Context: an optimization exercise on an open-source flow, tuned for small area. The choices shown serve that exercise and are no tape-out recipe.
Only simulation tests tie the RTL to the original design; equivalence was not proved.
Some runs may be left out. An edit can pass the tests and still lose a function that they never use.

Figure 1. Routed metal, one colour a layer (run 1).
Scale bar: 100 um. Only two layers are drawn.
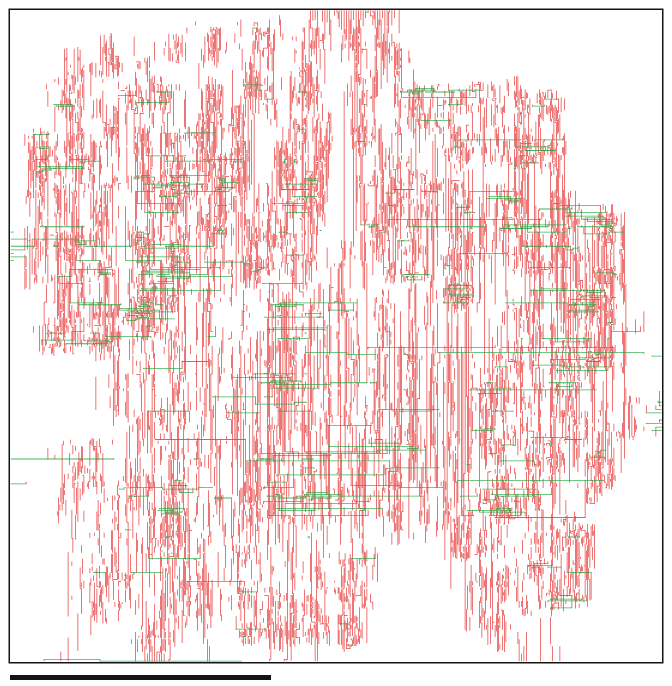
Figure 2. Signal wires on met4 (run 1).
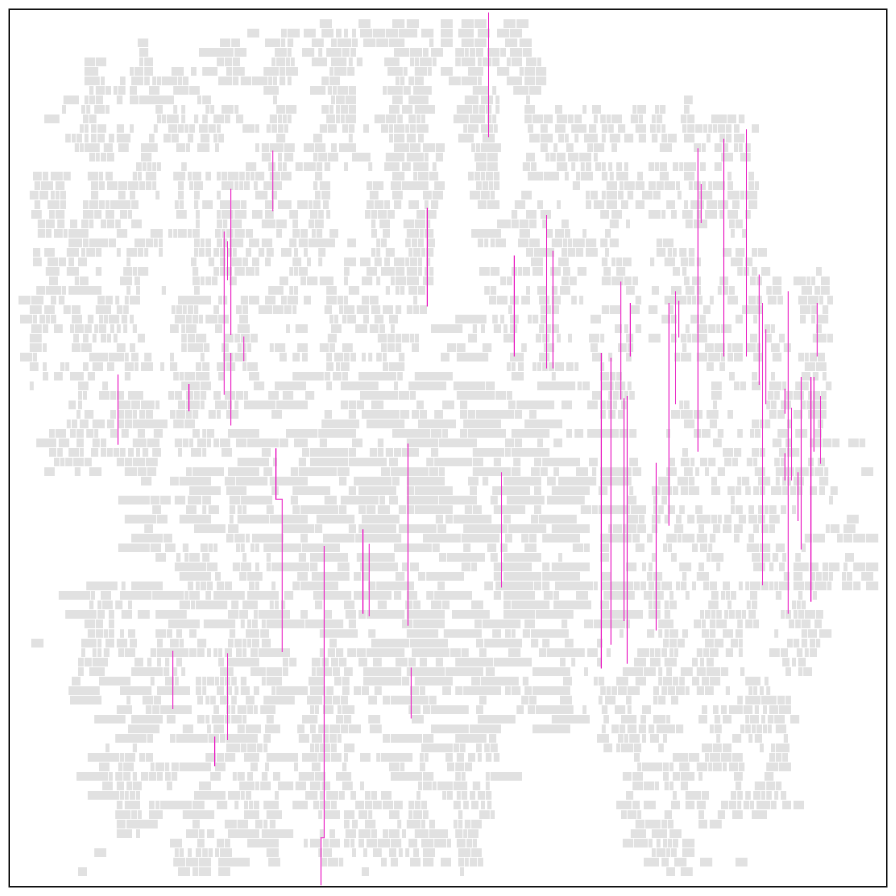
Figure 3. Nets reached from selected ports (run 1).
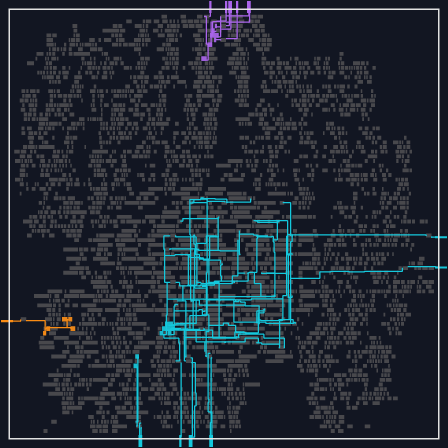
`flow/run.sh`:
```
#!/bin/bash
# synth_recipe.tcl (not shown) runs the flow's synth.tcl, then flattens the netlist and writes it again
# the make line also repeats each setting of config.mk as NAME=value (left out here)
make -C /OpenROAD-flow-scripts/flow DESIGN_CONFIG=/design/flow/config.mk WORK_HOME=/design/flow/orfs CLKGATE_MAP_FILE= SYNTH_SCRIPT=/design/flow/synth_recipe.tcl finish
```
`flow/config.mk`:
```
export PLATFORM = sky130hd
export DESIGN_NAME = stopwatch
export DESIGN_NICKNAME = stopwatch
export VERILOG_FILES = /design/flow/design.v
export SDC_FILE = /design/flow/constraint.sdc
export NUM_CORES = 4
export LEC_CHECK = 0
export CAP_MARGIN = 20
export CORE_MARGIN = 2
export CORE_UTILIZATION = 40
export SLEW_MARGIN = 20
```
`flow/design.v`:
```
module stopwatch (
    clk,  
    KeyA,KeyB,KeyC,  
    HEX0,HEX1,HEX2,HEX3,HEX4,HEX5,HEX6,HEX7,  
    led_g,led_r1,led_r2  
);
    parameter time_min = 500_000;
    parameter _0 = 7'b100_0000, _1 = 7'b111_1001, _2 = 7'b010_0100,
        _3 = 7'b011_0000, _4 = 7'b001_1001, _5 = 7'b001_0010, _6 = 7'b000_0010,
        _7 = 7'b111_1000, _8 = 7'b000_0000, _9 = 7'b001_0000;
    input clk;
	wire rstn;  
    input KeyA;
    input KeyB;
	input KeyC;
	assign rstn = KeyC;
	integer i;
    reg [6:0] KeyA_press;
    reg [6:0] KeyB_press;
    reg KeyA_short;
    reg KeyA_long;
    reg KeyB_short;
    reg KeyB_long;
    reg [12:0] count;
    reg [12:0] display;
    reg [12:0] display2;
    reg [3:0] display_a,display_b,display_c,display_d;
    reg [3:0] display_e,display_f,display_g,display_h;
    output [6:0] HEX3,HEX2,HEX1,HEX0;
    reg [6:0] HEX3,HEX2,HEX1,HEX0;
    output [6:0] HEX7,HEX6,HEX5,HEX4;
    reg [6:0] HEX7,HEX6,HEX5,HEX4;
	reg [12:0] storage[0:8];
	reg [9:0] storage_count;
    reg [3:0] storage_display_count;
    reg [3:0] storage_sum;
    output [8:0] led_r1;
    reg [8:0] led_r1;
    output [8:0] led_r2;
    reg [8:0] led_r2;
    output [2:0] led_g;
    reg [2:0] led_g;
    reg on_off;
    reg reset;
    reg pause;
    localparam HALF_TICK = 4;
    reg [1:0] clk_count;
    always @(posedge clk or negedge rstn) begin
        if (!rstn) begin
            clk_count <= 'b0;
        end
        else if (clk_count==HALF_TICK-1) begin
            clk_count <= 'b0;
        end
        else begin
            clk_count <= clk_count + 1;
        end
    end
    reg clk_min;
    always @(posedge clk or negedge rstn) begin
        if (!rstn) begin
            clk_min <= 1'b0;
        end
        else if (clk_count==HALF_TICK-1) begin
            clk_min <= ~clk_min;
        end
    end
    wire tick = (clk_count==HALF_TICK-1) && !clk_min;
    always @(posedge clk or negedge rstn) begin
        if (!rstn) begin
            reset <= 1;
            on_off <= 0;
            pause <= 0;
            count <= 13'd0;
            KeyA_press <= 7'd0;
            KeyB_press <= 7'd0;
            KeyA_short <= 1'b0;
            KeyA_long <= 1'b0;
            KeyB_short <= 1'b0;
            KeyB_long <= 1'b0;
            display <= 13'd0;
            display2 <= 13'd0;
            storage_count <= 10'd0;
            storage_sum <= 4'd0;
            storage_display_count <= 4'd0;
        end
        else if (tick) begin
		    if (count==13'b1_0111_0111_0000) begin
                pause <= 1;
                storage_display_count <= 4'd0;
            end
            else if (reset) begin
                count <= 13'd0;
            end
            else if (pause) begin
                count <= count;
            end
            else if (on_off) begin
                count <= count + 1;
            end
            if (KeyA==0) begin
                if (KeyA_press<100) begin
                    KeyA_press <= KeyA_press + 1;
                end
                else if (KeyA_press==100) begin
                    KeyA_long <= 1;
                    KeyA_press <= KeyA_press + 1;
                end
            end
            else begin
                if (KeyA_press>99) begin
                    KeyA_press <= 7'd0;
                end
                else if (KeyA_press>1) begin
                    KeyA_short <= 1;
                    KeyA_press <= 7'd0;
                end
                else begin
                    KeyA_press <= 7'd0;
                end
            end
            if (KeyB==0) begin
                if (KeyB_press<100) begin
                    KeyB_press <= KeyB_press + 1;
                end
                else if (KeyB_press==100) begin
                    KeyB_long <= 1;
                    KeyB_press <= KeyB_press + 1;
                end
            end
            else begin
                if (KeyB_press>99) begin
                    KeyB_press <= 7'd0;
                end
                else if (KeyB_press>1) begin
                    KeyB_short <= 1;
                    KeyB_press <= 7'd0;
                end
                else begin
                    KeyB_press <= 7'd0;
                end
            end
            if (reset) begin
                if (KeyA_short) begin
                    reset <= 0;
                    on_off <= 1;
                    KeyA_short <= ~KeyA_short;
                end
            end
            else if (on_off) begin
                if (KeyA_short) begin
                    on_off <= 0;
                    pause <= 1;
                    storage_display_count <= 4'd0;
                    KeyA_short <= ~KeyA_short;
                end
                else if (KeyA_long) begin
                    on_off <= 0;
                    reset <= 1;
                    KeyA_long <= ~KeyA_long;
                end
                else if (KeyB_short) begin
                    case (storage_count)
                        10'd0:storage_sum <= 4'd1;
                        10'd1:storage_sum <= 4'd2;
                        10'd2:storage_sum <= 4'd3;
                        10'd3:storage_sum <= 4'd4;
                        10'd4:storage_sum <= 4'd5;
                        10'd5:storage_sum <= 4'd6;
                        10'd6:storage_sum <= 4'd7;
                        10'd7:storage_sum <= 4'd8;
                        10'd8:storage_sum <= 4'd9;
                        default:storage_sum <= 4'd9;
                    endcase
                    storage_count <= storage_count + 1;
                    KeyB_short <= ~KeyB_short;
                end
            end
            else if (pause) begin
                if (KeyA_short) begin
                    pause <= 0;
                    on_off <= 1;
                    KeyA_short <= ~KeyA_short;
                end
                else if (KeyA_long) begin
                    pause <= 0;
                    reset <= 1;
                    KeyA_long <= ~KeyA_long;
                end
                else if (KeyB_short) begin
                    if (storage_display_count==storage_sum) begin
                        storage_display_count <= 4'd0;
                    end
                    else begin
                        storage_display_count <= storage_display_count + 1;
                    end
                    KeyB_short <= ~KeyB_short;
                end
                else if (KeyB_long) begin
                    if (!storage_count) begin
                        KeyB_long <= ~KeyB_long;
                    end
                    else begin
                        case (storage_count)
                            10'd1:storage_display_count <= 4'd1;
                            10'd2:storage_display_count <= 4'd1;
                            10'd3:storage_display_count <= 4'd1;
                            10'd4:storage_display_count <= 4'd1;
                            10'd5:storage_display_count <= 4'd1;
                            10'd6:storage_display_count <= 4'd1;
                            10'd7:storage_display_count <= 4'd1;
                            10'd8:storage_display_count <= 4'd1;
                            10'd9:storage_display_count <= 4'd1;
                            default:storage_display_count <= storage_count%9+1;
                        endcase
                        KeyB_long <= ~KeyB_long;
                    end
                end
            end
            if (reset) begin
                display <= 13'd0;
				display2 <= 13'd0;
                storage_count <= 10'd0;
                storage_sum <= 4'd0;
                storage_display_count <= 4'd0;
            end
            if (on_off) begin
                display <= count;
            end
            if (pause) begin
                case (storage_display_count)
                    4'd0:display2 <= 13'd0;
                    4'd1:display2 <= storage[0];
                    4'd2:display2 <= storage[1];
                    4'd3:display2 <= storage[2];
                    4'd4:display2 <= storage[3];
                    4'd5:display2 <= storage[4];
                    4'd6:display2 <= storage[5];
                    4'd7:display2 <= storage[6];
                    4'd8:display2 <= storage[7];
                    4'd9:display2 <= storage[8];
                    default:storage_display_count <= 4'd0;
                endcase
            end
		end
    end
    always @(posedge clk) begin
        if (rstn && tick) begin
            if (reset) begin
                for(i=0;i<9;i=i+1) begin
                    storage[i] <= 13'd0;
                end
            end
            else if (on_off && !KeyA_short && !KeyA_long && KeyB_short) begin
                storage[storage_count%9] <= count;
            end
        end
    end
    always @(display) begin
        display_a = display/1000;
        case (display_a)
            4'd0:HEX3 = _0;
            4'd1:HEX3 = _1;
            4'd2:HEX3 = _2;
            4'd3:HEX3 = _3;
            4'd4:HEX3 = _4;
            4'd5:HEX3 = _5;
            4'd6:HEX3 = _6;
            default:HEX3 = _0;
        endcase    
    end
    always @(display) begin
        display_b = (display/100)%10;
        case (display_b)
            4'd0:HEX2 = _0;
            4'd1:HEX2 = _1;
            4'd2:HEX2 = _2;
            4'd3:HEX2 = _3;
            4'd4:HEX2 = _4;
            4'd5:HEX2 = _5;
            4'd6:HEX2 = _6;
            4'd7:HEX2 = _7;
            4'd8:HEX2 = _8;
            4'd9:HEX2 = _9;
            default:HEX2 = _0;
        endcase
    end
    always @(display) begin
        display_c = (display/10)%10;
        case (display_c)
            4'd0:HEX1 = _0;
            4'd1:HEX1 = _1;
            4'd2:HEX1 = _2;
            4'd3:HEX1 = _3;
            4'd4:HEX1 = _4;
            4'd5:HEX1 = _5;
            4'd6:HEX1 = _6;
            4'd7:HEX1 = _7;
            4'd8:HEX1 = _8;
            4'd9:HEX1 = _9;
            default:HEX1 = _0;
        endcase
    end
    always @(display) begin
        display_d = display%10;
        case (display_d)
            4'd0:HEX0 = _0;
            4'd1:HEX0 = _1;
            4'd2:HEX0 = _2;
            4'd3:HEX0 = _3;
            4'd4:HEX0 = _4;
            4'd5:HEX0 = _5;
            4'd6:HEX0 = _6;
            4'd7:HEX0 = _7;
            4'd8:HEX0 = _8;
            4'd9:HEX0 = _9;
            default:HEX0 = _0;
        endcase
    end
    always @(display2) begin
        display_e = display2/1000;
        case (display_e)
            4'd0:HEX7 = _0;
            4'd1:HEX7 = _1;
            4'd2:HEX7 = _2;
            4'd3:HEX7 = _3;
            4'd4:HEX7 = _4;
            4'd5:HEX7 = _5;
            4'd6:HEX7 = _6;
            default:HEX7 = _0;
        endcase    
    end
    always @(display2) begin
        display_f = (display2/100)%10;
        case (display_f)
            4'd0:HEX6 = _0;
            4'd1:HEX6 = _1;
            4'd2:HEX6 = _2;
            4'd3:HEX6 = _3;
            4'd4:HEX6 = _4;
            4'd5:HEX6 = _5;
            4'd6:HEX6 = _6;
            4'd7:HEX6 = _7;
            4'd8:HEX6 = _8;
            4'd9:HEX6 = _9;
            default:HEX6 = _0;
        endcase
    end
    always @(display2) begin
        display_g = (display2/10)%10;
        case (display_g)
            4'd0:HEX5 = _0;
            4'd1:HEX5 = _1;
            4'd2:HEX5 = _2;
            4'd3:HEX5 = _3;
            4'd4:HEX5 = _4;
            4'd5:HEX5 = _5;
            4'd6:HEX5 = _6;
            4'd7:HEX5 = _7;
            4'd8:HEX5 = _8;
            4'd9:HEX5 = _9;
            default:HEX5 = _0;
        endcase
    end
    always @(display2) begin
        display_h = display2%10;
        case (display_h)
            4'd0:HEX4 = _0;
            4'd1:HEX4 = _1;
            4'd2:HEX4 = _2;
            4'd3:HEX4 = _3;
            4'd4:HEX4 = _4;
            4'd5:HEX4 = _5;
            4'd6:HEX4 = _6;
            4'd7:HEX4 = _7;
            4'd8:HEX4 = _8;
            4'd9:HEX4 = _9;
            default:HEX4 = _0;
        endcase
    end
    always @(reset or on_off or pause) begin
        if (reset) begin
            led_g = 3'b100;
        end
        else if (on_off) begin
            led_g = 3'b010;
        end
        else if (pause) begin
            led_g = 3'b001;
        end
        else begin
            led_g = 3'b000;
        end
    end
    always @(storage_sum) begin
        case (storage_sum)
            4'd0:led_r1 = 9'b0_0000_0000;
            4'd1:led_r1 = 9'b1_0000_0000;
            4'd2:led_r1 = 9'b0_1000_0000;
            4'd3:led_r1 = 9'b0_0100_0000;
            4'd4:led_r1 = 9'b0_0010_0000;
            4'd5:led_r1 = 9'b0_0001_0000;
            4'd6:led_r1 = 9'b0_0000_1000;
            4'd7:led_r1 = 9'b0_0000_0100;
            4'd8:led_r1 = 9'b0_0000_0010;
            4'd9:led_r1 = 9'b0_0000_0001;
            default:led_r1 = 9'b0_0000_0000;
        endcase
    end
    always @(storage_display_count) begin
        case (storage_display_count)
            4'd0:led_r2 = 9'b0_0000_0000;
            4'd1:led_r2 = 9'b1_0000_0000;
            4'd2:led_r2 = 9'b0_1000_0000;
            4'd3:led_r2 = 9'b0_0100_0000;
            4'd4:led_r2 = 9'b0_0010_0000;
            4'd5:led_r2 = 9'b0_0001_0000;
            4'd6:led_r2 = 9'b0_0000_1000;
            4'd7:led_r2 = 9'b0_0000_0100;
            4'd8:led_r2 = 9'b0_0000_0010;
            4'd9:led_r2 = 9'b0_0000_0001;
            default:led_r2 = 9'b0_0000_0000;
        endcase
    end
endmodule  
```
`flow/constraint.sdc`:
```
create_clock -name core_clock -period 20.0 [get_ports {clk}]
set_input_delay 4.0000 -clock core_clock [delete_from_list [all_inputs] [get_ports {clk}]]
set_output_delay 4.0000 -clock core_clock [all_outputs]
set_load 0.01 [all_outputs]
```
==> impl_metrics.yaml, run 1 <==
synthesis:
  yosys.area.top_type: "edfxtp_1"
  syn_avg_cell_area_um2: 7.597
  synthFlopType: "edfxtp_1"
  synth_top_family_by_area: "compound AO/OA/AOI/OAI gates"
  syn_inst: 3188
  synth_adder_area_share_pct: 5.223
  async_flop_share_pct: 40.91
  synthSimpleGateAreaFrac_pct: 27.19
  ys_seq_area_share_pct: 22.88
clock_tree:
  ctsHoldBuffers: 0
  cts_sinks: 198
  cts-root-buf: "clkbuf_16"
  cts-resized-gates: 0
  cts_max_level: 4
place:
  hpwl_um: 55450
  gp_congestion: 0.9423
timing:
  period_needed_ps: 15880
  setup_viol: 0
  final.period_utilization_pct: 79.42
  setup_tns_ps: 0
  slew_headroom_pct: 32.59
routing:
  wl_um: 75570
  vias: 24687
  drt-wirelength-per-cell_um: 19.38
  ant_nets: 0
critical_path:
  cp_max_fo: 29
  max_stage_delay_ps: 860
  reg2reg_slack_ps: 9570
  worstPathArrival_ps: 11880
  cp.depth: 30
  critical-path-slowest-cell: "nor4b_4"
  critPathLaunchType: "flop"
  worstPathBufferInverterCount: 3
  r2r_start: "storage_count[7]"
status:
  status: "finished clean"
min_path:
  holdPathEnd: "clk_count[0]"
floorplanning:
  core-area_mm2: 0.06013
  fp.dieH_um: 250.1
  die-area_mm2: 0.06254
layout:
  final_cell_mix: "319 x nor2_1, 276 x nand2_1, 197 x o21ai_0"
  mostFrequentLayoutCell: "nor2_1"
  regArea_mm2: 0.005542
  area_delta_synth_final_pct: 6.731
global_route:
  grt_pass1_wl_um: 123200
  antenna_found_initial: 0
  grt.overflow.total: 0
Notes on Figure 1 above:
Key: green = metal 3 [wire length 4120 um]; red = metal 2 [wire length 35.8 mm]

Notes on Figure 2 above:
The layer holds 2.5% of the routed length. The layer carries 1860 um of wire. The longest straight run is 91.8 um. 44 nets have wire on it. The wires run mostly vertical.

Notes on Figure 3 above:
Key: purple = HEX1 [bits 7, direction output, edge north, end cells 7, wire 185 um]; cyan = led_r2 [bits 9, direction output, edge 7 south, 2 east, end cells 9, wire 2450 um]; orange = KeyA [bits 1, direction input, edge west, end cells 5, wire 48.1 um]

## run 1: routing by layer
| metal | GRT usage, % | wire (um) | vias up |
|---|---|---|---|
| li1 | - | - | 11883 |
| met5 | 0 | 0 | - |
| met2 | 40.04 | 35760 | 872 |
| met4 | 6.655 | 1863 | 0 |
| met3 | 2.037 | 4122 | 108 |
| met1 | 31.30 | 33820 | 11824 |
## run 1: registers in the layout, summed over array words and instances (netlist names), 2 cells and up
signal and count:
KeyB_press 7, storage_display_count 4, storage_sum 4, storage_count 10
display2 13, clk_count 2, KeyA_press 7, storage 117
count 13, display 13
## run 1: area by class of cell
type / instances / area share (%)
Multi-Input combinational cell: 2663 / 66.90
Sequential cell: 198 / 21.44
Timing Repair Buffer: 113 / 4.046
Tap cell: 782 / 3.785
Clock buffer: 19 / 1.713
Inverter: 112 / 1.660
Clock inverter: 13 / 0.4550
## run 1: stage by stage
stage	hold WS [ps]	std cells	setup WS (ps)	util, %	instance area, um^2
final	433.3	3900	4117	42.99	25850
after detailed placement	428.9	3868	4788	42.06	25290
after floorplan	403.1	3188	7472	-	24220
after global placement	413.8	3868	5072	42.06	25290
after CTS	439.6	3900	4251	42.99	25850
after global routing	460.4	3900	2971	42.99	25850
## run 1: how the worst max path moves through the flow
| stage | start | slack (ps) | endpoint |
|---|---|---|---|
| CTS | display2[11] | 4250 | HEX5[4] |
| floorplan | display2[11] | 7470 | HEX5[4] |
| global placement | display2[11] | 5070 | HEX5[4] |
| finish | display2[11] | 4120 | HEX5[4] |
| detailed placement | display2[11] | 4790 | HEX5[4] |
| global route | display2[11] | 2970 | HEX5[4] |
## run 1: logic make-up (layout without fill, tap and decap cells)
logic type,count (synthesis),after routing
flip-flops,198,198
buffers and inverters,327,257
XOR/XNOR,127,127
AND/OR/NAND/NOR,1300,1300
adder cells (fa/ha/maj),105,105
multiplexers,57,57
AO/OA/AOI/OAI,1074,1074
## run 1: cells in the mapped netlist, types with 15 or more instances
| cell type | instances |
|---|---|
| a31oi_1 | 56 |
| o31ai_1 | 54 |
| o21ai_1 | 19 |
| a22o_1 | 34 |
| xor2_1 | 33 |
| nor2b_1 | 34 |
| nand4_1 | 37 |
| ha_1 | 84 |
| a222oi_1 | 16 |
| a21oi_1 | 185 |
| and2_1 | 155 |
| o21ai_0 | 197 |
| a211o_1 | 24 |
| xnor2_1 | 87 |
| nand2b_1 | 41 |
| inv_1 | 96 |
| buf_2 | 38 |
| a211oi_1 | 48 |
| nand3_1 | 113 |
| edfxtp_1 | 117 |
| or3_1 | 26 |
| nor2_1 | 319 |
| dfrtp_1 | 80 |
| o221ai_1 | 15 |
| buf_4 | 18 |
| o21a_1 | 21 |
| a21o_1 | 37 |
| o22ai_1 | 26 |
| clkbuf_1 | 142 |
| nor4_1 | 34 |
| maj3_1 | 20 |
| and3_1 | 43 |
| or2_2 | 27 |
| mux2i_1 | 38 |
| nand2_1 | 276 |
| nor3_1 | 107 |
| o211ai_1 | 51 |
| a22oi_1 | 38 |
Figure 4. Where the registers sit (run 1).
Other sequential cells in the stronger grey, the rest of the logic in the fainter grey.
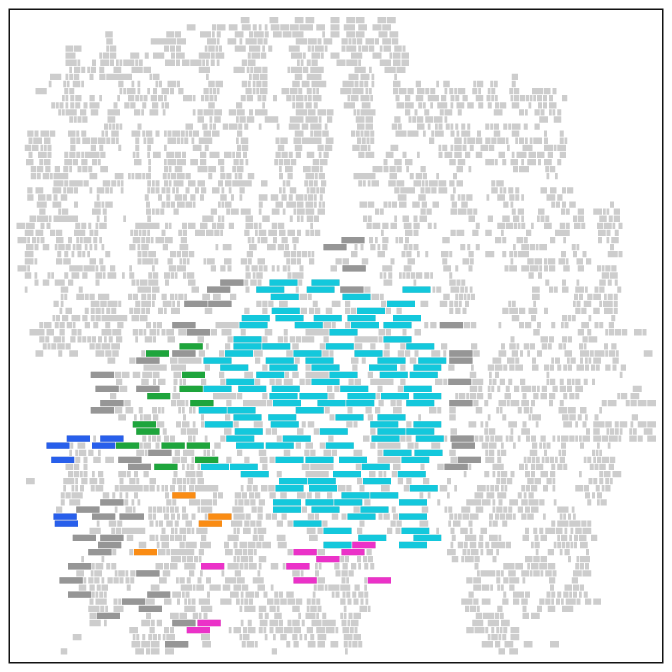

==> run 2: a larger rewrite; changed files in full <==
==> flow/design.v <==
module stopwatch (
    clk,
    KeyA, KeyB, KeyC,
    HEX0, HEX1, HEX2, HEX3, HEX4, HEX5, HEX6, HEX7,
    led_g, led_r1, led_r2
);
    input clk;
    input KeyA;
    input KeyB;
    input KeyC;
    output [6:0] HEX0, HEX1, HEX2, HEX3, HEX4, HEX5, HEX6, HEX7;
    output [2:0] led_g;
    output [8:0] led_r1;
    output [8:0] led_r2;
    wire rstn = KeyC;
    function [6:0] seg;
        input [3:0] d;
        case (d)
            4'd0: seg = 7'b100_0000;
            4'd1: seg = 7'b111_1001;
            4'd2: seg = 7'b010_0100;
            4'd3: seg = 7'b011_0000;
            4'd4: seg = 7'b001_1001;
            4'd5: seg = 7'b001_0010;
            4'd6: seg = 7'b000_0010;
            4'd7: seg = 7'b111_1000;
            4'd8: seg = 7'b000_0000;
            4'd9: seg = 7'b001_0000;
            default: seg = 7'bxxx_xxxx;
        endcase
    endfunction
    reg [2:0] ph;
    always @(posedge clk or negedge rstn)
        if (!rstn) ph <= 3'd0;
        else ph <= ph + 3'd1;
    wire tick = (ph == 3'd3);
    reg reset, on_off, pause;
    reg [6:0] pa, pb;
    reg as, al, bs, bl;
    reg [14:0] P;      
    reg L;             
    reg Bk;            
    reg [14:0] D2;     
    reg [6:0] q;       
    reg [3:0] r;
    reg W;             
    reg [3:0] dc;      
    reg [14:0] ring [0:7];
    reg [14:0] S8;
    reg [14:0] RB;     
    reg wp;            
    wire [3:0] p0 = P[3:0], p1 = P[7:4], p2 = P[11:8];
    wire [2:0] p3 = P[14:12];
    wire c0 = L & (p0 == 4'd9);
    wire c1 = c0 & (p1 == 4'd9);
    wire c2 = c1 & (p2 == 4'd9);
    wire [3:0] i0 = c0 ? 4'd0 : p0 + {3'd0, L};
    wire [3:0] i1 = c1 ? 4'd0 : p1 + {3'd0, c0};
    wire [3:0] i2 = c2 ? 4'd0 : p2 + {3'd0, c1};
    wire [2:0] i3 = p3 + {2'd0, c2};
    wire [14:0] cnt = {i3, i2, i1, i0};
    wire c6000 = i3[2] & i3[1];
    wire cz = (q == 7'd0) & (r == 4'd0);
    wire [3:0] sum = (q != 7'd0) ? 4'd9 : (r != 4'd0) ? r : (W ? 4'd9 : 4'd0);
    wire a_dn = !KeyA, b_dn = !KeyB;
    wire a_long_set  = a_dn & (pa == 7'd100);
    wire b_long_set  = b_dn & (pb == 7'd100);
    wire a_short_set = !a_dn & (pa > 7'd1) & (pa < 7'd100);
    wire b_short_set = !b_dn & (pb > 7'd1) & (pb < 7'd100);
    wire r_as   = reset & as;
    wire o_as   = !reset & on_off & as;
    wire o_al   = !reset & on_off & !as & al;
    wire o_bs   = !reset & on_off & !as & !al & bs;
    wire pp     = !reset & !on_off & pause;
    wire p_as   = pp & as;
    wire p_al   = pp & !as & al;
    wire p_bs   = pp & !as & !al & bs;
    wire p_bl   = pp & !as & !al & !bs & bl;
    always @(posedge clk or negedge rstn) begin
        if (!rstn) begin
            reset <= 1'b1; on_off <= 1'b0; pause <= 1'b0;
            pa <= 7'd0; pb <= 7'd0;
            as <= 1'b0; al <= 1'b0; bs <= 1'b0; bl <= 1'b0;
            P <= 15'd0; L <= 1'b0; Bk <= 1'b0; D2 <= 15'd0;
            q <= 7'd0; r <= 4'd0; W <= 1'b0; dc <= 4'd0;
        end else if (tick) begin
            if (a_dn) begin
                if (pa != 7'd101) pa <= pa + 7'd1;
            end else
                pa <= 7'd0;
            if (b_dn) begin
                if (pb != 7'd101) pb <= pb + 7'd1;
            end else
                pb <= 7'd0;
            if (r_as | o_as | p_as) as <= 1'b0;
            else if (a_short_set) as <= 1'b1;
            if (o_al | p_al) al <= 1'b0;
            else if (a_long_set) al <= 1'b1;
            if (o_bs | p_bs) bs <= 1'b0;
            else if (b_short_set) bs <= 1'b1;
            if (p_bl) bl <= 1'b0;
            else if (b_long_set) bl <= 1'b1;
            if (r_as) begin reset <= 1'b0; on_off <= 1'b1; end
            if (o_as) begin on_off <= 1'b0; pause <= 1'b1; end
            if (o_al) begin on_off <= 1'b0; reset <= 1'b1; end
            if (p_as) begin on_off <= 1'b1; end
            if (p_al) begin reset <= 1'b1; end
            if (p_as | p_al) pause <= 1'b0;
            else if (c6000) pause <= 1'b1;
            if (on_off) begin
                P <= cnt; L <= !c6000 & !pause; Bk <= 1'b0;
            end else if (reset) begin
                P <= c6000 ? cnt : 15'd0; L <= 1'b0; Bk <= 1'b1;
            end
            if (reset) begin
                q <= 7'd0; r <= 4'd0; W <= 1'b0;
            end else if (o_bs) begin
                if (q == 7'd113 && r == 4'd6) begin
                    q <= 7'd0; r <= 4'd0; W <= 1'b1;
                end else if (r == 4'd8) begin
                    q <= q + 7'd1; r <= 4'd0;
                end else
                    r <= r + 4'd1;
            end
            if (reset | o_as | (c6000 & !p_bs & !p_bl))
                dc <= 4'd0;
            else if (p_bs)
                dc <= (dc == sum) ? 4'd0 : dc + 4'd1;
            else if (p_bl & !cz)
                dc <= (q == 7'd0) ? 4'd1 : r + 4'd1;
            if (pause)
                D2 <= (dc == 4'd0) ? 15'd0 : (dc == 4'd9) ? S8 : RB;
            else if (reset)
                D2 <= 15'd0;
        end
    end
    reg [3:0] dc_n;
    always @* begin
        dc_n = dc;
        if (reset | o_as | (c6000 & !p_bs & !p_bl))
            dc_n = 4'd0;
        else if (p_bs)
            dc_n = (dc == sum) ? 4'd0 : dc + 4'd1;
        else if (p_bl & !cz)
            dc_n = (q == 7'd0) ? 4'd1 : r + 4'd1;
    end
    wire [3:0] ws = (r != 4'd0) ? r - 4'd1 : (q == 7'd0 && W) ? 4'd6 : 4'd8;
    wire [2:0] rs = ~ph;
    wire wr = wp & !ws[3] & (ws[2:0] == rs);
    wire [14:0] fb = wr ? P : ring[7];
    wire [3:0] tgt = tick ? dc_n : dc;
    integer j;
    always @(posedge clk) begin
        ring[0] <= fb;
        for (j = 1; j < 8; j = j + 1) ring[j] <= ring[j-1];
        if (wp & ws[3]) S8 <= P;
        if (tgt - 4'd1 == {1'b0, rs}) RB <= fb;
        if (tick) wp <= o_bs;
    end
    wire [14:0] Pd = Bk ? 15'd0 : P;
    assign HEX0 = seg(Pd[3:0]);
    assign HEX1 = seg(Pd[7:4]);
    assign HEX2 = seg(Pd[11:8]);
    assign HEX3 = seg({1'b0, Pd[14:12]});
    assign HEX4 = seg(D2[3:0]);
    assign HEX5 = seg(D2[7:4]);
    assign HEX6 = seg(D2[11:8]);
    assign HEX7 = seg({1'b0, D2[14:12]});
    assign led_g = reset ? 3'b100 : on_off ? 3'b010 : pause ? 3'b001 : 3'b000;
    wire [3:0] s = sum;
    assign led_r1 = (s == 4'd0) ? 9'd0 : (9'b1_0000_0000 >> (s - 4'd1));
    assign led_r2 = (dc == 4'd0) ? 9'd0 : (9'b1_0000_0000 >> (dc - 4'd1));
endmodule
==> flow/config.mk <==
export PLATFORM = sky130hd
export DESIGN_NAME = stopwatch
export DESIGN_NICKNAME = stopwatch
export VERILOG_FILES = /design/flow/design.v
export SDC_FILE = /design/flow/constraint.sdc
export NUM_CORES = 4
export LEC_CHECK = 0
export ABC_AREA = 1
export CAP_MARGIN = 20
export CORE_MARGIN = 2
export CORE_UTILIZATION = 40
export SLEW_MARGIN = 20
Figure 5. Where the registers sit (run 2).
Other sequential cells in the stronger grey, the rest of the logic in the fainter grey.
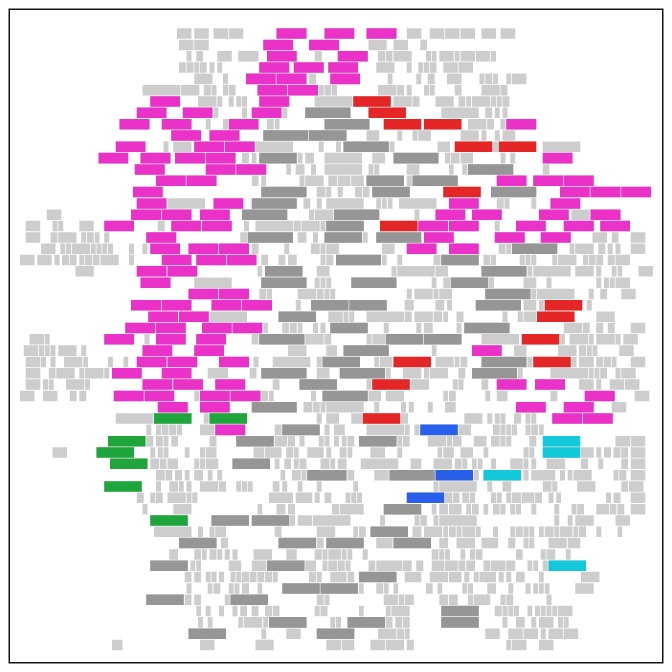
Key: blue = ph [flops 3]; cyan = dc [flops 4]; red = D2 [flops 15]; magenta = ring [flops 120]; green = pa [flops 7]
Another 74 sequential cells are not coloured.

Figure 6. Track usage over the die (run 2).
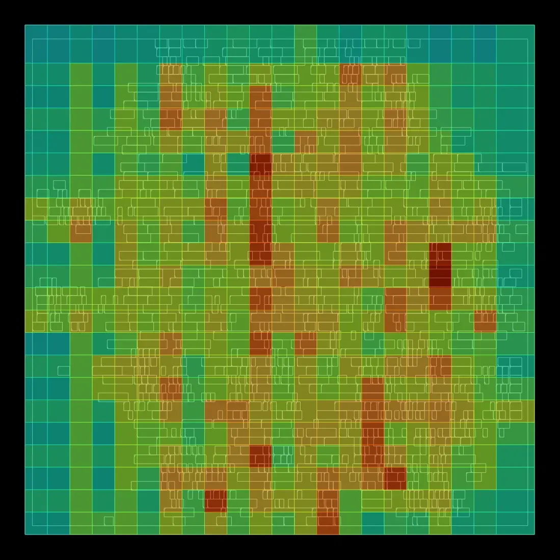
Total Routing Usage GR: 15.77%
grt met3 use: 2.492%
drt wl/cell: 13.19 um
GRT met2 Usage: 25.24%
Final Util: 49.42%

Figure 7. Routed metal, one colour a layer (run 2).
Scale bar: 50 um. Only two layers are drawn.
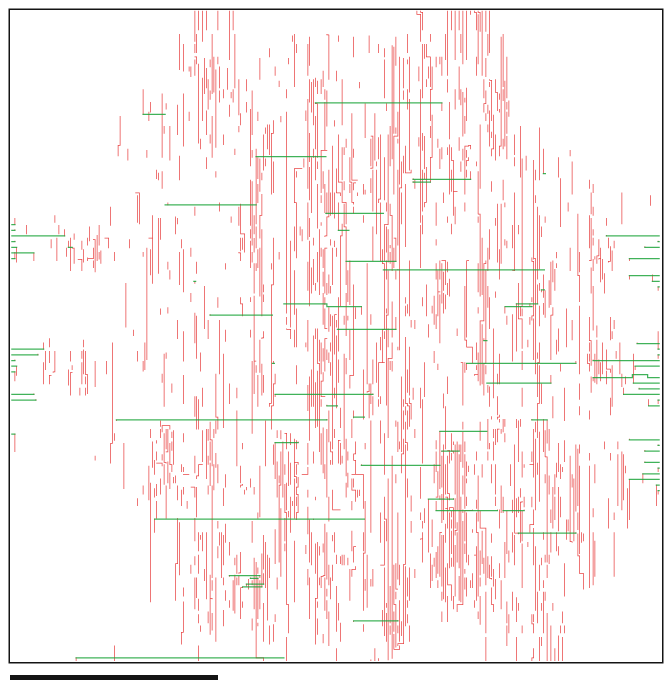
Key: green = metal 3 [wire length 730 um]; red = metal 2 [wire length 8180 um]

==> run 2 against run 1 <==
Net effect: die area shrank 61%; via count decreased by 73%; synthesized area fell by 62%; cell count down 64%; clock skew decreased by 0.87 ps; design area fell by 56%.
==> impl_metrics.yaml, run 2 <==
critical_path:
  r2r_start: "P[2]"
  max_stage_delay_ps: 540
  cp.depth: 13
  reg2reg_slack_ps: 16300
  critical-path-slowest-cell: "clkdlybuf4s50_1"
  worstPathBufferInverterCount: 3
  worstPathArrival_ps: 2980
  critPathLaunchType: "flop"
  crit_path_end: "led_r1[7]"
  critPathLaunch: "r[0]"
global_route:
  antenna_found_initial: 0
  grt_pass1_wl_um: 31550
  grt.overflow.total: 0
timing:
  setup_tns_ps: 0
  slew_headroom_pct: 35.44
  final.setup.worst_slack_ps: 13020
  worst_hold_slack_ps: 318.9
  period_needed_ps: 6983
  setup_viol: 0
layout:
  final_cell_mix: "139 x inv_1, 129 x nor2_1, 127 x nand2_1"
  largest_reg_flops: 120
  area_delta_synth_final_pct: 20.80
  top_register: "ring"
synthesis:
  yosys.cell_count.top_type: "inv_1"
  syn_inst: 988
  async_flop_share_pct: 32.29
  syn_avg_cell_area_um2: 9.431
  ys_seq_area_share_pct: 55.12
  synthFlopType: "dfxtp_1"
floorplanning:
  core-area_mm2: 0.02278
  fp.dieH_um: 156.6
clock_tree:
  ctsHoldBuffers: 0
  cts_max_level: 1
  cts-root-buf: "clkbuf_16"
  cts-resized-gates: 0
routing:
  ant_nets: 0
  wl_um: 18610
place:
  dp_slack_ps: 13550
  hpwl_um: 13060
  gp_congestion: 0.8368
status:
  status: "finished clean"
==> run 2: stage by stage <==
step	cell area [um^2]	std cells	utilization, %
2_1_floorplan	9318	988	-
3_3_place_gp	10460	1369	45.93
3_5_place_dp	10460	1369	45.93
4_1_cts	11260	1411	49.42
5_1_grt	11260	1411	49.42
6_report	11260	1411	49.42
==> run 2: worst min-delay path by stage <==
stage                 from           to  slack [ps]
3_3_place_gp    ring[4][6]   ring[5][6]         310
3_5_place_dp   ring[3][13]  ring[4][13]         310
6_report       ring[0][12]  ring[1][12]         320
4_1_cts        ring[0][12]  ring[1][12]         320
5_1_grt         ring[1][8]   ring[2][8]         330
2_1_floorplan   ring[0][0]   ring[1][0]         310
==> run 2: routing by layer <==
metal	up-vias	part of all wire [%]	track usage [%]
li1	3397	-	-
met1	3050	51	22.43
met2	113	44	25.24
met3	26	3.9	2.492
met4	0	1.6	3.888
met5	-	0	0
==> run 2: kinds of logic (layout without fill, tap and decap cells) <==
| logic type | count (synthesis) | in the layout | synth area share, % |
|---|---|---|---|
| and+or+nand+nor | 360 | 360 | 17.47 |
| DFF | 223 | 223 | 55.12 |
| buffers and inverters | 167 | 277 | 6.983 |
| AOI/OAI and AO/OA | 155 | 155 | 9.924 |
| adders and majority gates | 67 | 67 | 8.997 |
| xor gates and xnor gates | 16 | 16 | 1.504 |
==> run 2: final cells by class <==
class	instances	area, um^2
timing repair buffer	85	835.8
tap	313	391.6
multi-input combinational	598	3531
clock buffer	31	732.0
clock inverter	11	61.31
sequential	223	5136
fill	2102	11520
inverter	150	568.0
Figure 8. Nets reached from selected ports (run 2).
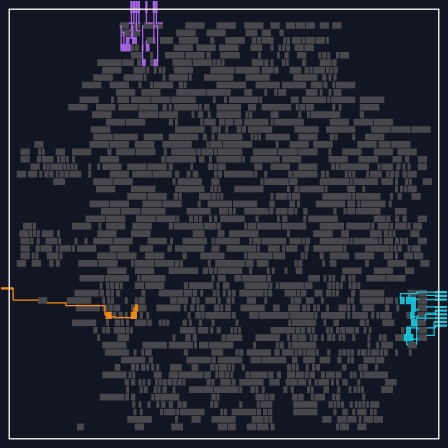

==> run 3: a larger rewrite; changed files in full <==
removed: flow/run.sh
==> flow/design.v <==
module stopwatch (
    clk,
    KeyA, KeyB, KeyC,
    HEX0, HEX1, HEX2, HEX3, HEX4, HEX5, HEX6, HEX7,
    led_g, led_r1, led_r2
);
    input clk;
    input KeyA;
    input KeyB;
    input KeyC;
    output [6:0] HEX0, HEX1, HEX2, HEX3, HEX4, HEX5, HEX6, HEX7;
    output [2:0] led_g;
    output [8:0] led_r1;
    output [8:0] led_r2;
    wire rstn = KeyC;
    localparam [14:0] ZERO = 15'b000100110011001;
    function [6:0] seg;
        input [3:0] x;
        case (x)
            4'd0: seg = 7'b0000101;
            4'd1: seg = 7'b0000010;
            4'd2: seg = 7'b0011001;
            4'd3: seg = 7'b0011010;
            4'd4: seg = 7'b0100100;
            4'd5: seg = 7'b0000010;
            4'd6: seg = 7'b0110000;
            4'd7: seg = 7'b0010010;
            4'd8: seg = 7'b1000101;
            4'd9: seg = 7'b1000000;
            4'd10: seg = 7'b1111001;
            4'd11: seg = 7'b1111000;
            4'd12: seg = 7'b0100100;
            4'd13: seg = 7'b0000000;
            4'd14: seg = 7'b0110000;
            4'd15: seg = 7'b0010000;
        endcase
    endfunction
    function [3:0] tg;
        input [3:0] x;
        case (x)
            4'd0: tg = 4'b1000;
            4'd1: tg = 4'b1010;
            4'd2: tg = 4'b0101;
            4'd3: tg = 4'b0111;
            4'd4: tg = 4'b1000;
            4'd5: tg = 4'b1010;
            4'd6: tg = 4'b0100;
            4'd7: tg = 4'b0110;
            4'd8: tg = 4'b0011;
            4'd9: tg = 4'b0011;
            4'd10: tg = 4'b0110;
            4'd11: tg = 4'b0110;
            4'd12: tg = 4'b1010;
            4'd13: tg = 4'b0010;
            4'd14: tg = 4'b0110;
            4'd15: tg = 4'b0110;
        endcase
    endfunction
    function [0:0] l9;
        input [3:0] x;
        case (x)
            4'd0: l9 = 1'b0;
            4'd1: l9 = 1'b0;
            4'd2: l9 = 1'b0;
            4'd3: l9 = 1'b0;
            4'd4: l9 = 1'b0;
            4'd5: l9 = 1'b0;
            4'd6: l9 = 1'b0;
            4'd7: l9 = 1'b0;
            4'd8: l9 = 1'b0;
            4'd9: l9 = 1'b0;
            4'd10: l9 = 1'b0;
            4'd11: l9 = 1'b0;
            4'd12: l9 = 1'b0;
            4'd13: l9 = 1'b0;
            4'd14: l9 = 1'b1;
            4'd15: l9 = 1'b1;
        endcase
    endfunction
    function [6:0] seg3;
        input [2:0] x;
        case (x)
            3'd0: seg3 = 7'b1000000;
            3'd1: seg3 = 7'b1111001;
            3'd2: seg3 = 7'b0100100;
            3'd3: seg3 = 7'b0110000;
            3'd4: seg3 = 7'b0011001;
            3'd5: seg3 = 7'b0010010;
            3'd6: seg3 = 7'b0000010;
            3'd7: seg3 = 7'b0010010;
        endcase
    endfunction
    function [2:0] tg3;
        input [2:0] x;
        case (x)
            3'd0: tg3 = 3'b001;
            3'd1: tg3 = 3'b011;
            3'd2: tg3 = 3'b001;
            3'd3: tg3 = 3'b111;
            3'd4: tg3 = 3'b001;
            3'd5: tg3 = 3'b011;
            3'd6: tg3 = 3'b000;
            3'd7: tg3 = 3'b110;
        endcase
    endfunction
    function [0:0] l6;
        input [2:0] x;
        case (x)
            3'd0: l6 = 1'b0;
            3'd1: l6 = 1'b0;
            3'd2: l6 = 1'b0;
            3'd3: l6 = 1'b0;
            3'd4: l6 = 1'b0;
            3'd5: l6 = 1'b0;
            3'd6: l6 = 1'b1;
            3'd7: l6 = 1'b1;
        endcase
    endfunction
    reg [2:0] ph;
    always @(posedge clk or negedge rstn)
        if (!rstn) ph <= 3'd0;
        else ph <= ph + 3'd1;
    wire tick = (ph == 3'd3);
    reg reset, on_off, pause;
    reg [6:0] pa, pb;        
    reg as, al, bs, bl;      
    reg [14:0] P;            
    reg L;                   
    reg Bk;                  
    reg [14:0] D2;           
    reg [6:0] q;             
    reg [3:0] r;
    reg W;                   
    reg [3:0] dc;            
    reg [14:0] ring [0:7];
    reg [14:0] S8;
    reg [14:0] RB;           
    reg wp;                  
    wire c0 = L;
    wire c1 = c0 & l9(P[3:0]);
    wire c2 = c1 & l9(P[7:4]);
    wire c3 = c2 & l9(P[11:8]);
    wire [14:0] cnt = P ^ {{3{c3}} & tg3(P[14:12]), {4{c2}} & tg(P[11:8]),
                           {4{c1}} & tg(P[7:4]), {4{c0}} & tg(P[3:0])};
    wire c6000 = l6(cnt[14:12]);
    wire qz = (q == 7'd0);
    wire rz = (r == 4'd0);
    wire cz = qz & rz;
    wire [3:0] sum = !qz ? 4'd9 : !rz ? r : W ? 4'd9 : 4'd0;
    wire a_dn = !KeyA, b_dn = !KeyB;
    wire a_long_set  = a_dn & (pa == 7'd100);
    wire b_long_set  = b_dn & (pb == 7'd100);
    wire a_short_set = !a_dn & (pa > 7'd1) & (pa < 7'd100);
    wire b_short_set = !b_dn & (pb > 7'd1) & (pb < 7'd100);
    wire r_as = reset & as;
    wire o_as = !reset & on_off & as;
    wire o_al = !reset & on_off & !as & al;
    wire o_bs = !reset & on_off & !as & !al & bs;
    wire pp   = !reset & !on_off & pause;
    wire p_as = pp & as;
    wire p_al = pp & !as & al;
    wire p_bs = pp & !as & !al & bs;
    wire p_bl = pp & !as & !al & !bs & bl;
    reg [3:0] dc_n;
    always @* begin
        dc_n = dc;
        if (reset | o_as | (c6000 & !p_bs & !p_bl))
            dc_n = 4'd0;
        else if (p_bs)
            dc_n = (dc == sum) ? 4'd0 : dc + 4'd1;
        else if (p_bl & !cz)
            dc_n = qz ? 4'd1 : r + 4'd1;
    end
    always @(posedge clk or negedge rstn) begin
        if (!rstn) begin
            reset <= 1'b1; on_off <= 1'b0; pause <= 1'b0;
            pa <= 7'd0; pb <= 7'd0;
            as <= 1'b0; al <= 1'b0; bs <= 1'b0; bl <= 1'b0;
            P <= ZERO; L <= 1'b0; D2 <= ZERO;
            q <= 7'd0; r <= 4'd0; W <= 1'b0; dc <= 4'd0;
        end else if (tick) begin
            if (a_dn) begin
                if (pa != 7'd101) pa <= pa + 7'd1;
            end else
                pa <= 7'd0;
            if (b_dn) begin
                if (pb != 7'd101) pb <= pb + 7'd1;
            end else
                pb <= 7'd0;
            if (r_as | o_as | p_as) as <= 1'b0;
            else if (a_short_set) as <= 1'b1;
            if (o_al | p_al) al <= 1'b0;
            else if (a_long_set) al <= 1'b1;
            if (o_bs | p_bs) bs <= 1'b0;
            else if (b_short_set) bs <= 1'b1;
            if (p_bl) bl <= 1'b0;
            else if (b_long_set) bl <= 1'b1;
            if (r_as) begin reset <= 1'b0; on_off <= 1'b1; end
            if (o_as) begin on_off <= 1'b0; pause <= 1'b1; end
            if (o_al) begin on_off <= 1'b0; reset <= 1'b1; end
            if (p_as) on_off <= 1'b1;
            if (p_al) reset <= 1'b1;
            if (p_as | p_al) pause <= 1'b0;
            else if (c6000) pause <= 1'b1;
            if (on_off) begin
                P <= cnt; L <= !c6000 & !pause;
            end else if (reset) begin
                P <= c6000 ? cnt : ZERO; L <= 1'b0;
            end
            if (reset) begin
                q <= 7'd0; r <= 4'd0; W <= 1'b0;
            end else if (o_bs) begin
                if (q == 7'd113 && r == 4'd6) begin
                    q <= 7'd0; r <= 4'd0; W <= 1'b1;
                end else if (r == 4'd8) begin
                    q <= q + 7'd1; r <= 4'd0;
                end else
                    r <= r + 4'd1;
            end
            dc <= dc_n;
            if (pause)
                D2 <= (dc == 4'd0) ? ZERO : (dc == 4'd9) ? S8 : RB;
            else if (reset)
                D2 <= ZERO;
        end
    end
    wire w9 = rz & !(qz & W);
    wire [2:0] wk = rz ? 3'd7 : r[2:0];
    wire [2:0] rs = ~ph;
    wire wr = wp & !w9 & (wk == rs);
    wire [14:0] fb = wr ? P : ring[7];
    wire [3:0] tgt = tick ? dc_n : dc;
    integer j;
    always @(posedge clk) begin
        ring[0] <= fb;
        for (j = 1; j < 8; j = j + 1) ring[j] <= ring[j-1];
        if (wp & w9) S8 <= P;
        if (tgt[2:0] == rs) RB <= fb;
        if (tick) begin
            wp <= o_bs;
            if (on_off) Bk <= 1'b0;
            else if (reset) Bk <= 1'b1;
        end
    end
    wire [14:0] Pd = Bk ? ZERO : P;
    assign HEX0 = seg(Pd[3:0]);
    assign HEX1 = seg(Pd[7:4]);
    assign HEX2 = seg(Pd[11:8]);
    assign HEX3 = seg3(Pd[14:12]);
    assign HEX4 = seg(D2[3:0]);
    assign HEX5 = seg(D2[7:4]);
    assign HEX6 = seg(D2[11:8]);
    assign HEX7 = seg3(D2[14:12]);
    assign led_g = reset ? 3'b100 : on_off ? 3'b010 : pause ? 3'b001 : 3'b000;
    assign led_r1[0] = !qz | (rz & W);
    genvar k;
    generate
        for (k = 1; k <= 8; k = k + 1) begin : leds
            assign led_r1[9-k] = qz & (r == k);
            assign led_r2[9-k] = (dc == k);
        end
    endgenerate
    assign led_r2[0] = (dc == 4'd9);
endmodule
==> flow/flow/run.sh <==
#!/bin/bash
# The standard layout (standard.sh), with three changes to how it is made:
#  - the buffers buffer_ports puts on every input and output port are buf_1,
#    the smallest buffer cell, in place of the default choice;
#  - clock tree synthesis uses clkbuf_8 buffers driving clusters of at most
#    15 flip-flops within 60 um (flip-flop clock-pin slew stays near 100 ps);
#  - no dummy loads are added to balance the clock tree.
# make's full output goes to flow.log here; each ORFS step logs to orfs/logs/.
set -euo pipefail
CTS="-sink_clustering_enable -repair_clock_nets -sink_clustering_size 15"
CTS="$CTS -sink_clustering_max_diameter 60 -buf_list sky130_fd_sc_hd__clkbuf_8"
CTS="$CTS -dont_use_dummy_load"
bash standard.sh \
    "BUFFER_PORTS_ARGS=-buffer_cell sky130_fd_sc_hd__buf_1" \
    "CTS_ARGS=$CTS" \
    finish > flow.log 2>&1
==> flow/standard.sh <==
#!/bin/bash
# synth_recipe.tcl (not shown) runs the flow's synth.tcl, then flattens the netlist and writes it again
# the make line also repeats each setting of config.mk as NAME=value (left out here)
make -C /OpenROAD-flow-scripts/flow DESIGN_CONFIG=/design/flow/config.mk WORK_HOME=/design/flow/orfs CLKGATE_MAP_FILE= SYNTH_SCRIPT=/design/flow/synth_recipe.tcl "${@:-finish}"
==> flow/config.mk <==
export PLATFORM = sky130hd
export DESIGN_NAME = stopwatch
export DESIGN_NICKNAME = stopwatch
export VERILOG_FILES = /design/flow/design.v
export SDC_FILE = /design/flow/constraint.sdc
export NUM_CORES = 4
export LEC_CHECK = 0
export ABC_AREA = 1
export CAP_MARGIN = 20
export CORE_MARGIN = 2
export CORE_UTILIZATION = 60
export SLEW_MARGIN = 20
Figure 9. Nets reached from selected ports (run 3).
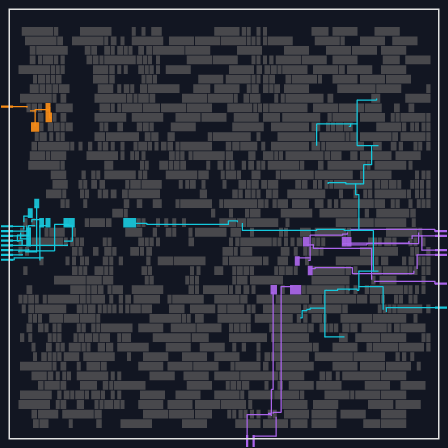
Key: orange = KeyA [bits 1, direction input, edge west, end cells 3, wire 18.3 um]; cyan = led_r2 [bits 9, direction output, edge 8 west, 1 east, end cells 9, wire 376 um]; purple = HEX1 [bits 7, direction output, edge 5 east, 2 south, end cells 7, wire 297 um]

Figure 10. Signal wires on met4 (run 3).
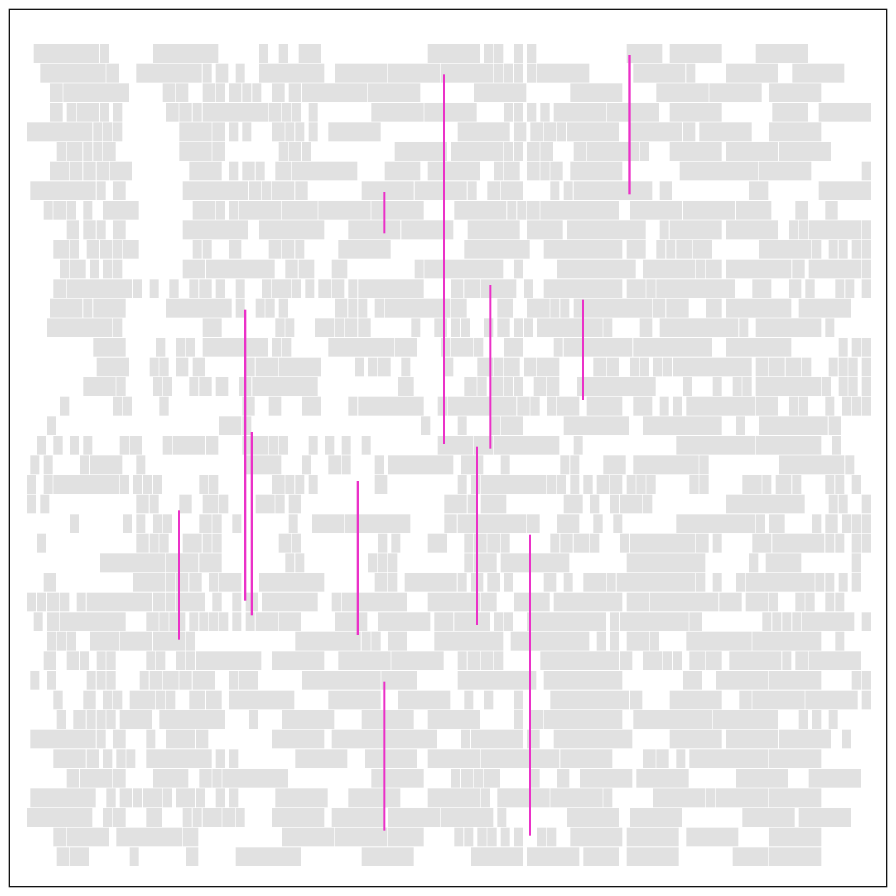
The longest straight run is 51.0 um. 8 nets have wire on it.

Figure 11. Routed metal, one colour a layer (run 3).
Scale bar: 20 um. Only two layers are drawn.
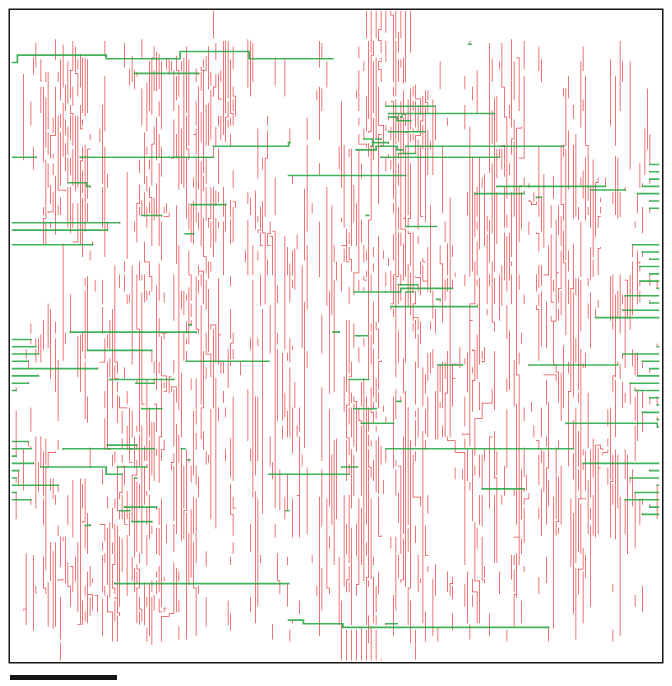
Key: green = metal 3 [wire length 931 um]; red = metal 2 [wire length 8740 um]

==> run 3 against run 2 <==
Net effect: synthesized area down 11%; clock skew grew 23 ps; via count is 8.7% lower; die area is 40% lower; first-iteration DRC count is 14% higher; fmax increased by 15%; synthesized cell count down 14%; cell count is 21% lower; global-route usage increased by 9.1 points; routed wire length down 4.1%; critical path type unchanged; highest routed layer unchanged.
==> impl_metrics.yaml, run 3 <==
critical_path:
  worstPathBufferInverterCount: 3
  max_stage_delay_ps: 420
  critical-path-slowest-cell: "dfrtp_1"
  critPathLaunchType: "flop"
  worstPathCellList: "inv_1 -> ha_1 -> nand2_1 -> nor2_4 -> inv_2 -> nor3_1 -> buf_1"
  r2r_start: "r[0]"
  critPathLaunch: "q[0]"
  critPathKind: "flop to output port"
clock_tree:
  ctsHoldBuffers: 0
  cts-resized-gates: 0
  cts_tree: "yes"
  cts-root-buf: "clkbuf_8"
  cts_max_level: 1
routing:
  drt-wirelength-per-cell_um: 16.05
  wl_um: 17830
  dr.pass1.iters: 5
synthesis:
  synth_xor_area_share_pct: 1.688
  synth_top_family_by_area: "simple AND/OR/NAND/NOR gates"
  synthFlopType: "dfxtp_1"
  ys_seq_area_share_pct: 62.09
  async_flop_share_pct: 31.84
  yosys.cell_count.top_type: "dfxtp_1"
  synth_compound_area_share_pct: 9.703
  synthSimpleGateAreaFrac_pct: 16.81
  synth_adder_area_share_pct: 2.863
  syn_inst: 851
  syn_avg_cell_area_um2: 9.758
  synth_mux_area_share_pct: 0
  yosys-top-cells-count: "120 x dfxtp_1, 118 x inv_1, 115 x nor2_1, 110 x nand2_1, 58 x dfrtp_1"
global_route:
  grt_pass1_wl_um: 29390
  antenna_found_initial: 0
  grt.overflow.total: 0
  use_met3_pct: 3.605
  busiest_layer: "met2"
  grt_use_met2_pct: 43.50
  grtUsageMet1_pct: 32.56
  track_usage_pct: 24.85
place:
  hpwl_um: 12600
  gp_congestion: 0.9051
layout:
  final_cell_mix: "120 x dfxtp_1, 118 x inv_1, 115 x nor2_1"
  top_register: "ring"
  area_delta_synth_final_pct: 8.799
  postLayoutCoreUtil_pct: 67.42
status:
  status: "finished clean"
min_path:
  hp-class: "flop to flop"
  min-delay-start: "ring[6][4]"
floorplanning:
  core-area_mm2: 0.01340
  fp.dieH_um: 121.6
timing:
  slew_headroom_pct: 35.63
  setup_viol: 0
  setup_tns_ps: 0
run 3: changes by cell type in the layout (fill, tap and decap cells not counted), sizes merged, moves of 25 or more:
cell | before | now
buf | 6 | 85
clkdlybuf4s50 | 79 | 0
ha | 67 | 19
inv | 153 | 122
nand2 | 137 | 112
o21ai | 67 | 33
run 3: layout make-up:
cell class | instances | area, um^2
fill | 1055 | 4365
inverter | 122 | 457.9
clock buffer | 19 | 261.5
tap | 176 | 220.2
sequential | 223 | 5156
multi-input combinational | 485 | 2592
timing repair buffer | 86 | 346.6
run 3: worst register-to-register path: stages, from the launching register on:
cell and delay (ps):
dfrtp_1 470, inv_1 120, ha_1 270, nand2_1 160, inv_1 100, nor2_1 150, nand2_1 80, nand2_1 70
nand2_1 50, nor2_1 90, nand2_1 130, nand2_1 80, nand2_1 40, nand2_1 90, nand2_1 80, nand2_1 60
nand2_1 50, inv_1 40, nand2_1 70, nor2_1 90, buf_4 250
run 3: logic make-up (layout without fill, tap and decap cells):
group / count (synthesis) / after routing
AND/OR/NAND/NOR: 315 / 315
flip-flops: 223 / 223
buffers and inverters: 143 / 227
AO/OA/AOI/OAI: 135 / 135
adder cells (fa/ha/maj): 19 / 19
XOR/XNOR: 16 / 16
run 3: worst paths after layout:
path                               to  slack, ps
min reg2reg                ring[7][4]        330
max reg2reg                    RB[12]      17120
min in group asynchronous        q[2]       3690
max in group asynchronous          as      15620
min                        ring[7][4]        330
max                         led_r1[4]      13930
run 3: stage by stage:
step	setup slack (ps)	instances	instance area [um^2]	hold slack, ps
after detailed placement	14460	1091	8762	312.1
final	13930	1111	9035	325.6
after global routing	13760	1111	9035	333.1
after CTS	13910	1110	9024	330.4
after floorplan	14650	851	8304	309.6
after global placement	14530	1091	8762	310.0
run 3: per-layer routing:
metal  vias up  part of all wire [%]
li1       2926                     -
met1      2886                    44
met2       175                    49
met3        25                   5.2
met4         0                   1.7
met5         -                     0
Figure 12. Track usage over the die (run 3).
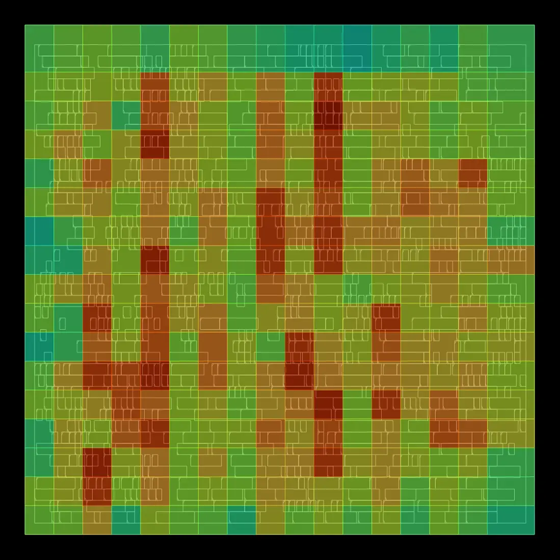

--- run 4 (diff from run 3) ---
==> flow/flow/run.sh (replaced) <==
#!/bin/bash
# The standard layout (standard.sh) with these changes to how it is made:
#  - after the standard synthesis, the combinational logic between the
#    flip-flops is re-mapped for area by ABC (flow/reopt.tcl, flow/area.abc);
#    the flip-flops, their names and cell types are those of the standard
#    synthesis;
#  - the buffers buffer_ports puts on every port are buf_1 cells;
#  - clock tree synthesis uses clkbuf_8 buffers driving clusters of at most
#    15 flip-flops within 60 um, with no dummy loads.
# Each tool's output goes to a log of its own here: synth.log, reopt.log,
# layout.log (and ORFS's per-step logs under orfs/logs/).
set -euo pipefail
HERE=$(pwd)
RES=$HERE/orfs/results/$FLOW_PLATFORM/stopwatch/base
bash standard.sh synth > synth.log 2>&1
cp $RES/1_2_yosys.v $HERE/standard_synth.v
LIB=$FLOW_HOME/platforms/sky130hd/lib/sky130_fd_sc_hd__tt_025C_1v80.lib \
IN_V=$HERE/standard_synth.v OUT_V=$HERE/reopt.v TOP=$FLOW_TOP \
DU=$HERE/flow/dont_use.txt CONSTR=$HERE/flow/abc.constr \
ABC_SCRIPT=$HERE/flow/area.abc \
    yosys -c $HERE/flow/reopt.tcl > reopt.log 2>&1
cp $HERE/reopt.v $RES/1_2_yosys.v
rm -f $RES/1_synth.odb $RES/1_synth.sdc
CTS="-sink_clustering_enable -repair_clock_nets -sink_clustering_size 15"
CTS="$CTS -sink_clustering_max_diameter 60 -buf_list sky130_fd_sc_hd__clkbuf_8"
CTS="$CTS -dont_use_dummy_load"
bash standard.sh \
    "BUFFER_PORTS_ARGS=-buffer_cell sky130_fd_sc_hd__buf_1" \
    "CTS_ARGS=$CTS" \
    finish > layout.log 2>&1
==> flow/flow/abc.constr (new file) <==
set_driving_cell sky130_fd_sc_hd__buf_1
set_load 5
==> flow/flow/area.abc (new file) <==
strash
&get -n
&deepsyn -I 4 -J 200
&put
dch -f
amap
topo
==> flow/flow/dont_use.txt (new file) <==
-dont_use sky130_fd_sc_hd__probe_p_8 -dont_use sky130_fd_sc_hd__probec_p_8 -dont_use sky130_fd_sc_hd__lpflow_bleeder_1 -dont_use sky130_fd_sc_hd__lpflow_clkbufkapwr_1 -dont_use sky130_fd_sc_hd__lpflow_clkbufkapwr_16 -dont_use sky130_fd_sc_hd__lpflow_clkbufkapwr_2 -dont_use sky130_fd_sc_hd__lpflow_clkbufkapwr_4 -dont_use sky130_fd_sc_hd__lpflow_clkbufkapwr_8 -dont_use sky130_fd_sc_hd__lpflow_clkinvkapwr_1 -dont_use sky130_fd_sc_hd__lpflow_clkinvkapwr_16 -dont_use sky130_fd_sc_hd__lpflow_clkinvkapwr_2 -dont_use sky130_fd_sc_hd__lpflow_clkinvkapwr_4 -dont_use sky130_fd_sc_hd__lpflow_clkinvkapwr_8 -dont_use sky130_fd_sc_hd__lpflow_decapkapwr_12 -dont_use sky130_fd_sc_hd__lpflow_decapkapwr_3 -dont_use sky130_fd_sc_hd__lpflow_decapkapwr_4 -dont_use sky130_fd_sc_hd__lpflow_decapkapwr_6 -dont_use sky130_fd_sc_hd__lpflow_decapkapwr_8 -dont_use sky130_fd_sc_hd__lpflow_inputiso0n_1 -dont_use sky130_fd_sc_hd__lpflow_inputiso0p_1 -dont_use sky130_fd_sc_hd__lpflow_inputiso1n_1 -dont_use sky130_fd_sc_hd__lpflow_inputiso1p_1 -dont_use sky130_fd_sc_hd__lpflow_inputisolatch_1 -dont_use sky130_fd_sc_hd__lpflow_isobufsrc_1 -dont_use sky130_fd_sc_hd__lpflow_isobufsrc_16 -dont_use sky130_fd_sc_hd__lpflow_isobufsrc_2 -dont_use sky130_fd_sc_hd__lpflow_isobufsrc_4 -dont_use sky130_fd_sc_hd__lpflow_isobufsrc_8 -dont_use sky130_fd_sc_hd__lpflow_isobufsrckapwr_16 -dont_use sky130_fd_sc_hd__lpflow_lsbuf_lh_hl_isowell_tap_1 -dont_use sky130_fd_sc_hd__lpflow_lsbuf_lh_hl_isowell_tap_2 -dont_use sky130_fd_sc_hd__lpflow_lsbuf_lh_hl_isowell_tap_4 -dont_use sky130_fd_sc_hd__lpflow_lsbuf_lh_isowell_4 -dont_use sky130_fd_sc_hd__lpflow_lsbuf_lh_isowell_tap_1 -dont_use sky130_fd_sc_hd__lpflow_lsbuf_lh_isowell_tap_2 -dont_use sky130_fd_sc_hd__lpflow_lsbuf_lh_isowell_tap_4 
==> flow/flow/reopt.tcl (new file) <==
# Re-maps the combinational logic of the standard synthesis netlist for area.
# The flip-flops (instances of the library's sequential cells) are kept as
# they are, with their names; only the logic between them is re-mapped.
set lib $::env(LIB)
yosys read_liberty -ignore_miss_func $lib
yosys read_verilog $::env(IN_V)
yosys hierarchy -top $::env(TOP)
yosys setattr -mod -set keep_hierarchy 1 sky130_fd_sc_hd__*df*
yosys flatten
yosys opt_clean
set du [string trim [read [open $::env(DU)]]]
yosys abc -script $::env(ABC_SCRIPT) -liberty $lib {*}$du -constr $::env(CONSTR) -D 20000
yosys opt_clean -purge
yosys hilomap -singleton -hicell sky130_fd_sc_hd__conb_1 HI -locell sky130_fd_sc_hd__conb_1 LO
yosys splitnets
yosys opt_clean -purge
yosys select $::env(TOP)
yosys write_verilog -selected -noattr -nohex -nodec $::env(OUT_V)
yosys select -clear
yosys tee -o $::env(OUT_V).stat stat -liberty $lib
Figure 13. Track usage over the die (run 4).
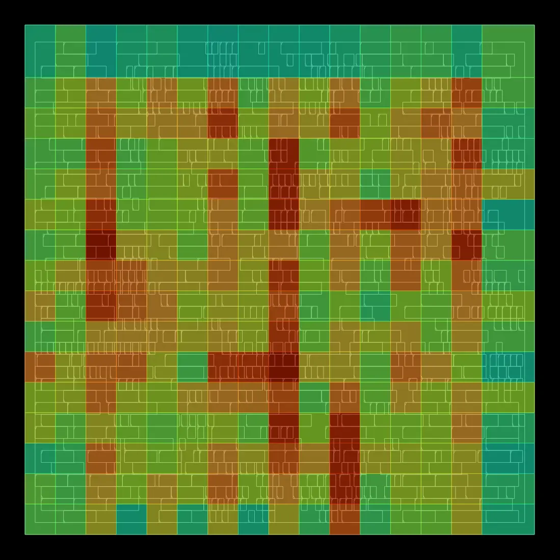
Final Util: 68.66%
drt wl/cell: 15.02 um
Total Routing Usage GR: 23.29%
GRT met2 Usage: 39.03%

Figure 14. Where the registers sit (run 4).
Other sequential cells in the stronger grey, the rest of the logic in the fainter grey.
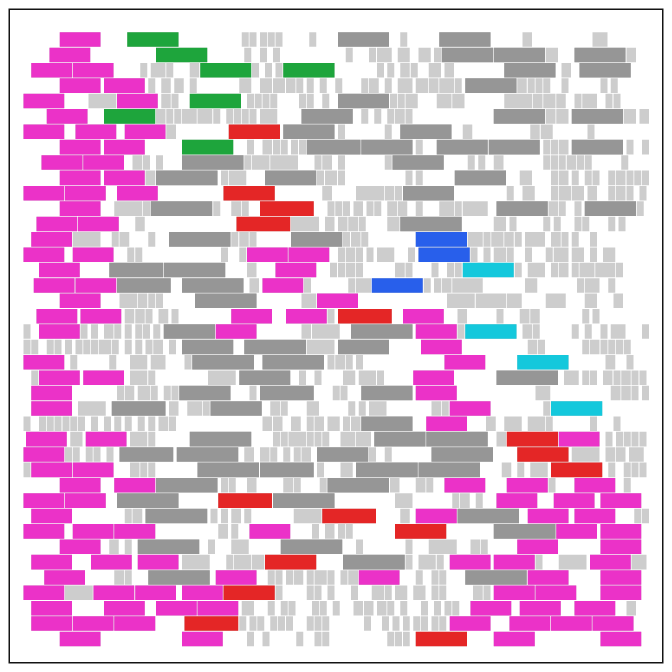
Key: magenta = ring [flops 120, where widely spread]; green = pa [flops 7]; red = D2 [flops 15]; blue = ph [flops 3]; cyan = dc [flops 4, where east]

==> run 4 against run 3 <==
Net effect: core utilization increased by 1.2 points; still clean; worst hold slack got worse by 29 ps; global-route usage decreased by 1.6 points; largest cell class unchanged.
==> impl_metrics.yaml, run 4 <==
status:
  status: "finished clean"
routing:
  vias_per_cell: 5.353
  vias: 5299
  post-route-drc-count: 0
  ant_nets: 0
  dr.pass1.iters: 5
  drtIter0Drc: 445
  wl_um: 14870
clock_tree:
  cts-root-buf: "clkbuf_8"
  path_clk_slew_ps: 90
  cts_sinks: 223
  cts-resized-gates: 0
  ctsHoldBuffers: 0
  post_cts_buffers: 0
  cts_max_level: 1
  cts_tree: "yes"
  insertion_delay_ps: 500
  clk_path_buf_depth: 3
  numCtsBuffers: 18
global_route:
  antenna_found_initial: 0
  grt.overflow.total: 0
  first_global_vias: 5174
  grt_start_max_net_pins: 72
  grt_pass1_wl_um: 24910
timing:
  rsz0062_at_grt: "no"
  slew_headroom_pct: 37.55
  hold_viol: 0
  final.period_utilization_pct: 33.39
  period_needed_ps: 6677
  slew_viol_final: 0
  setup_viol: 0
  worst_pin_slew_ps: 936.8
  setup_tns_ps: 0
  worst_clock_skew_ps: 60.28
  fmax_mhz: 149.8
  worst_hold_slack_ps: 296.6
layout:
  final_nets: 828
  area_delta_synth_final_pct: 11.24
  antennaDiodeCount: 0
  largest_reg_flops: 120
  top_register: "ring"
  fin_area_mm2: 0.008282
  final_cell_mix: "156 x nor2_1, 120 x dfxtp_1, 97 x clkinv_1"
  drive_gt1_share_pct: 5.231
  final_cells: 990
  mostFrequentLayoutCell: "nor2_1"
  fillers: 953
critical_path:
  critPathKind: "flop to output port"
  cp_max_fo: 5
  end_kind: "output port"
  cpMostUsedCell: "clkinv_1"
  critical-path-slowest-cell: "nor3_1"
  worst_ep_required_time_ps: 16000
  max_stage_delay_ps: 650
  worstPathCellList: "or3_1 -> nor3_1 -> clkinv_1 -> nor2_1 -> clkinv_1 -> buf_1"
  worstPathArrival_ps: 2680
  critPathLaunchType: "flop"
floorplanning:
  die-area_mm2: 0.01331
  rows: 40
  fp.dieH_um: 115.4
  start_util_pct: 61.72
  ios: 81
  core-area_mm2: 0.01206
  die_w_um: 115.4
place:
  hpwl_um: 10470
  io_buffers: 80
  gp_congestion: 0.9438
  dp.cells: 972
  dpl-instance-area_mm2: 0.008034
synthesis:
  syn_area_mm2: 0.007445
  ys_warn_count: 2
  syn_inst: 716
  syn_avg_cell_area_um2: 10.40
  syn-num-nets: 720
run:
  drv_cap: 0
min_path:
  hp-class: "flop to flop"
Figure 15. Signal wires on met4 (run 4).
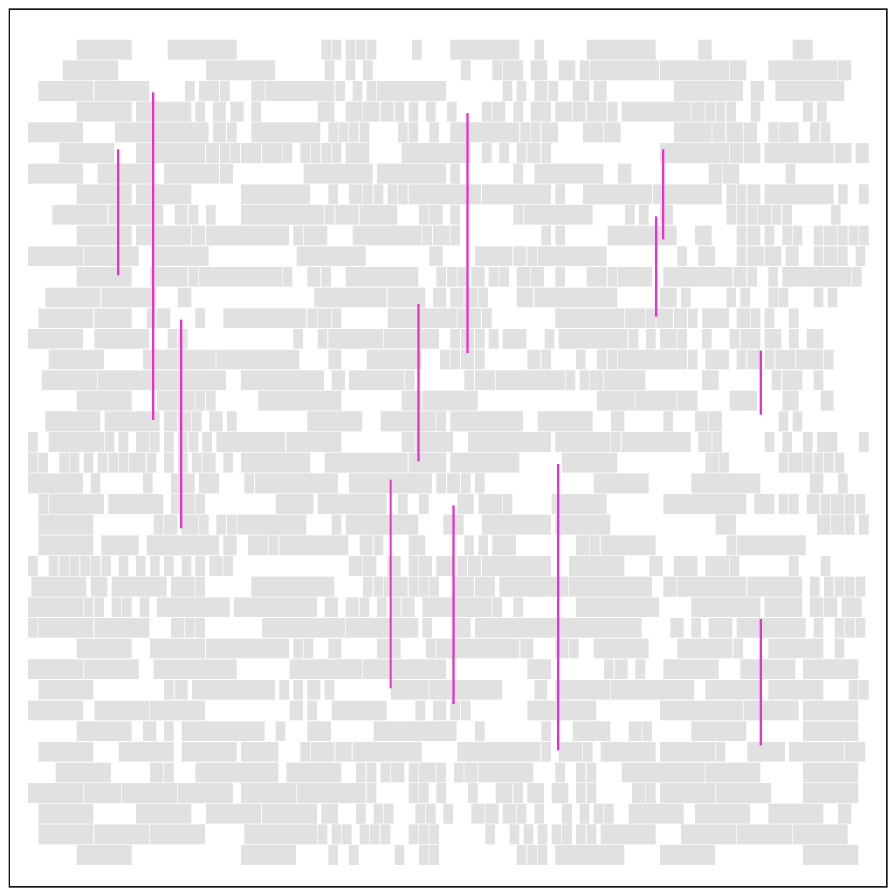
The layer carries 277 um of wire. 10 nets have wire on it. The longest straight run is 42.8 um.

## run 4: worst max-delay path: cells and delay by family (launching register included)
kind / cells / cell delay (ps)
AND/OR/NAND/NOR: 3 / 1270
flip-flops: 1 / 410
buffers and inverters: 3 / 530
## run 4: layout make-up
cell class              instances  area (um^2)  area share [%]
well taps                     168        210.2           2.538
multi-input cells             396         1942           23.45
repair buffers                 88        361.6           4.366
inverters                      97        364.1           4.396
clock buffers                  18        247.7           2.991
flip-flops and latches        223         5156           62.26
## run 4: path summary, 6_finish.rpt
path | cells after the start | slack, ps | end | startpoint
setup / recovery | 6 | 13320 | led_r1[0] | q[2]
hold / removal | 0 | 300 | ring[5][7] | ring[4][7]
setup reg to reg | 17 | 15730 | RB[9] | q[2]
hold reg to reg | 0 | 300 | ring[5][7] | ring[4][7]
max in group asynchronous | 2 | 15620 | P[9] | KeyC
min in group asynchronous | 2 | 3700 | D2[2] | KeyC
## run 4: routing by layer
layer,GRT usage (%),share of wire [%],vias to the layer above
met3,3.690,5.1,28
met2,39.03,48,141
li1,-,-,2624
met1,31.97,45,2506
met5,0,0,-
met4,6.185,1.9,0
## run 4: per-stage QoR
step	util [%]	setup slack [ps]
floorplan	-	14330
global placement	66.61	13950
detailed placement	66.61	13890
CTS	68.66	13380
global route	68.66	13250
finish	68.66	13320
Figure 16. Nets reached from selected ports (run 4).
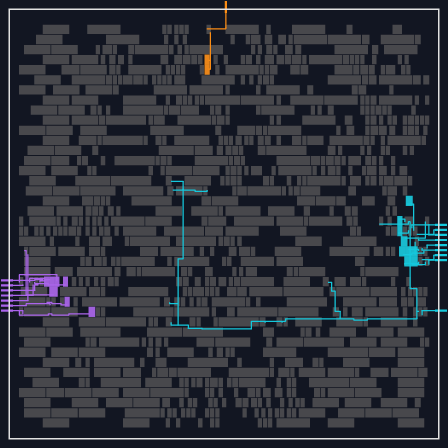

--- run 5 (diff from run 4) ---
--- a/flow/design.v
+++ b/flow/design.v
@@ -13,47 +13,47 @@
     output [8:0] led_r1;
     output [8:0] led_r2;
     wire rstn = KeyC;
-    localparam [14:0] ZERO = 15'b000100110011001;
+    localparam [14:0] ZERO = 15'b000000000000000;
     function [6:0] seg;
         input [3:0] x;
         case (x)
-            4'd0: seg = 7'b0000101;
-            4'd1: seg = 7'b0000010;
-            4'd2: seg = 7'b0011001;
-            4'd3: seg = 7'b0011010;
-            4'd4: seg = 7'b0100100;
-            4'd5: seg = 7'b0000010;
-            4'd6: seg = 7'b0110000;
-            4'd7: seg = 7'b0010010;
-            4'd8: seg = 7'b1000101;
-            4'd9: seg = 7'b1000000;
-            4'd10: seg = 7'b1111001;
-            4'd11: seg = 7'b1111000;
-            4'd12: seg = 7'b0100100;
-            4'd13: seg = 7'b0000000;
-            4'd14: seg = 7'b0110000;
-            4'd15: seg = 7'b0010000;
+            4'd0: seg = 7'b1000000;
+            4'd1: seg = 7'b1000101;
+            4'd2: seg = 7'b0000000;
+            4'd3: seg = 7'b0100100;
+            4'd4: seg = 7'b1111000;
+            4'd5: seg = 7'b1111001;
+            4'd6: seg = 7'b0010000;
+            4'd7: seg = 7'b0110000;
+            4'd8: seg = 7'b0000010;
+            4'd9: seg = 7'b0000101;
+            4'd10: seg = 7'b0000010;
+            4'd11: seg = 7'b0100100;
+            4'd12: seg = 7'b0011010;
+            4'd13: seg = 7'b0011001;
+            4'd14: seg = 7'b0010010;
+            4'd15: seg = 7'b0110000;
         endcase
     endfunction
     function [3:0] tg;
         input [3:0] x;
         case (x)
-            4'd0: tg = 4'b1000;
-            4'd1: tg = 4'b1010;
-            4'd2: tg = 4'b0101;
-            4'd3: tg = 4'b0111;
-            4'd4: tg = 4'b1000;
-            4'd5: tg = 4'b1010;
-            4'd6: tg = 4'b0100;
+            4'd0: tg = 4'b0101;
+            4'd1: tg = 4'b1101;
+            4'd2: tg = 4'b0100;
+            4'd3: tg = 4'b1100;
+            4'd4: tg = 4'b0110;
+            4'd5: tg = 4'b0110;
+            4'd6: tg = 4'b0110;
             4'd7: tg = 4'b0110;
-            4'd8: tg = 4'b0011;
-            4'd9: tg = 4'b0011;
-            4'd10: tg = 4'b0110;
-            4'd11: tg = 4'b0110;
-            4'd12: tg = 4'b1010;
-            4'd13: tg = 4'b0010;
+            4'd8: tg = 4'b1100;
+            4'd9: tg = 4'b1000;
+            4'd10: tg = 4'b0100;
+            4'd11: tg = 4'b1000;
+            4'd12: tg = 4'b0111;
+            4'd13: tg = 4'b0011;
             4'd14: tg = 4'b0110;
-            4'd15: tg = 4'b0110;
+            4'd15: tg = 4'b0010;
         endcase
     endfunction
     function [0:0] l9;
@@ -65,16 +65,16 @@
             4'd3: l9 = 1'b0;
             4'd4: l9 = 1'b0;
             4'd5: l9 = 1'b0;
-            4'd6: l9 = 1'b0;
-            4'd7: l9 = 1'b0;
+            4'd6: l9 = 1'b1;
+            4'd7: l9 = 1'b1;
             4'd8: l9 = 1'b0;
             4'd9: l9 = 1'b0;
             4'd10: l9 = 1'b0;
             4'd11: l9 = 1'b0;
             4'd12: l9 = 1'b0;
             4'd13: l9 = 1'b0;
-            4'd14: l9 = 1'b1;
-            4'd15: l9 = 1'b1;
+            4'd14: l9 = 1'b0;
+            4'd15: l9 = 1'b0;
         endcase
     endfunction
     function [6:0] seg3;
@@ -129,8 +129,7 @@
     reg Bk;                  
     reg [14:0] D2;           
     reg [6:0] q;             
-    reg [3:0] r;
-    reg W;                   
+    reg [3:0] r;             
     reg [3:0] dc;            
     reg [14:0] ring [0:7];
     reg [14:0] S8;
@@ -145,8 +144,9 @@
     wire c6000 = l6(cnt[14:12]);
     wire qz = (q == 7'd0);
     wire rz = (r == 4'd0);
-    wire cz = qz & rz;
-    wire [3:0] sum = !qz ? 4'd9 : !rz ? r : W ? 4'd9 : 4'd0;
+    wire r9 = (r == 4'd9);
+    wire cz = qz & (rz | r9);
+    wire [3:0] sum = qz ? r : 4'd9;
     wire a_dn = !KeyA, b_dn = !KeyB;
     wire a_long_set  = a_dn & (pa == 7'd100);
     wire b_long_set  = b_dn & (pb == 7'd100);
@@ -177,7 +177,7 @@
             pa <= 7'd0; pb <= 7'd0;
             as <= 1'b0; al <= 1'b0; bs <= 1'b0; bl <= 1'b0;
             P <= ZERO; L <= 1'b0; D2 <= ZERO;
-            q <= 7'd0; r <= 4'd0; W <= 1'b0; dc <= 4'd0;
+            q <= 7'd0; r <= 4'd0; dc <= 4'd0;
         end else if (tick) begin
             if (a_dn) begin
                 if (pa != 7'd101) pa <= pa + 7'd1;
@@ -208,13 +208,15 @@
                 P <= c6000 ? cnt : ZERO; L <= 1'b0;
             end
             if (reset) begin
-                q <= 7'd0; r <= 4'd0; W <= 1'b0;
+                q <= 7'd0; r <= 4'd0;
             end else if (o_bs) begin
-                if (q == 7'd113 && r == 4'd6) begin
-                    q <= 7'd0; r <= 4'd0; W <= 1'b1;
+                if (q == 7'd25 && r == 4'd6) begin
+                    q <= 7'd0; r <= 4'd9;
                 end else if (r == 4'd8) begin
-                    q <= q + 7'd1; r <= 4'd0;
-                end else
+                    q <= {q[5:0], q[6] ~^ q[5]}; r <= 4'd0;
+                end else if (r9)
+                    r <= 4'd1;
+                else
                     r <= r + 4'd1;
             end
             dc <= dc_n;
@@ -224,8 +226,8 @@
                 D2 <= ZERO;
         end
     end
-    wire w9 = rz & !(qz & W);
-    wire [2:0] wk = rz ? 3'd7 : r[2:0];
+    wire w9 = rz;
+    wire [2:0] wk = r9 ? 3'd7 : r[2:0];
     wire [2:0] rs = ~ph;
     wire wr = wp & !w9 & (wk == rs);
     wire [14:0] fb = wr ? P : ring[7];
@@ -252,7 +254,7 @@
     assign HEX6 = seg(D2[11:8]);
     assign HEX7 = seg3(D2[14:12]);
     assign led_g = reset ? 3'b100 : on_off ? 3'b010 : pause ? 3'b001 : 3'b000;
-    assign led_r1[0] = !qz | (rz & W);
+    assign led_r1[0] = !qz | r9;
     genvar k;
     generate
         for (k = 1; k <= 8; k = k + 1) begin : leds
Figure 17. Nets reached from selected ports (run 5).
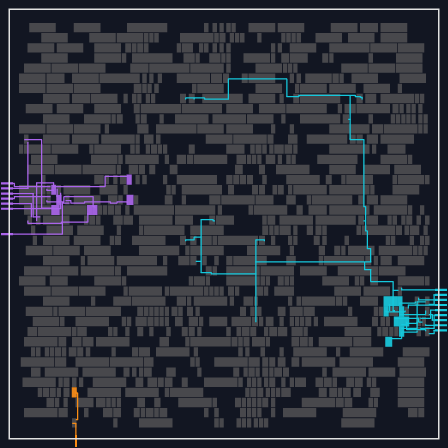
Key: orange = KeyA [bits 1, direction input, edge south, end cells 1, wire 12.9 um]; cyan = led_r2 [bits 9, direction output, edge east, end cells 9, wire 345 um]; purple = HEX1 [bits 7, direction output, edge west, end cells 7, wire 227 um]

Figure 18. Track usage over the die (run 5).
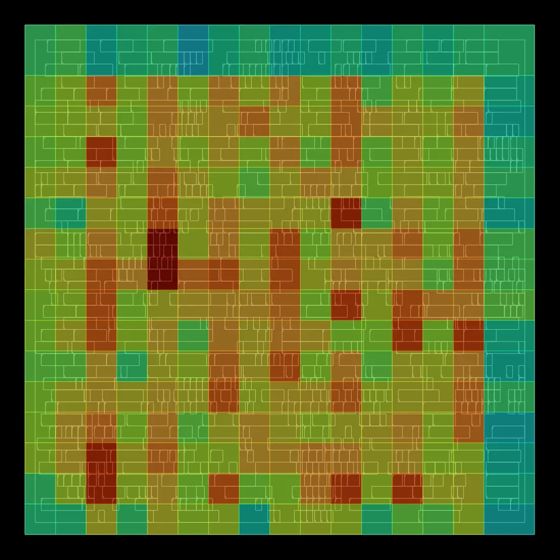
Final Util: 67.98%
drt wl/cell: 15.61 um
GRT met2 Usage: 36.31%
grt met3 use: 3.479%

Figure 19. Signal wires on met4 (run 5).
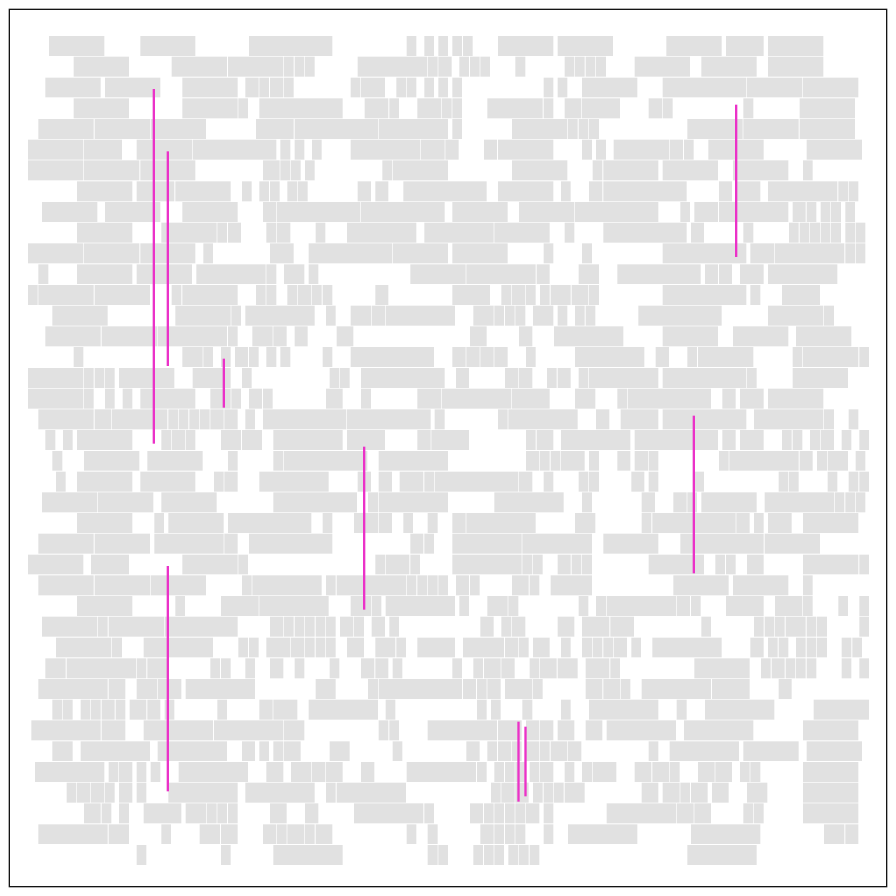
The longest straight run is 46.2 um. The wires run mostly vertical. The layer carries 190 um of wire. The layer holds 1.3% of the routed length.

==> run 5 against run 4 <==
Net effect: largest cell class unchanged; flip-flop and latch count fell by 1; highest routed layer unchanged; worst setup slack improved by 410 ps; clock skew fell by 28 ps.
==> impl_metrics.yaml, run 5 <==
clock_tree:
  cts_sinks: 222
  clk_path_buf_depth: 3
  cts_tree: "yes"
  ctsHoldBuffers: 0
  post_cts_buffers: 0
  path_clk_slew_ps: 90
  cts-root-buf: "clkbuf_8"
floorplanning:
  rows: 40
  core-area_mm2: 0.01201
  start_util_pct: 61.42
  fp.dieH_um: 114.9
global_route:
  antenna_found_initial: 0
  grt.overflow.total: 0
timing:
  fmax_mhz: 159.4
  hold_viol: 0
  final.setup.worst_slack_ps: 13730
  worst_hold_slack_ps: 331.1
  worst_pin_slew_ps: 907.0
  worst_clock_skew_ps: 31.98
  rsz0062_at_grt: "no"
  setup_viol: 0
  slew_headroom_pct: 39.53
layout:
  mostFrequentLayoutCell: "nor2_1"
  drive_gt1_share_pct: 3.509
  antennaDiodeCount: 0
  regArea_mm2: 0.005116
  final_cells: 945
  top_register: "ring"
  final_cell_mix: "132 x nor2_1, 120 x dfxtp_1, 100 x clkinv_1"
  area_delta_synth_final_pct: 10.69
  largest_reg_flops: 120
place:
  dp.cells: 927
  dp_slack_ps: 14300
  io_buffers: 80
  hpwl_um: 10310
min_path:
  hp-class: "flop to flop"
  min-delay-start: "ring[0][0]"
synthesis:
  syn_inst: 695
  syn_area_mm2: 0.007377
  syn-num-nets: 699
  syn_avg_cell_area_um2: 10.61
routing:
  ant_nets: 0
  wl_um: 14750
  vias_per_cell: 5.561
  dr.pass1.iters: 5
  post-route-drc-count: 0
critical_path:
  worstPathArrival_ps: 2270
  end_kind: "output port"
  r2r_start: "ph[0]"
  critPathKind: "flop to output port"
status:
  status: "finished clean"
run:
  drv_cap: 0
## run 5: metrics by stage
step | cell area (um^2)
5_1_grt | 8165
4_1_cts | 8165
3_3_place_gp | 7918
3_5_place_dp | 7918
6_report | 8165
2_1_floorplan | 7377
## run 5: final cells by class
type | count | share of cell area [%]
Clock buffer | 18 | 3.034
Tap cell | 147 | 2.253
Timing Repair Buffer | 85 | 4.153
Inverter | 100 | 4.597
Sequential cell | 222 | 62.66
Multi-Input combinational cell | 373 | 23.31
## run 5: worst paths after layout
check | cells after the start | slack (ps) | endpoint
worst max-delay path | 6 | 13730 | led_r1[1]
worst min-delay path | 0 | 330 | ring[1][0]
worst max register to register | 16 | 16080 | RB[11]
worst min register to register | 0 | 330 | ring[1][0]
max in group asynchronous | 2 | 15680 | D2[10]
min in group asynchronous | 2 | 3720 | q[2]
## run 5: worst max-delay path, stage by stage (launching register included)
cell and delay (ps):
dfrtp_1 430, clkinv_1 190, nor3_1 490, clkinv_1 210, o21ai_0 250, nor2_1 90, buf_1 150
## run 5: metal layers
layer / part of all wire, % / GRT usage [%] / up-vias / wire length, um
met5: 0 / 0 / - / 0
met4: 1.3 / 5.060 / 0 / 189
met3: 5.6 / 3.479 / 20 / 830
met2: 46 / 36.31 / 182 / 6811
met1: 47 / 33.82 / 2483 / 6917
li1: - / - / 2570 / -
Figure 20. Routed metal, one colour a layer (run 5).
Scale bar: 20 um. Only two layers are drawn.
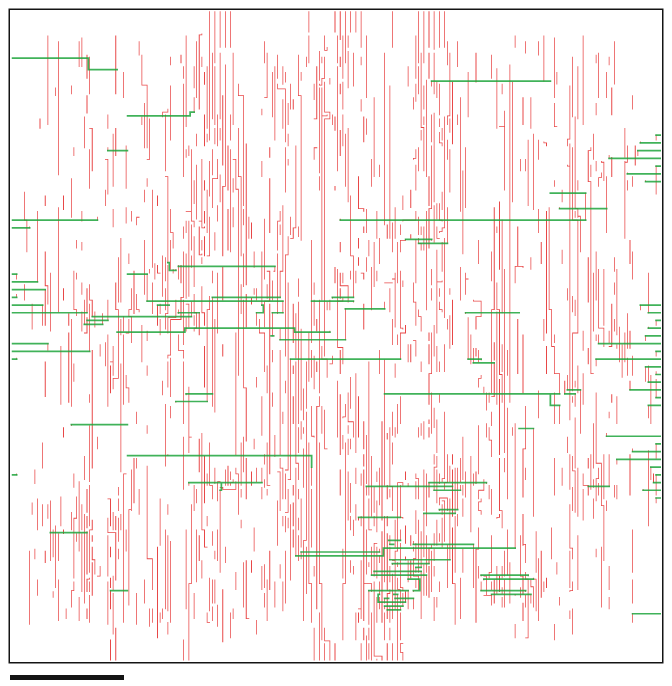

--- run 6 (diff from run 5) ---
==> flow/flow/area.abc (replaced) <==
strash
&get -n
&deepsyn -I 4 -J 200
&put
dch -f
amap -F 10 -A 30
topo
Figure 21. Routed metal, one colour a layer (run 6).
Scale bar: 20 um. Only two layers are drawn.
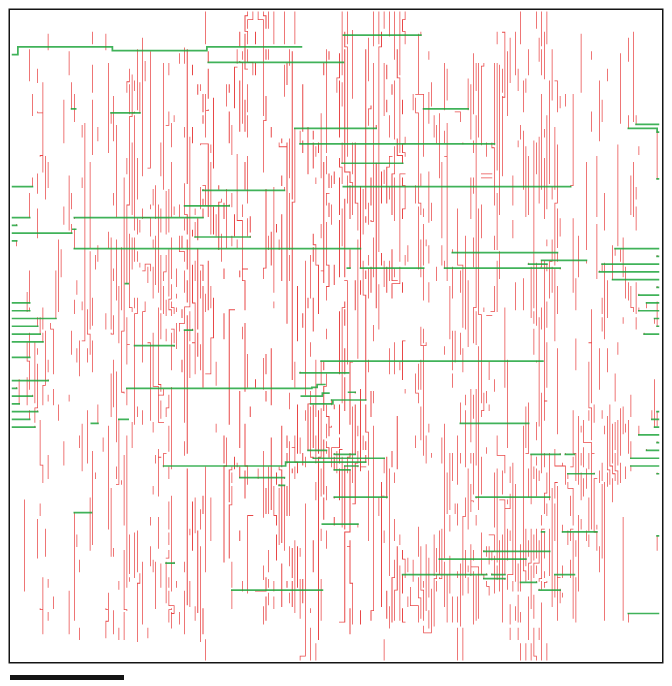
Key: green = metal 3 [wire length 838 um]; red = metal 2 [wire length 6930 um]

Figure 22. Signal wires on met4 (run 6).
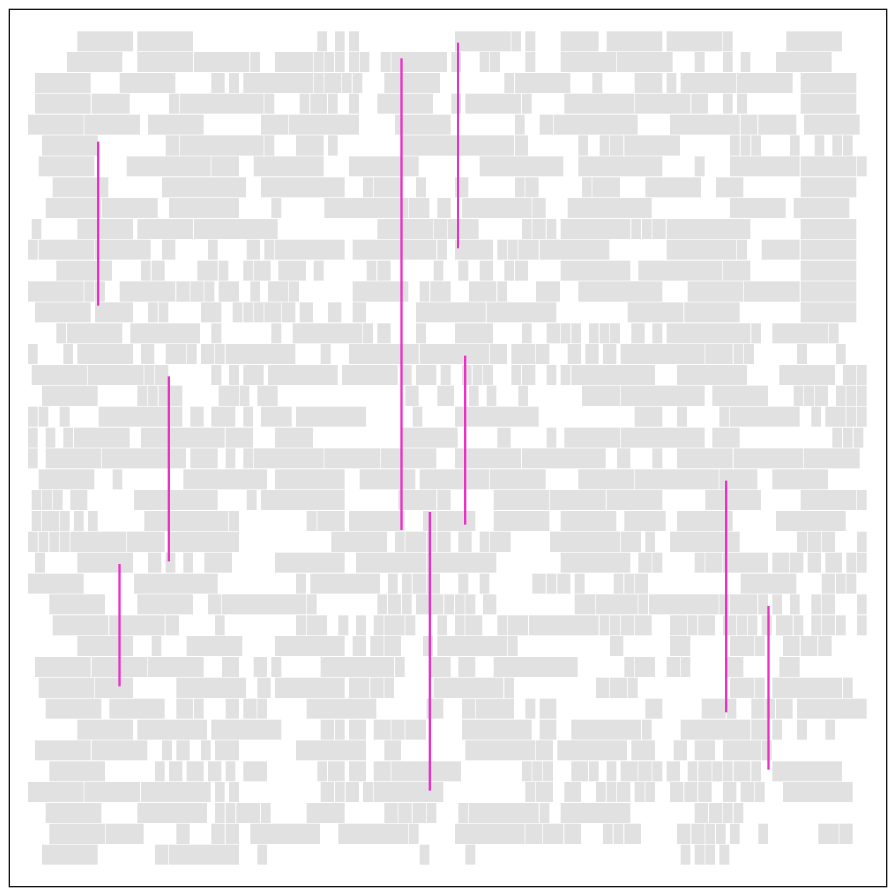
The layer carries 257 um of wire. The wires run mostly vertical. The longest straight run is 61.2 um.

Figure 23. Where the registers sit (run 6).
Other sequential cells in the stronger grey, the rest of the logic in the fainter grey.
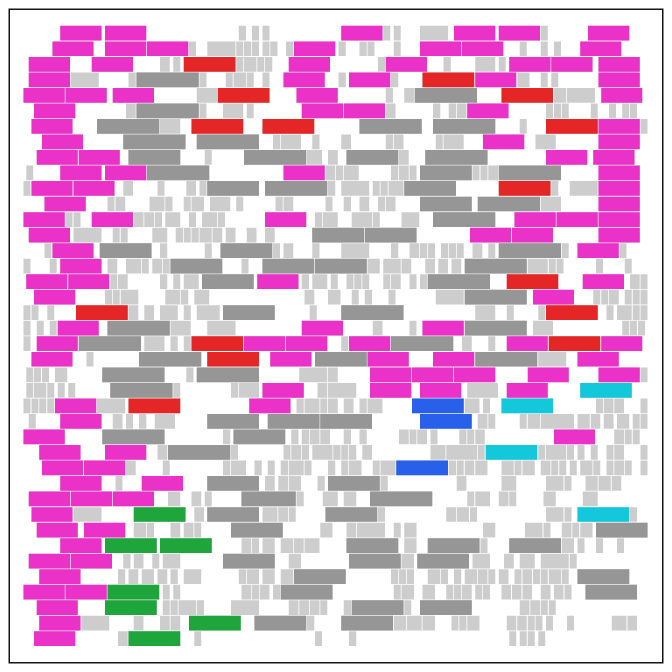
Key: magenta = ring [flops 120, where widely spread]; red = D2 [flops 15]; blue = ph [flops 3]; green = pa [flops 7, where south-west]; cyan = dc [flops 4]

==> run 6 against run 5 <==
Net effect: fmax decreased by 3.7%; core utilization about the same; critical path type unchanged; design area decreased by 0.87%; still clean on timing, DRC and antenna; worst hold slack got worse by 37 ps; sequential share of layout area increased by 0.55 points; cell count decreased by 4.0%; largest cell class unchanged.
==> impl_metrics.yaml, run 6 <==
place:
  io_buffers: 80
  hpwl_um: 10130
global_route:
  first_global_vias: 5040
  grt.overflow.total: 0
  grt_start_max_net_pins: 71
  antenna_found_initial: 0
  grt_pass1_wl_um: 24850
timing:
  hold_viol: 0
  rsz0062_at_grt: "no"
  setup_viol: 0
  slew_headroom_pct: 38.78
  worst_pin_slew_ps: 918.2
  worst_clock_skew_ps: 52.64
  fmax_mhz: 153.5
synthesis:
  syn_area_mm2: 0.007291
  ys_warn_count: 2
  syn_inst: 657
  syn-num-nets: 661
  syn_avg_cell_area_um2: 11.10
layout:
  fillers: 932
  postLayoutCoreUtil_pct: 67.95
  largest_reg_flops: 120
  area_delta_synth_final_pct: 11.02
  top_register: "ring"
  final_cell_mix: "120 x dfxtp_1, 104 x nor2_1, 85 x clkinv_1"
  mostFrequentLayoutCell: "dfxtp_1"
  antennaDiodeCount: 0
  drive_gt1_share_pct: 3.816
  regArea_mm2: 0.005116
critical_path:
  r2r_start: "P[2]"
  worstPathArrival_ps: 2510
  critPathLaunch: "Bk"
  reg2reg_slack_ps: 15910
  worstRegToRegCells: 12
  r2r-end: "RB[5]"
  end_kind: "output port"
  critPathKind: "flop to output port"
  critPathLaunchType: "flop"
clock_tree:
  clk_path_buf_depth: 3
  cts-resized-gates: 0
  post_cts_buffers: 0
  cts_tree: "yes"
  ctsHoldBuffers: 0
  path_clk_slew_ps: 90
  cts-root-buf: "clkbuf_8"
  cts_sinks: 222
  cts_max_level: 1
routing:
  ant_nets: 0
  met1_length_um: 7074
  vias_per_cell: 5.636
  dr.pass1.iters: 5
  vias: 5112
  met3_length_um: 837
  dr.max_layer_used: "met4"
  post-route-drc-count: 0
  met2_length_um: 6926
  drt-wirelength-per-cell_um: 16.64
  wl_um: 15100
floorplanning:
  die_w_um: 114.2
  rows: 40
  core-area_mm2: 0.01191
  die-area_mm2: 0.01305
  fp.dieH_um: 114.2
  start_util_pct: 61.21
min_path:
  hp-class: "flop to flop"
  holdPathEnd: "ring[6][5]"
  hold_path_depth: 0
  min-delay-start: "ring[5][5]"
status:
  status: "finished clean"
run:
  drv_cap: 0
## run 6: area by class of cell
cell class	count	area share, %
well taps	147	2.272
multi-input cells	350	23.25
repair buffers	84	4.096
clock buffers	19	3.231
inverters	85	3.942
flip-flops and latches	222	63.21
## run 6: critical path, stage by stage (launching register included)
cell and delay [ps]:
edfxtp_1 730, clkinv_1 390, o21ai_0 240, nor2_1 100, nor3_1 340, buf_1 190
## run 6: worst max-delay path by stage
stage / end / slack, ps / cells after the start
4_1_cts: HEX3[0] / 13480 / 5
6_report: HEX3[0] / 13490 / 5
3_3_place_gp: HEX3[3] / 14180 / 5
5_1_grt: HEX3[0] / 13300 / 5
2_1_floorplan: HEX3[0] / 14400 / 4
3_5_place_dp: HEX3[0] / 14060 / 5
## run 6: metrics by stage
stage               instances  hold slack, ps  instance area [um^2]  setup WS, ps
global placement          888           310.5                  7824         14180
detailed placement        888           312.1                  7833         14060
global route              907           303.7                  8094         13300
CTS                       907           299.3                  8094         13480
floorplan                 657           309.6                  7291         14400
finish                    907           294.5                  8094         13490
## run 6: layer usage
| layer | track usage, % | vias to the layer above |
|---|---|---|
| met5 | 0 | - |
| met3 | 3.759 | 21 |
| met1 | 36.00 | 2425 |
| met4 | 7.642 | 0 |
| li1 | - | 2511 |
| met2 | 36.19 | 155 |
Figure 24. Track usage over the die (run 6).
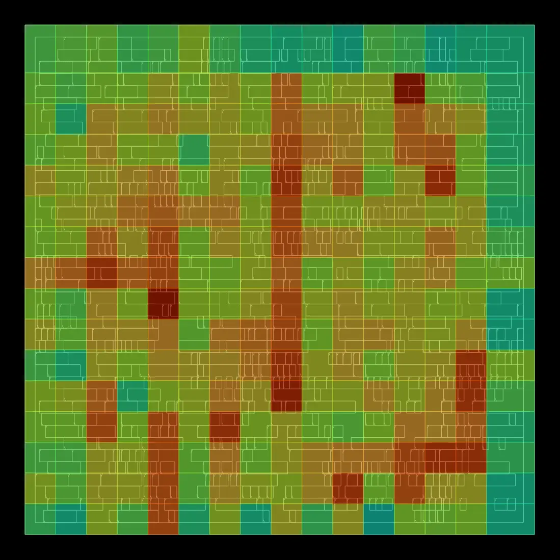

--- run 7 (diff from run 6) ---
--- a/flow/flow/run.sh
+++ b/flow/flow/run.sh
@@ -5,8 +5,8 @@
 #    the flip-flops, their names and cell types are those of the standard
 #    synthesis;
 #  - the buffers buffer_ports puts on every port are buf_1 cells;
-#  - clock tree synthesis uses clkbuf_8 buffers driving clusters of at most
-#    15 flip-flops within 60 um, with no dummy loads.
+#  - clock tree synthesis uses clkbuf_4 buffers driving clusters of at most
+#    10 flip-flops within 40 um, with no dummy loads.
 # Each tool's output goes to a log of its own here: synth.log, reopt.log,
 # layout.log (and ORFS's per-step logs under orfs/logs/).
 set -euo pipefail
@@ -21,8 +21,8 @@
     yosys -c $HERE/flow/reopt.tcl > reopt.log 2>&1
 cp $HERE/reopt.v $RES/1_2_yosys.v
 rm -f $RES/1_synth.odb $RES/1_synth.sdc
-CTS="-sink_clustering_enable -repair_clock_nets -sink_clustering_size 15"
-CTS="$CTS -sink_clustering_max_diameter 60 -buf_list sky130_fd_sc_hd__clkbuf_8"
+CTS="-sink_clustering_enable -repair_clock_nets -sink_clustering_size 10"
+CTS="$CTS -sink_clustering_max_diameter 40 -buf_list sky130_fd_sc_hd__clkbuf_4"
 CTS="$CTS -dont_use_dummy_load"
 bash standard.sh \
     "BUFFER_PORTS_ARGS=-buffer_cell sky130_fd_sc_hd__buf_1" \
Figure 25. Track usage over the die (run 7).
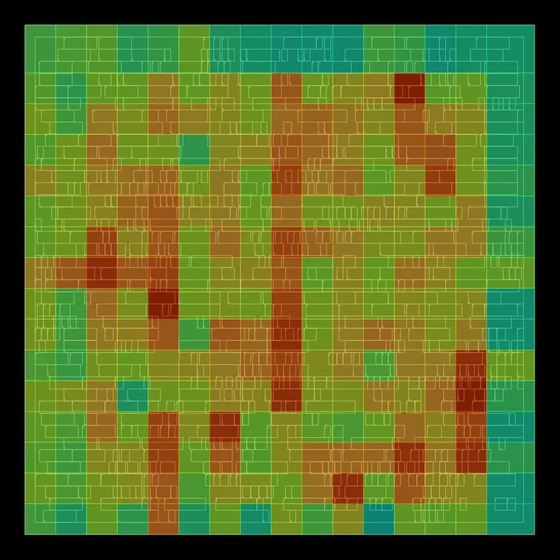
Final Util: 67.46%
Total Routing Usage GR: 23.80%
grt met3 use: 4.235%
global route hottest layer: met2

Figure 26. Routed metal, one colour a layer (run 7).
Scale bar: 20 um. Only two layers are drawn.
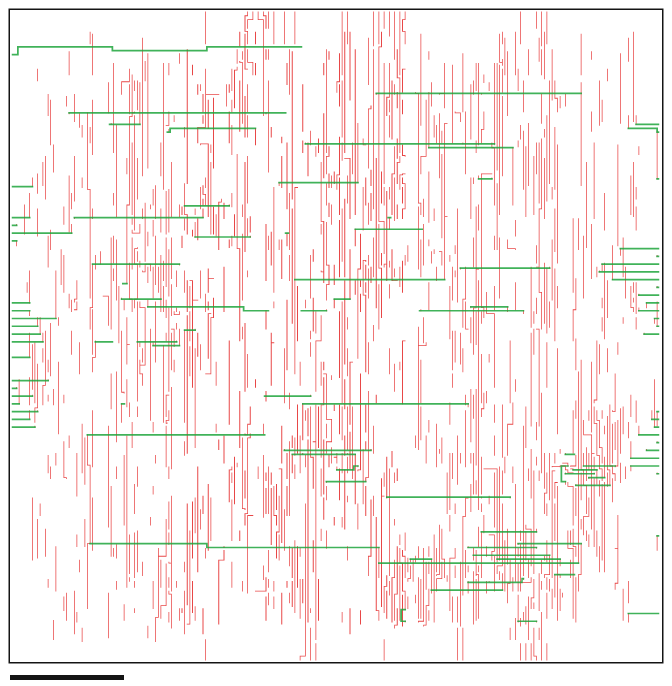
Key: green = metal 3 [wire length 888 um]; red = metal 2 [wire length 6780 um]

Figure 27. Where the registers sit (run 7).
Other sequential cells in the stronger grey, the rest of the logic in the fainter grey.
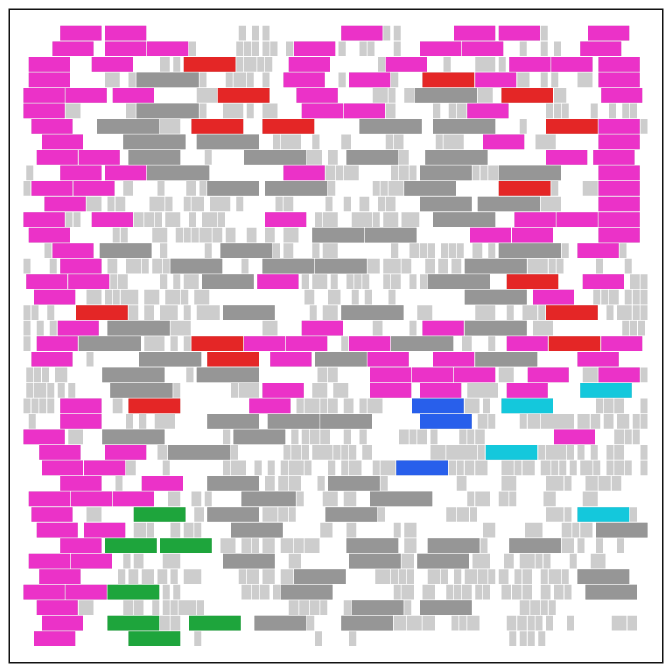
Key: green = pa [flops 7, where south-west]; magenta = ring [flops 120, where widely spread]; red = D2 [flops 15]; cyan = dc [flops 4]; blue = ph [flops 3]

==> run 7 against run 6 <==
Net effect: fmax is 0.78% lower; die area stayed put; critical path depth stayed put; clock-buffer cell count is 8 higher; worst hold slack better by 26 ps; worst setup slack worse by 51 ps; first-iteration DRC count is 26% lower; highest routed layer unchanged.
==> impl_metrics.yaml, run 7 <==
clock_tree:
  path_clk_slew_ps: 110
  cts-root-buf: "clkbuf_4"
  cts_max_level: 1
  cts_tree: "yes"
  clk_path_buf_depth: 3
  cts-resized-gates: 0
  cts_sinks: 222
  post_cts_buffers: 0
layout:
  final_cells: 915
  final_cell_mix: "120 x dfxtp_1, 104 x nor2_1, 85 x clkinv_1"
  largest_reg_flops: 120
  fin_area_mm2: 0.008035
  fillers: 949
  area_delta_synth_final_pct: 10.21
  mostFrequentLayoutCell: "dfxtp_1"
  drive_gt1_share_pct: 4.818
  antennaDiodeCount: 0
critical_path:
  end_kind: "output port"
  critPathLaunchType: "flop"
  worstPathCellList: "clkinv_1 -> o21ai_0 -> nor2_1 -> nor3_1 -> buf_1"
  worstPathArrival_ps: 2570
  r2r_start: "P[2]"
  critPathKind: "flop to output port"
  worstPathBufferInverterCount: 2
  reg2reg_slack_ps: 15980
  max_stage_delay_ps: 720
place:
  dpl-instance-area_mm2: 0.007833
  hpwl_um: 10130
  dp.cells: 888
  io_buffers: 80
routing:
  drt-wirelength-per-cell_um: 16.37
  vias_per_cell: 5.634
  vias: 5155
  ant_nets: 0
  wl_um: 14980
  dr.pass1.iters: 5
global_route:
  grt_start_max_net_pins: 71
  grt.overflow.total: 0
  grt_pass1_wl_um: 24830
  antenna_found_initial: 0
status:
  status: "finished clean"
min_path:
  hold_path_depth: 0
  hp-class: "flop to flop"
  min-delay-start: "ring[1][9]"
floorplanning:
  die-area_mm2: 0.01305
  start_util_pct: 61.21
  rows: 40
  die_w_um: 114.2
  fp.dieH_um: 114.2
  core-area_mm2: 0.01191
timing:
  worst_clock_skew_ps: 42.56
  setup_viol: 0
  hold_viol: 0
  slew_headroom_pct: 38.10
  final.setup.worst_slack_ps: 13430
synthesis:
  ys_warn_count: 2
  syn_avg_cell_area_um2: 11.10
  syn-num-nets: 661
  syn_inst: 657
  syn_area_mm2: 0.007291
run:
  drv_cap: 0
==> run 7: layer usage <==
layer / routed length (um) / GRT usage, %
met1: 7070 / 35.58
met2: 6775 / 36.27
met3: 888 / 4.235
met4: 242 / 6.667
met5: 0 / 0
==> run 7: cell type report <==
| cell class | count | area [um^2] | area share [%] |
|---|---|---|---|
| Sequential cell | 222 | 5116 | 63.67 |
| Multi-Input combinational cell | 350 | 1882 | 23.42 |
| Timing Repair Buffer | 84 | 331.6 | 4.126 |
| Inverter | 85 | 319.1 | 3.971 |
| Clock buffer | 27 | 202.7 | 2.523 |
| Tap cell | 147 | 183.9 | 2.289 |
==> run 7: worst max path at each step <==
stage                     from       to  slack, ps  cells after the start
after floorplan             Bk  HEX3[0]      14400                      4
after global placement      Bk  HEX3[3]      14180                      5
after detailed placement    Bk  HEX3[0]      14060                      5
after CTS                   Bk  HEX3[0]      13410                      5
after global routing        Bk  HEX3[0]      13230                      5
final                       Bk  HEX3[0]      13430                      5
==> run 7: through the flow <==
step,hold WS (ps)
final,320.4
after CTS,322.5
after global placement,310.5
after floorplan,309.6
after global routing,294.0
after detailed placement,312.1

afterwards: timing with drivers on the ports:
How much do the figures lean on ideal ports? The routed layouts below were timed once more, with nothing changed but the port constraints.
Step 1 assumes that a clkbuf_16 drives the clock port and a buf_2 every other input.
Step 2 times the ports against the registers' clock, not the clock port: input delays grow and output delays shrink by t, the midpoint of the rising clock arrivals with the driver on.
a / b / c = no drivers / after step 1 / after step 2; a / b = the first two.
run	t, ns	setup slack, ns	worst register clock-pin slew, ns
run 1	0.486	4.117 / 4.066 / 4.553	0.08 / 0.08
run 2	0.550	13.017 / 12.971 / 13.520	0.07 / 0.07
run 3	0.524	13.933 / 13.895 / 14.419	0.10 / 0.10
run 4	0.506	13.323 / 13.288 / 13.795	0.09 / 0.09
run 5	0.511	13.728 / 13.691 / 14.202	0.09 / 0.09
run 6	0.524	13.486 / 13.448 / 13.972	0.10 / 0.10
run 7	0.619	13.435 / 13.404 / 14.023	0.11 / 0.11
After both steps every run listed still meets setup and hold.
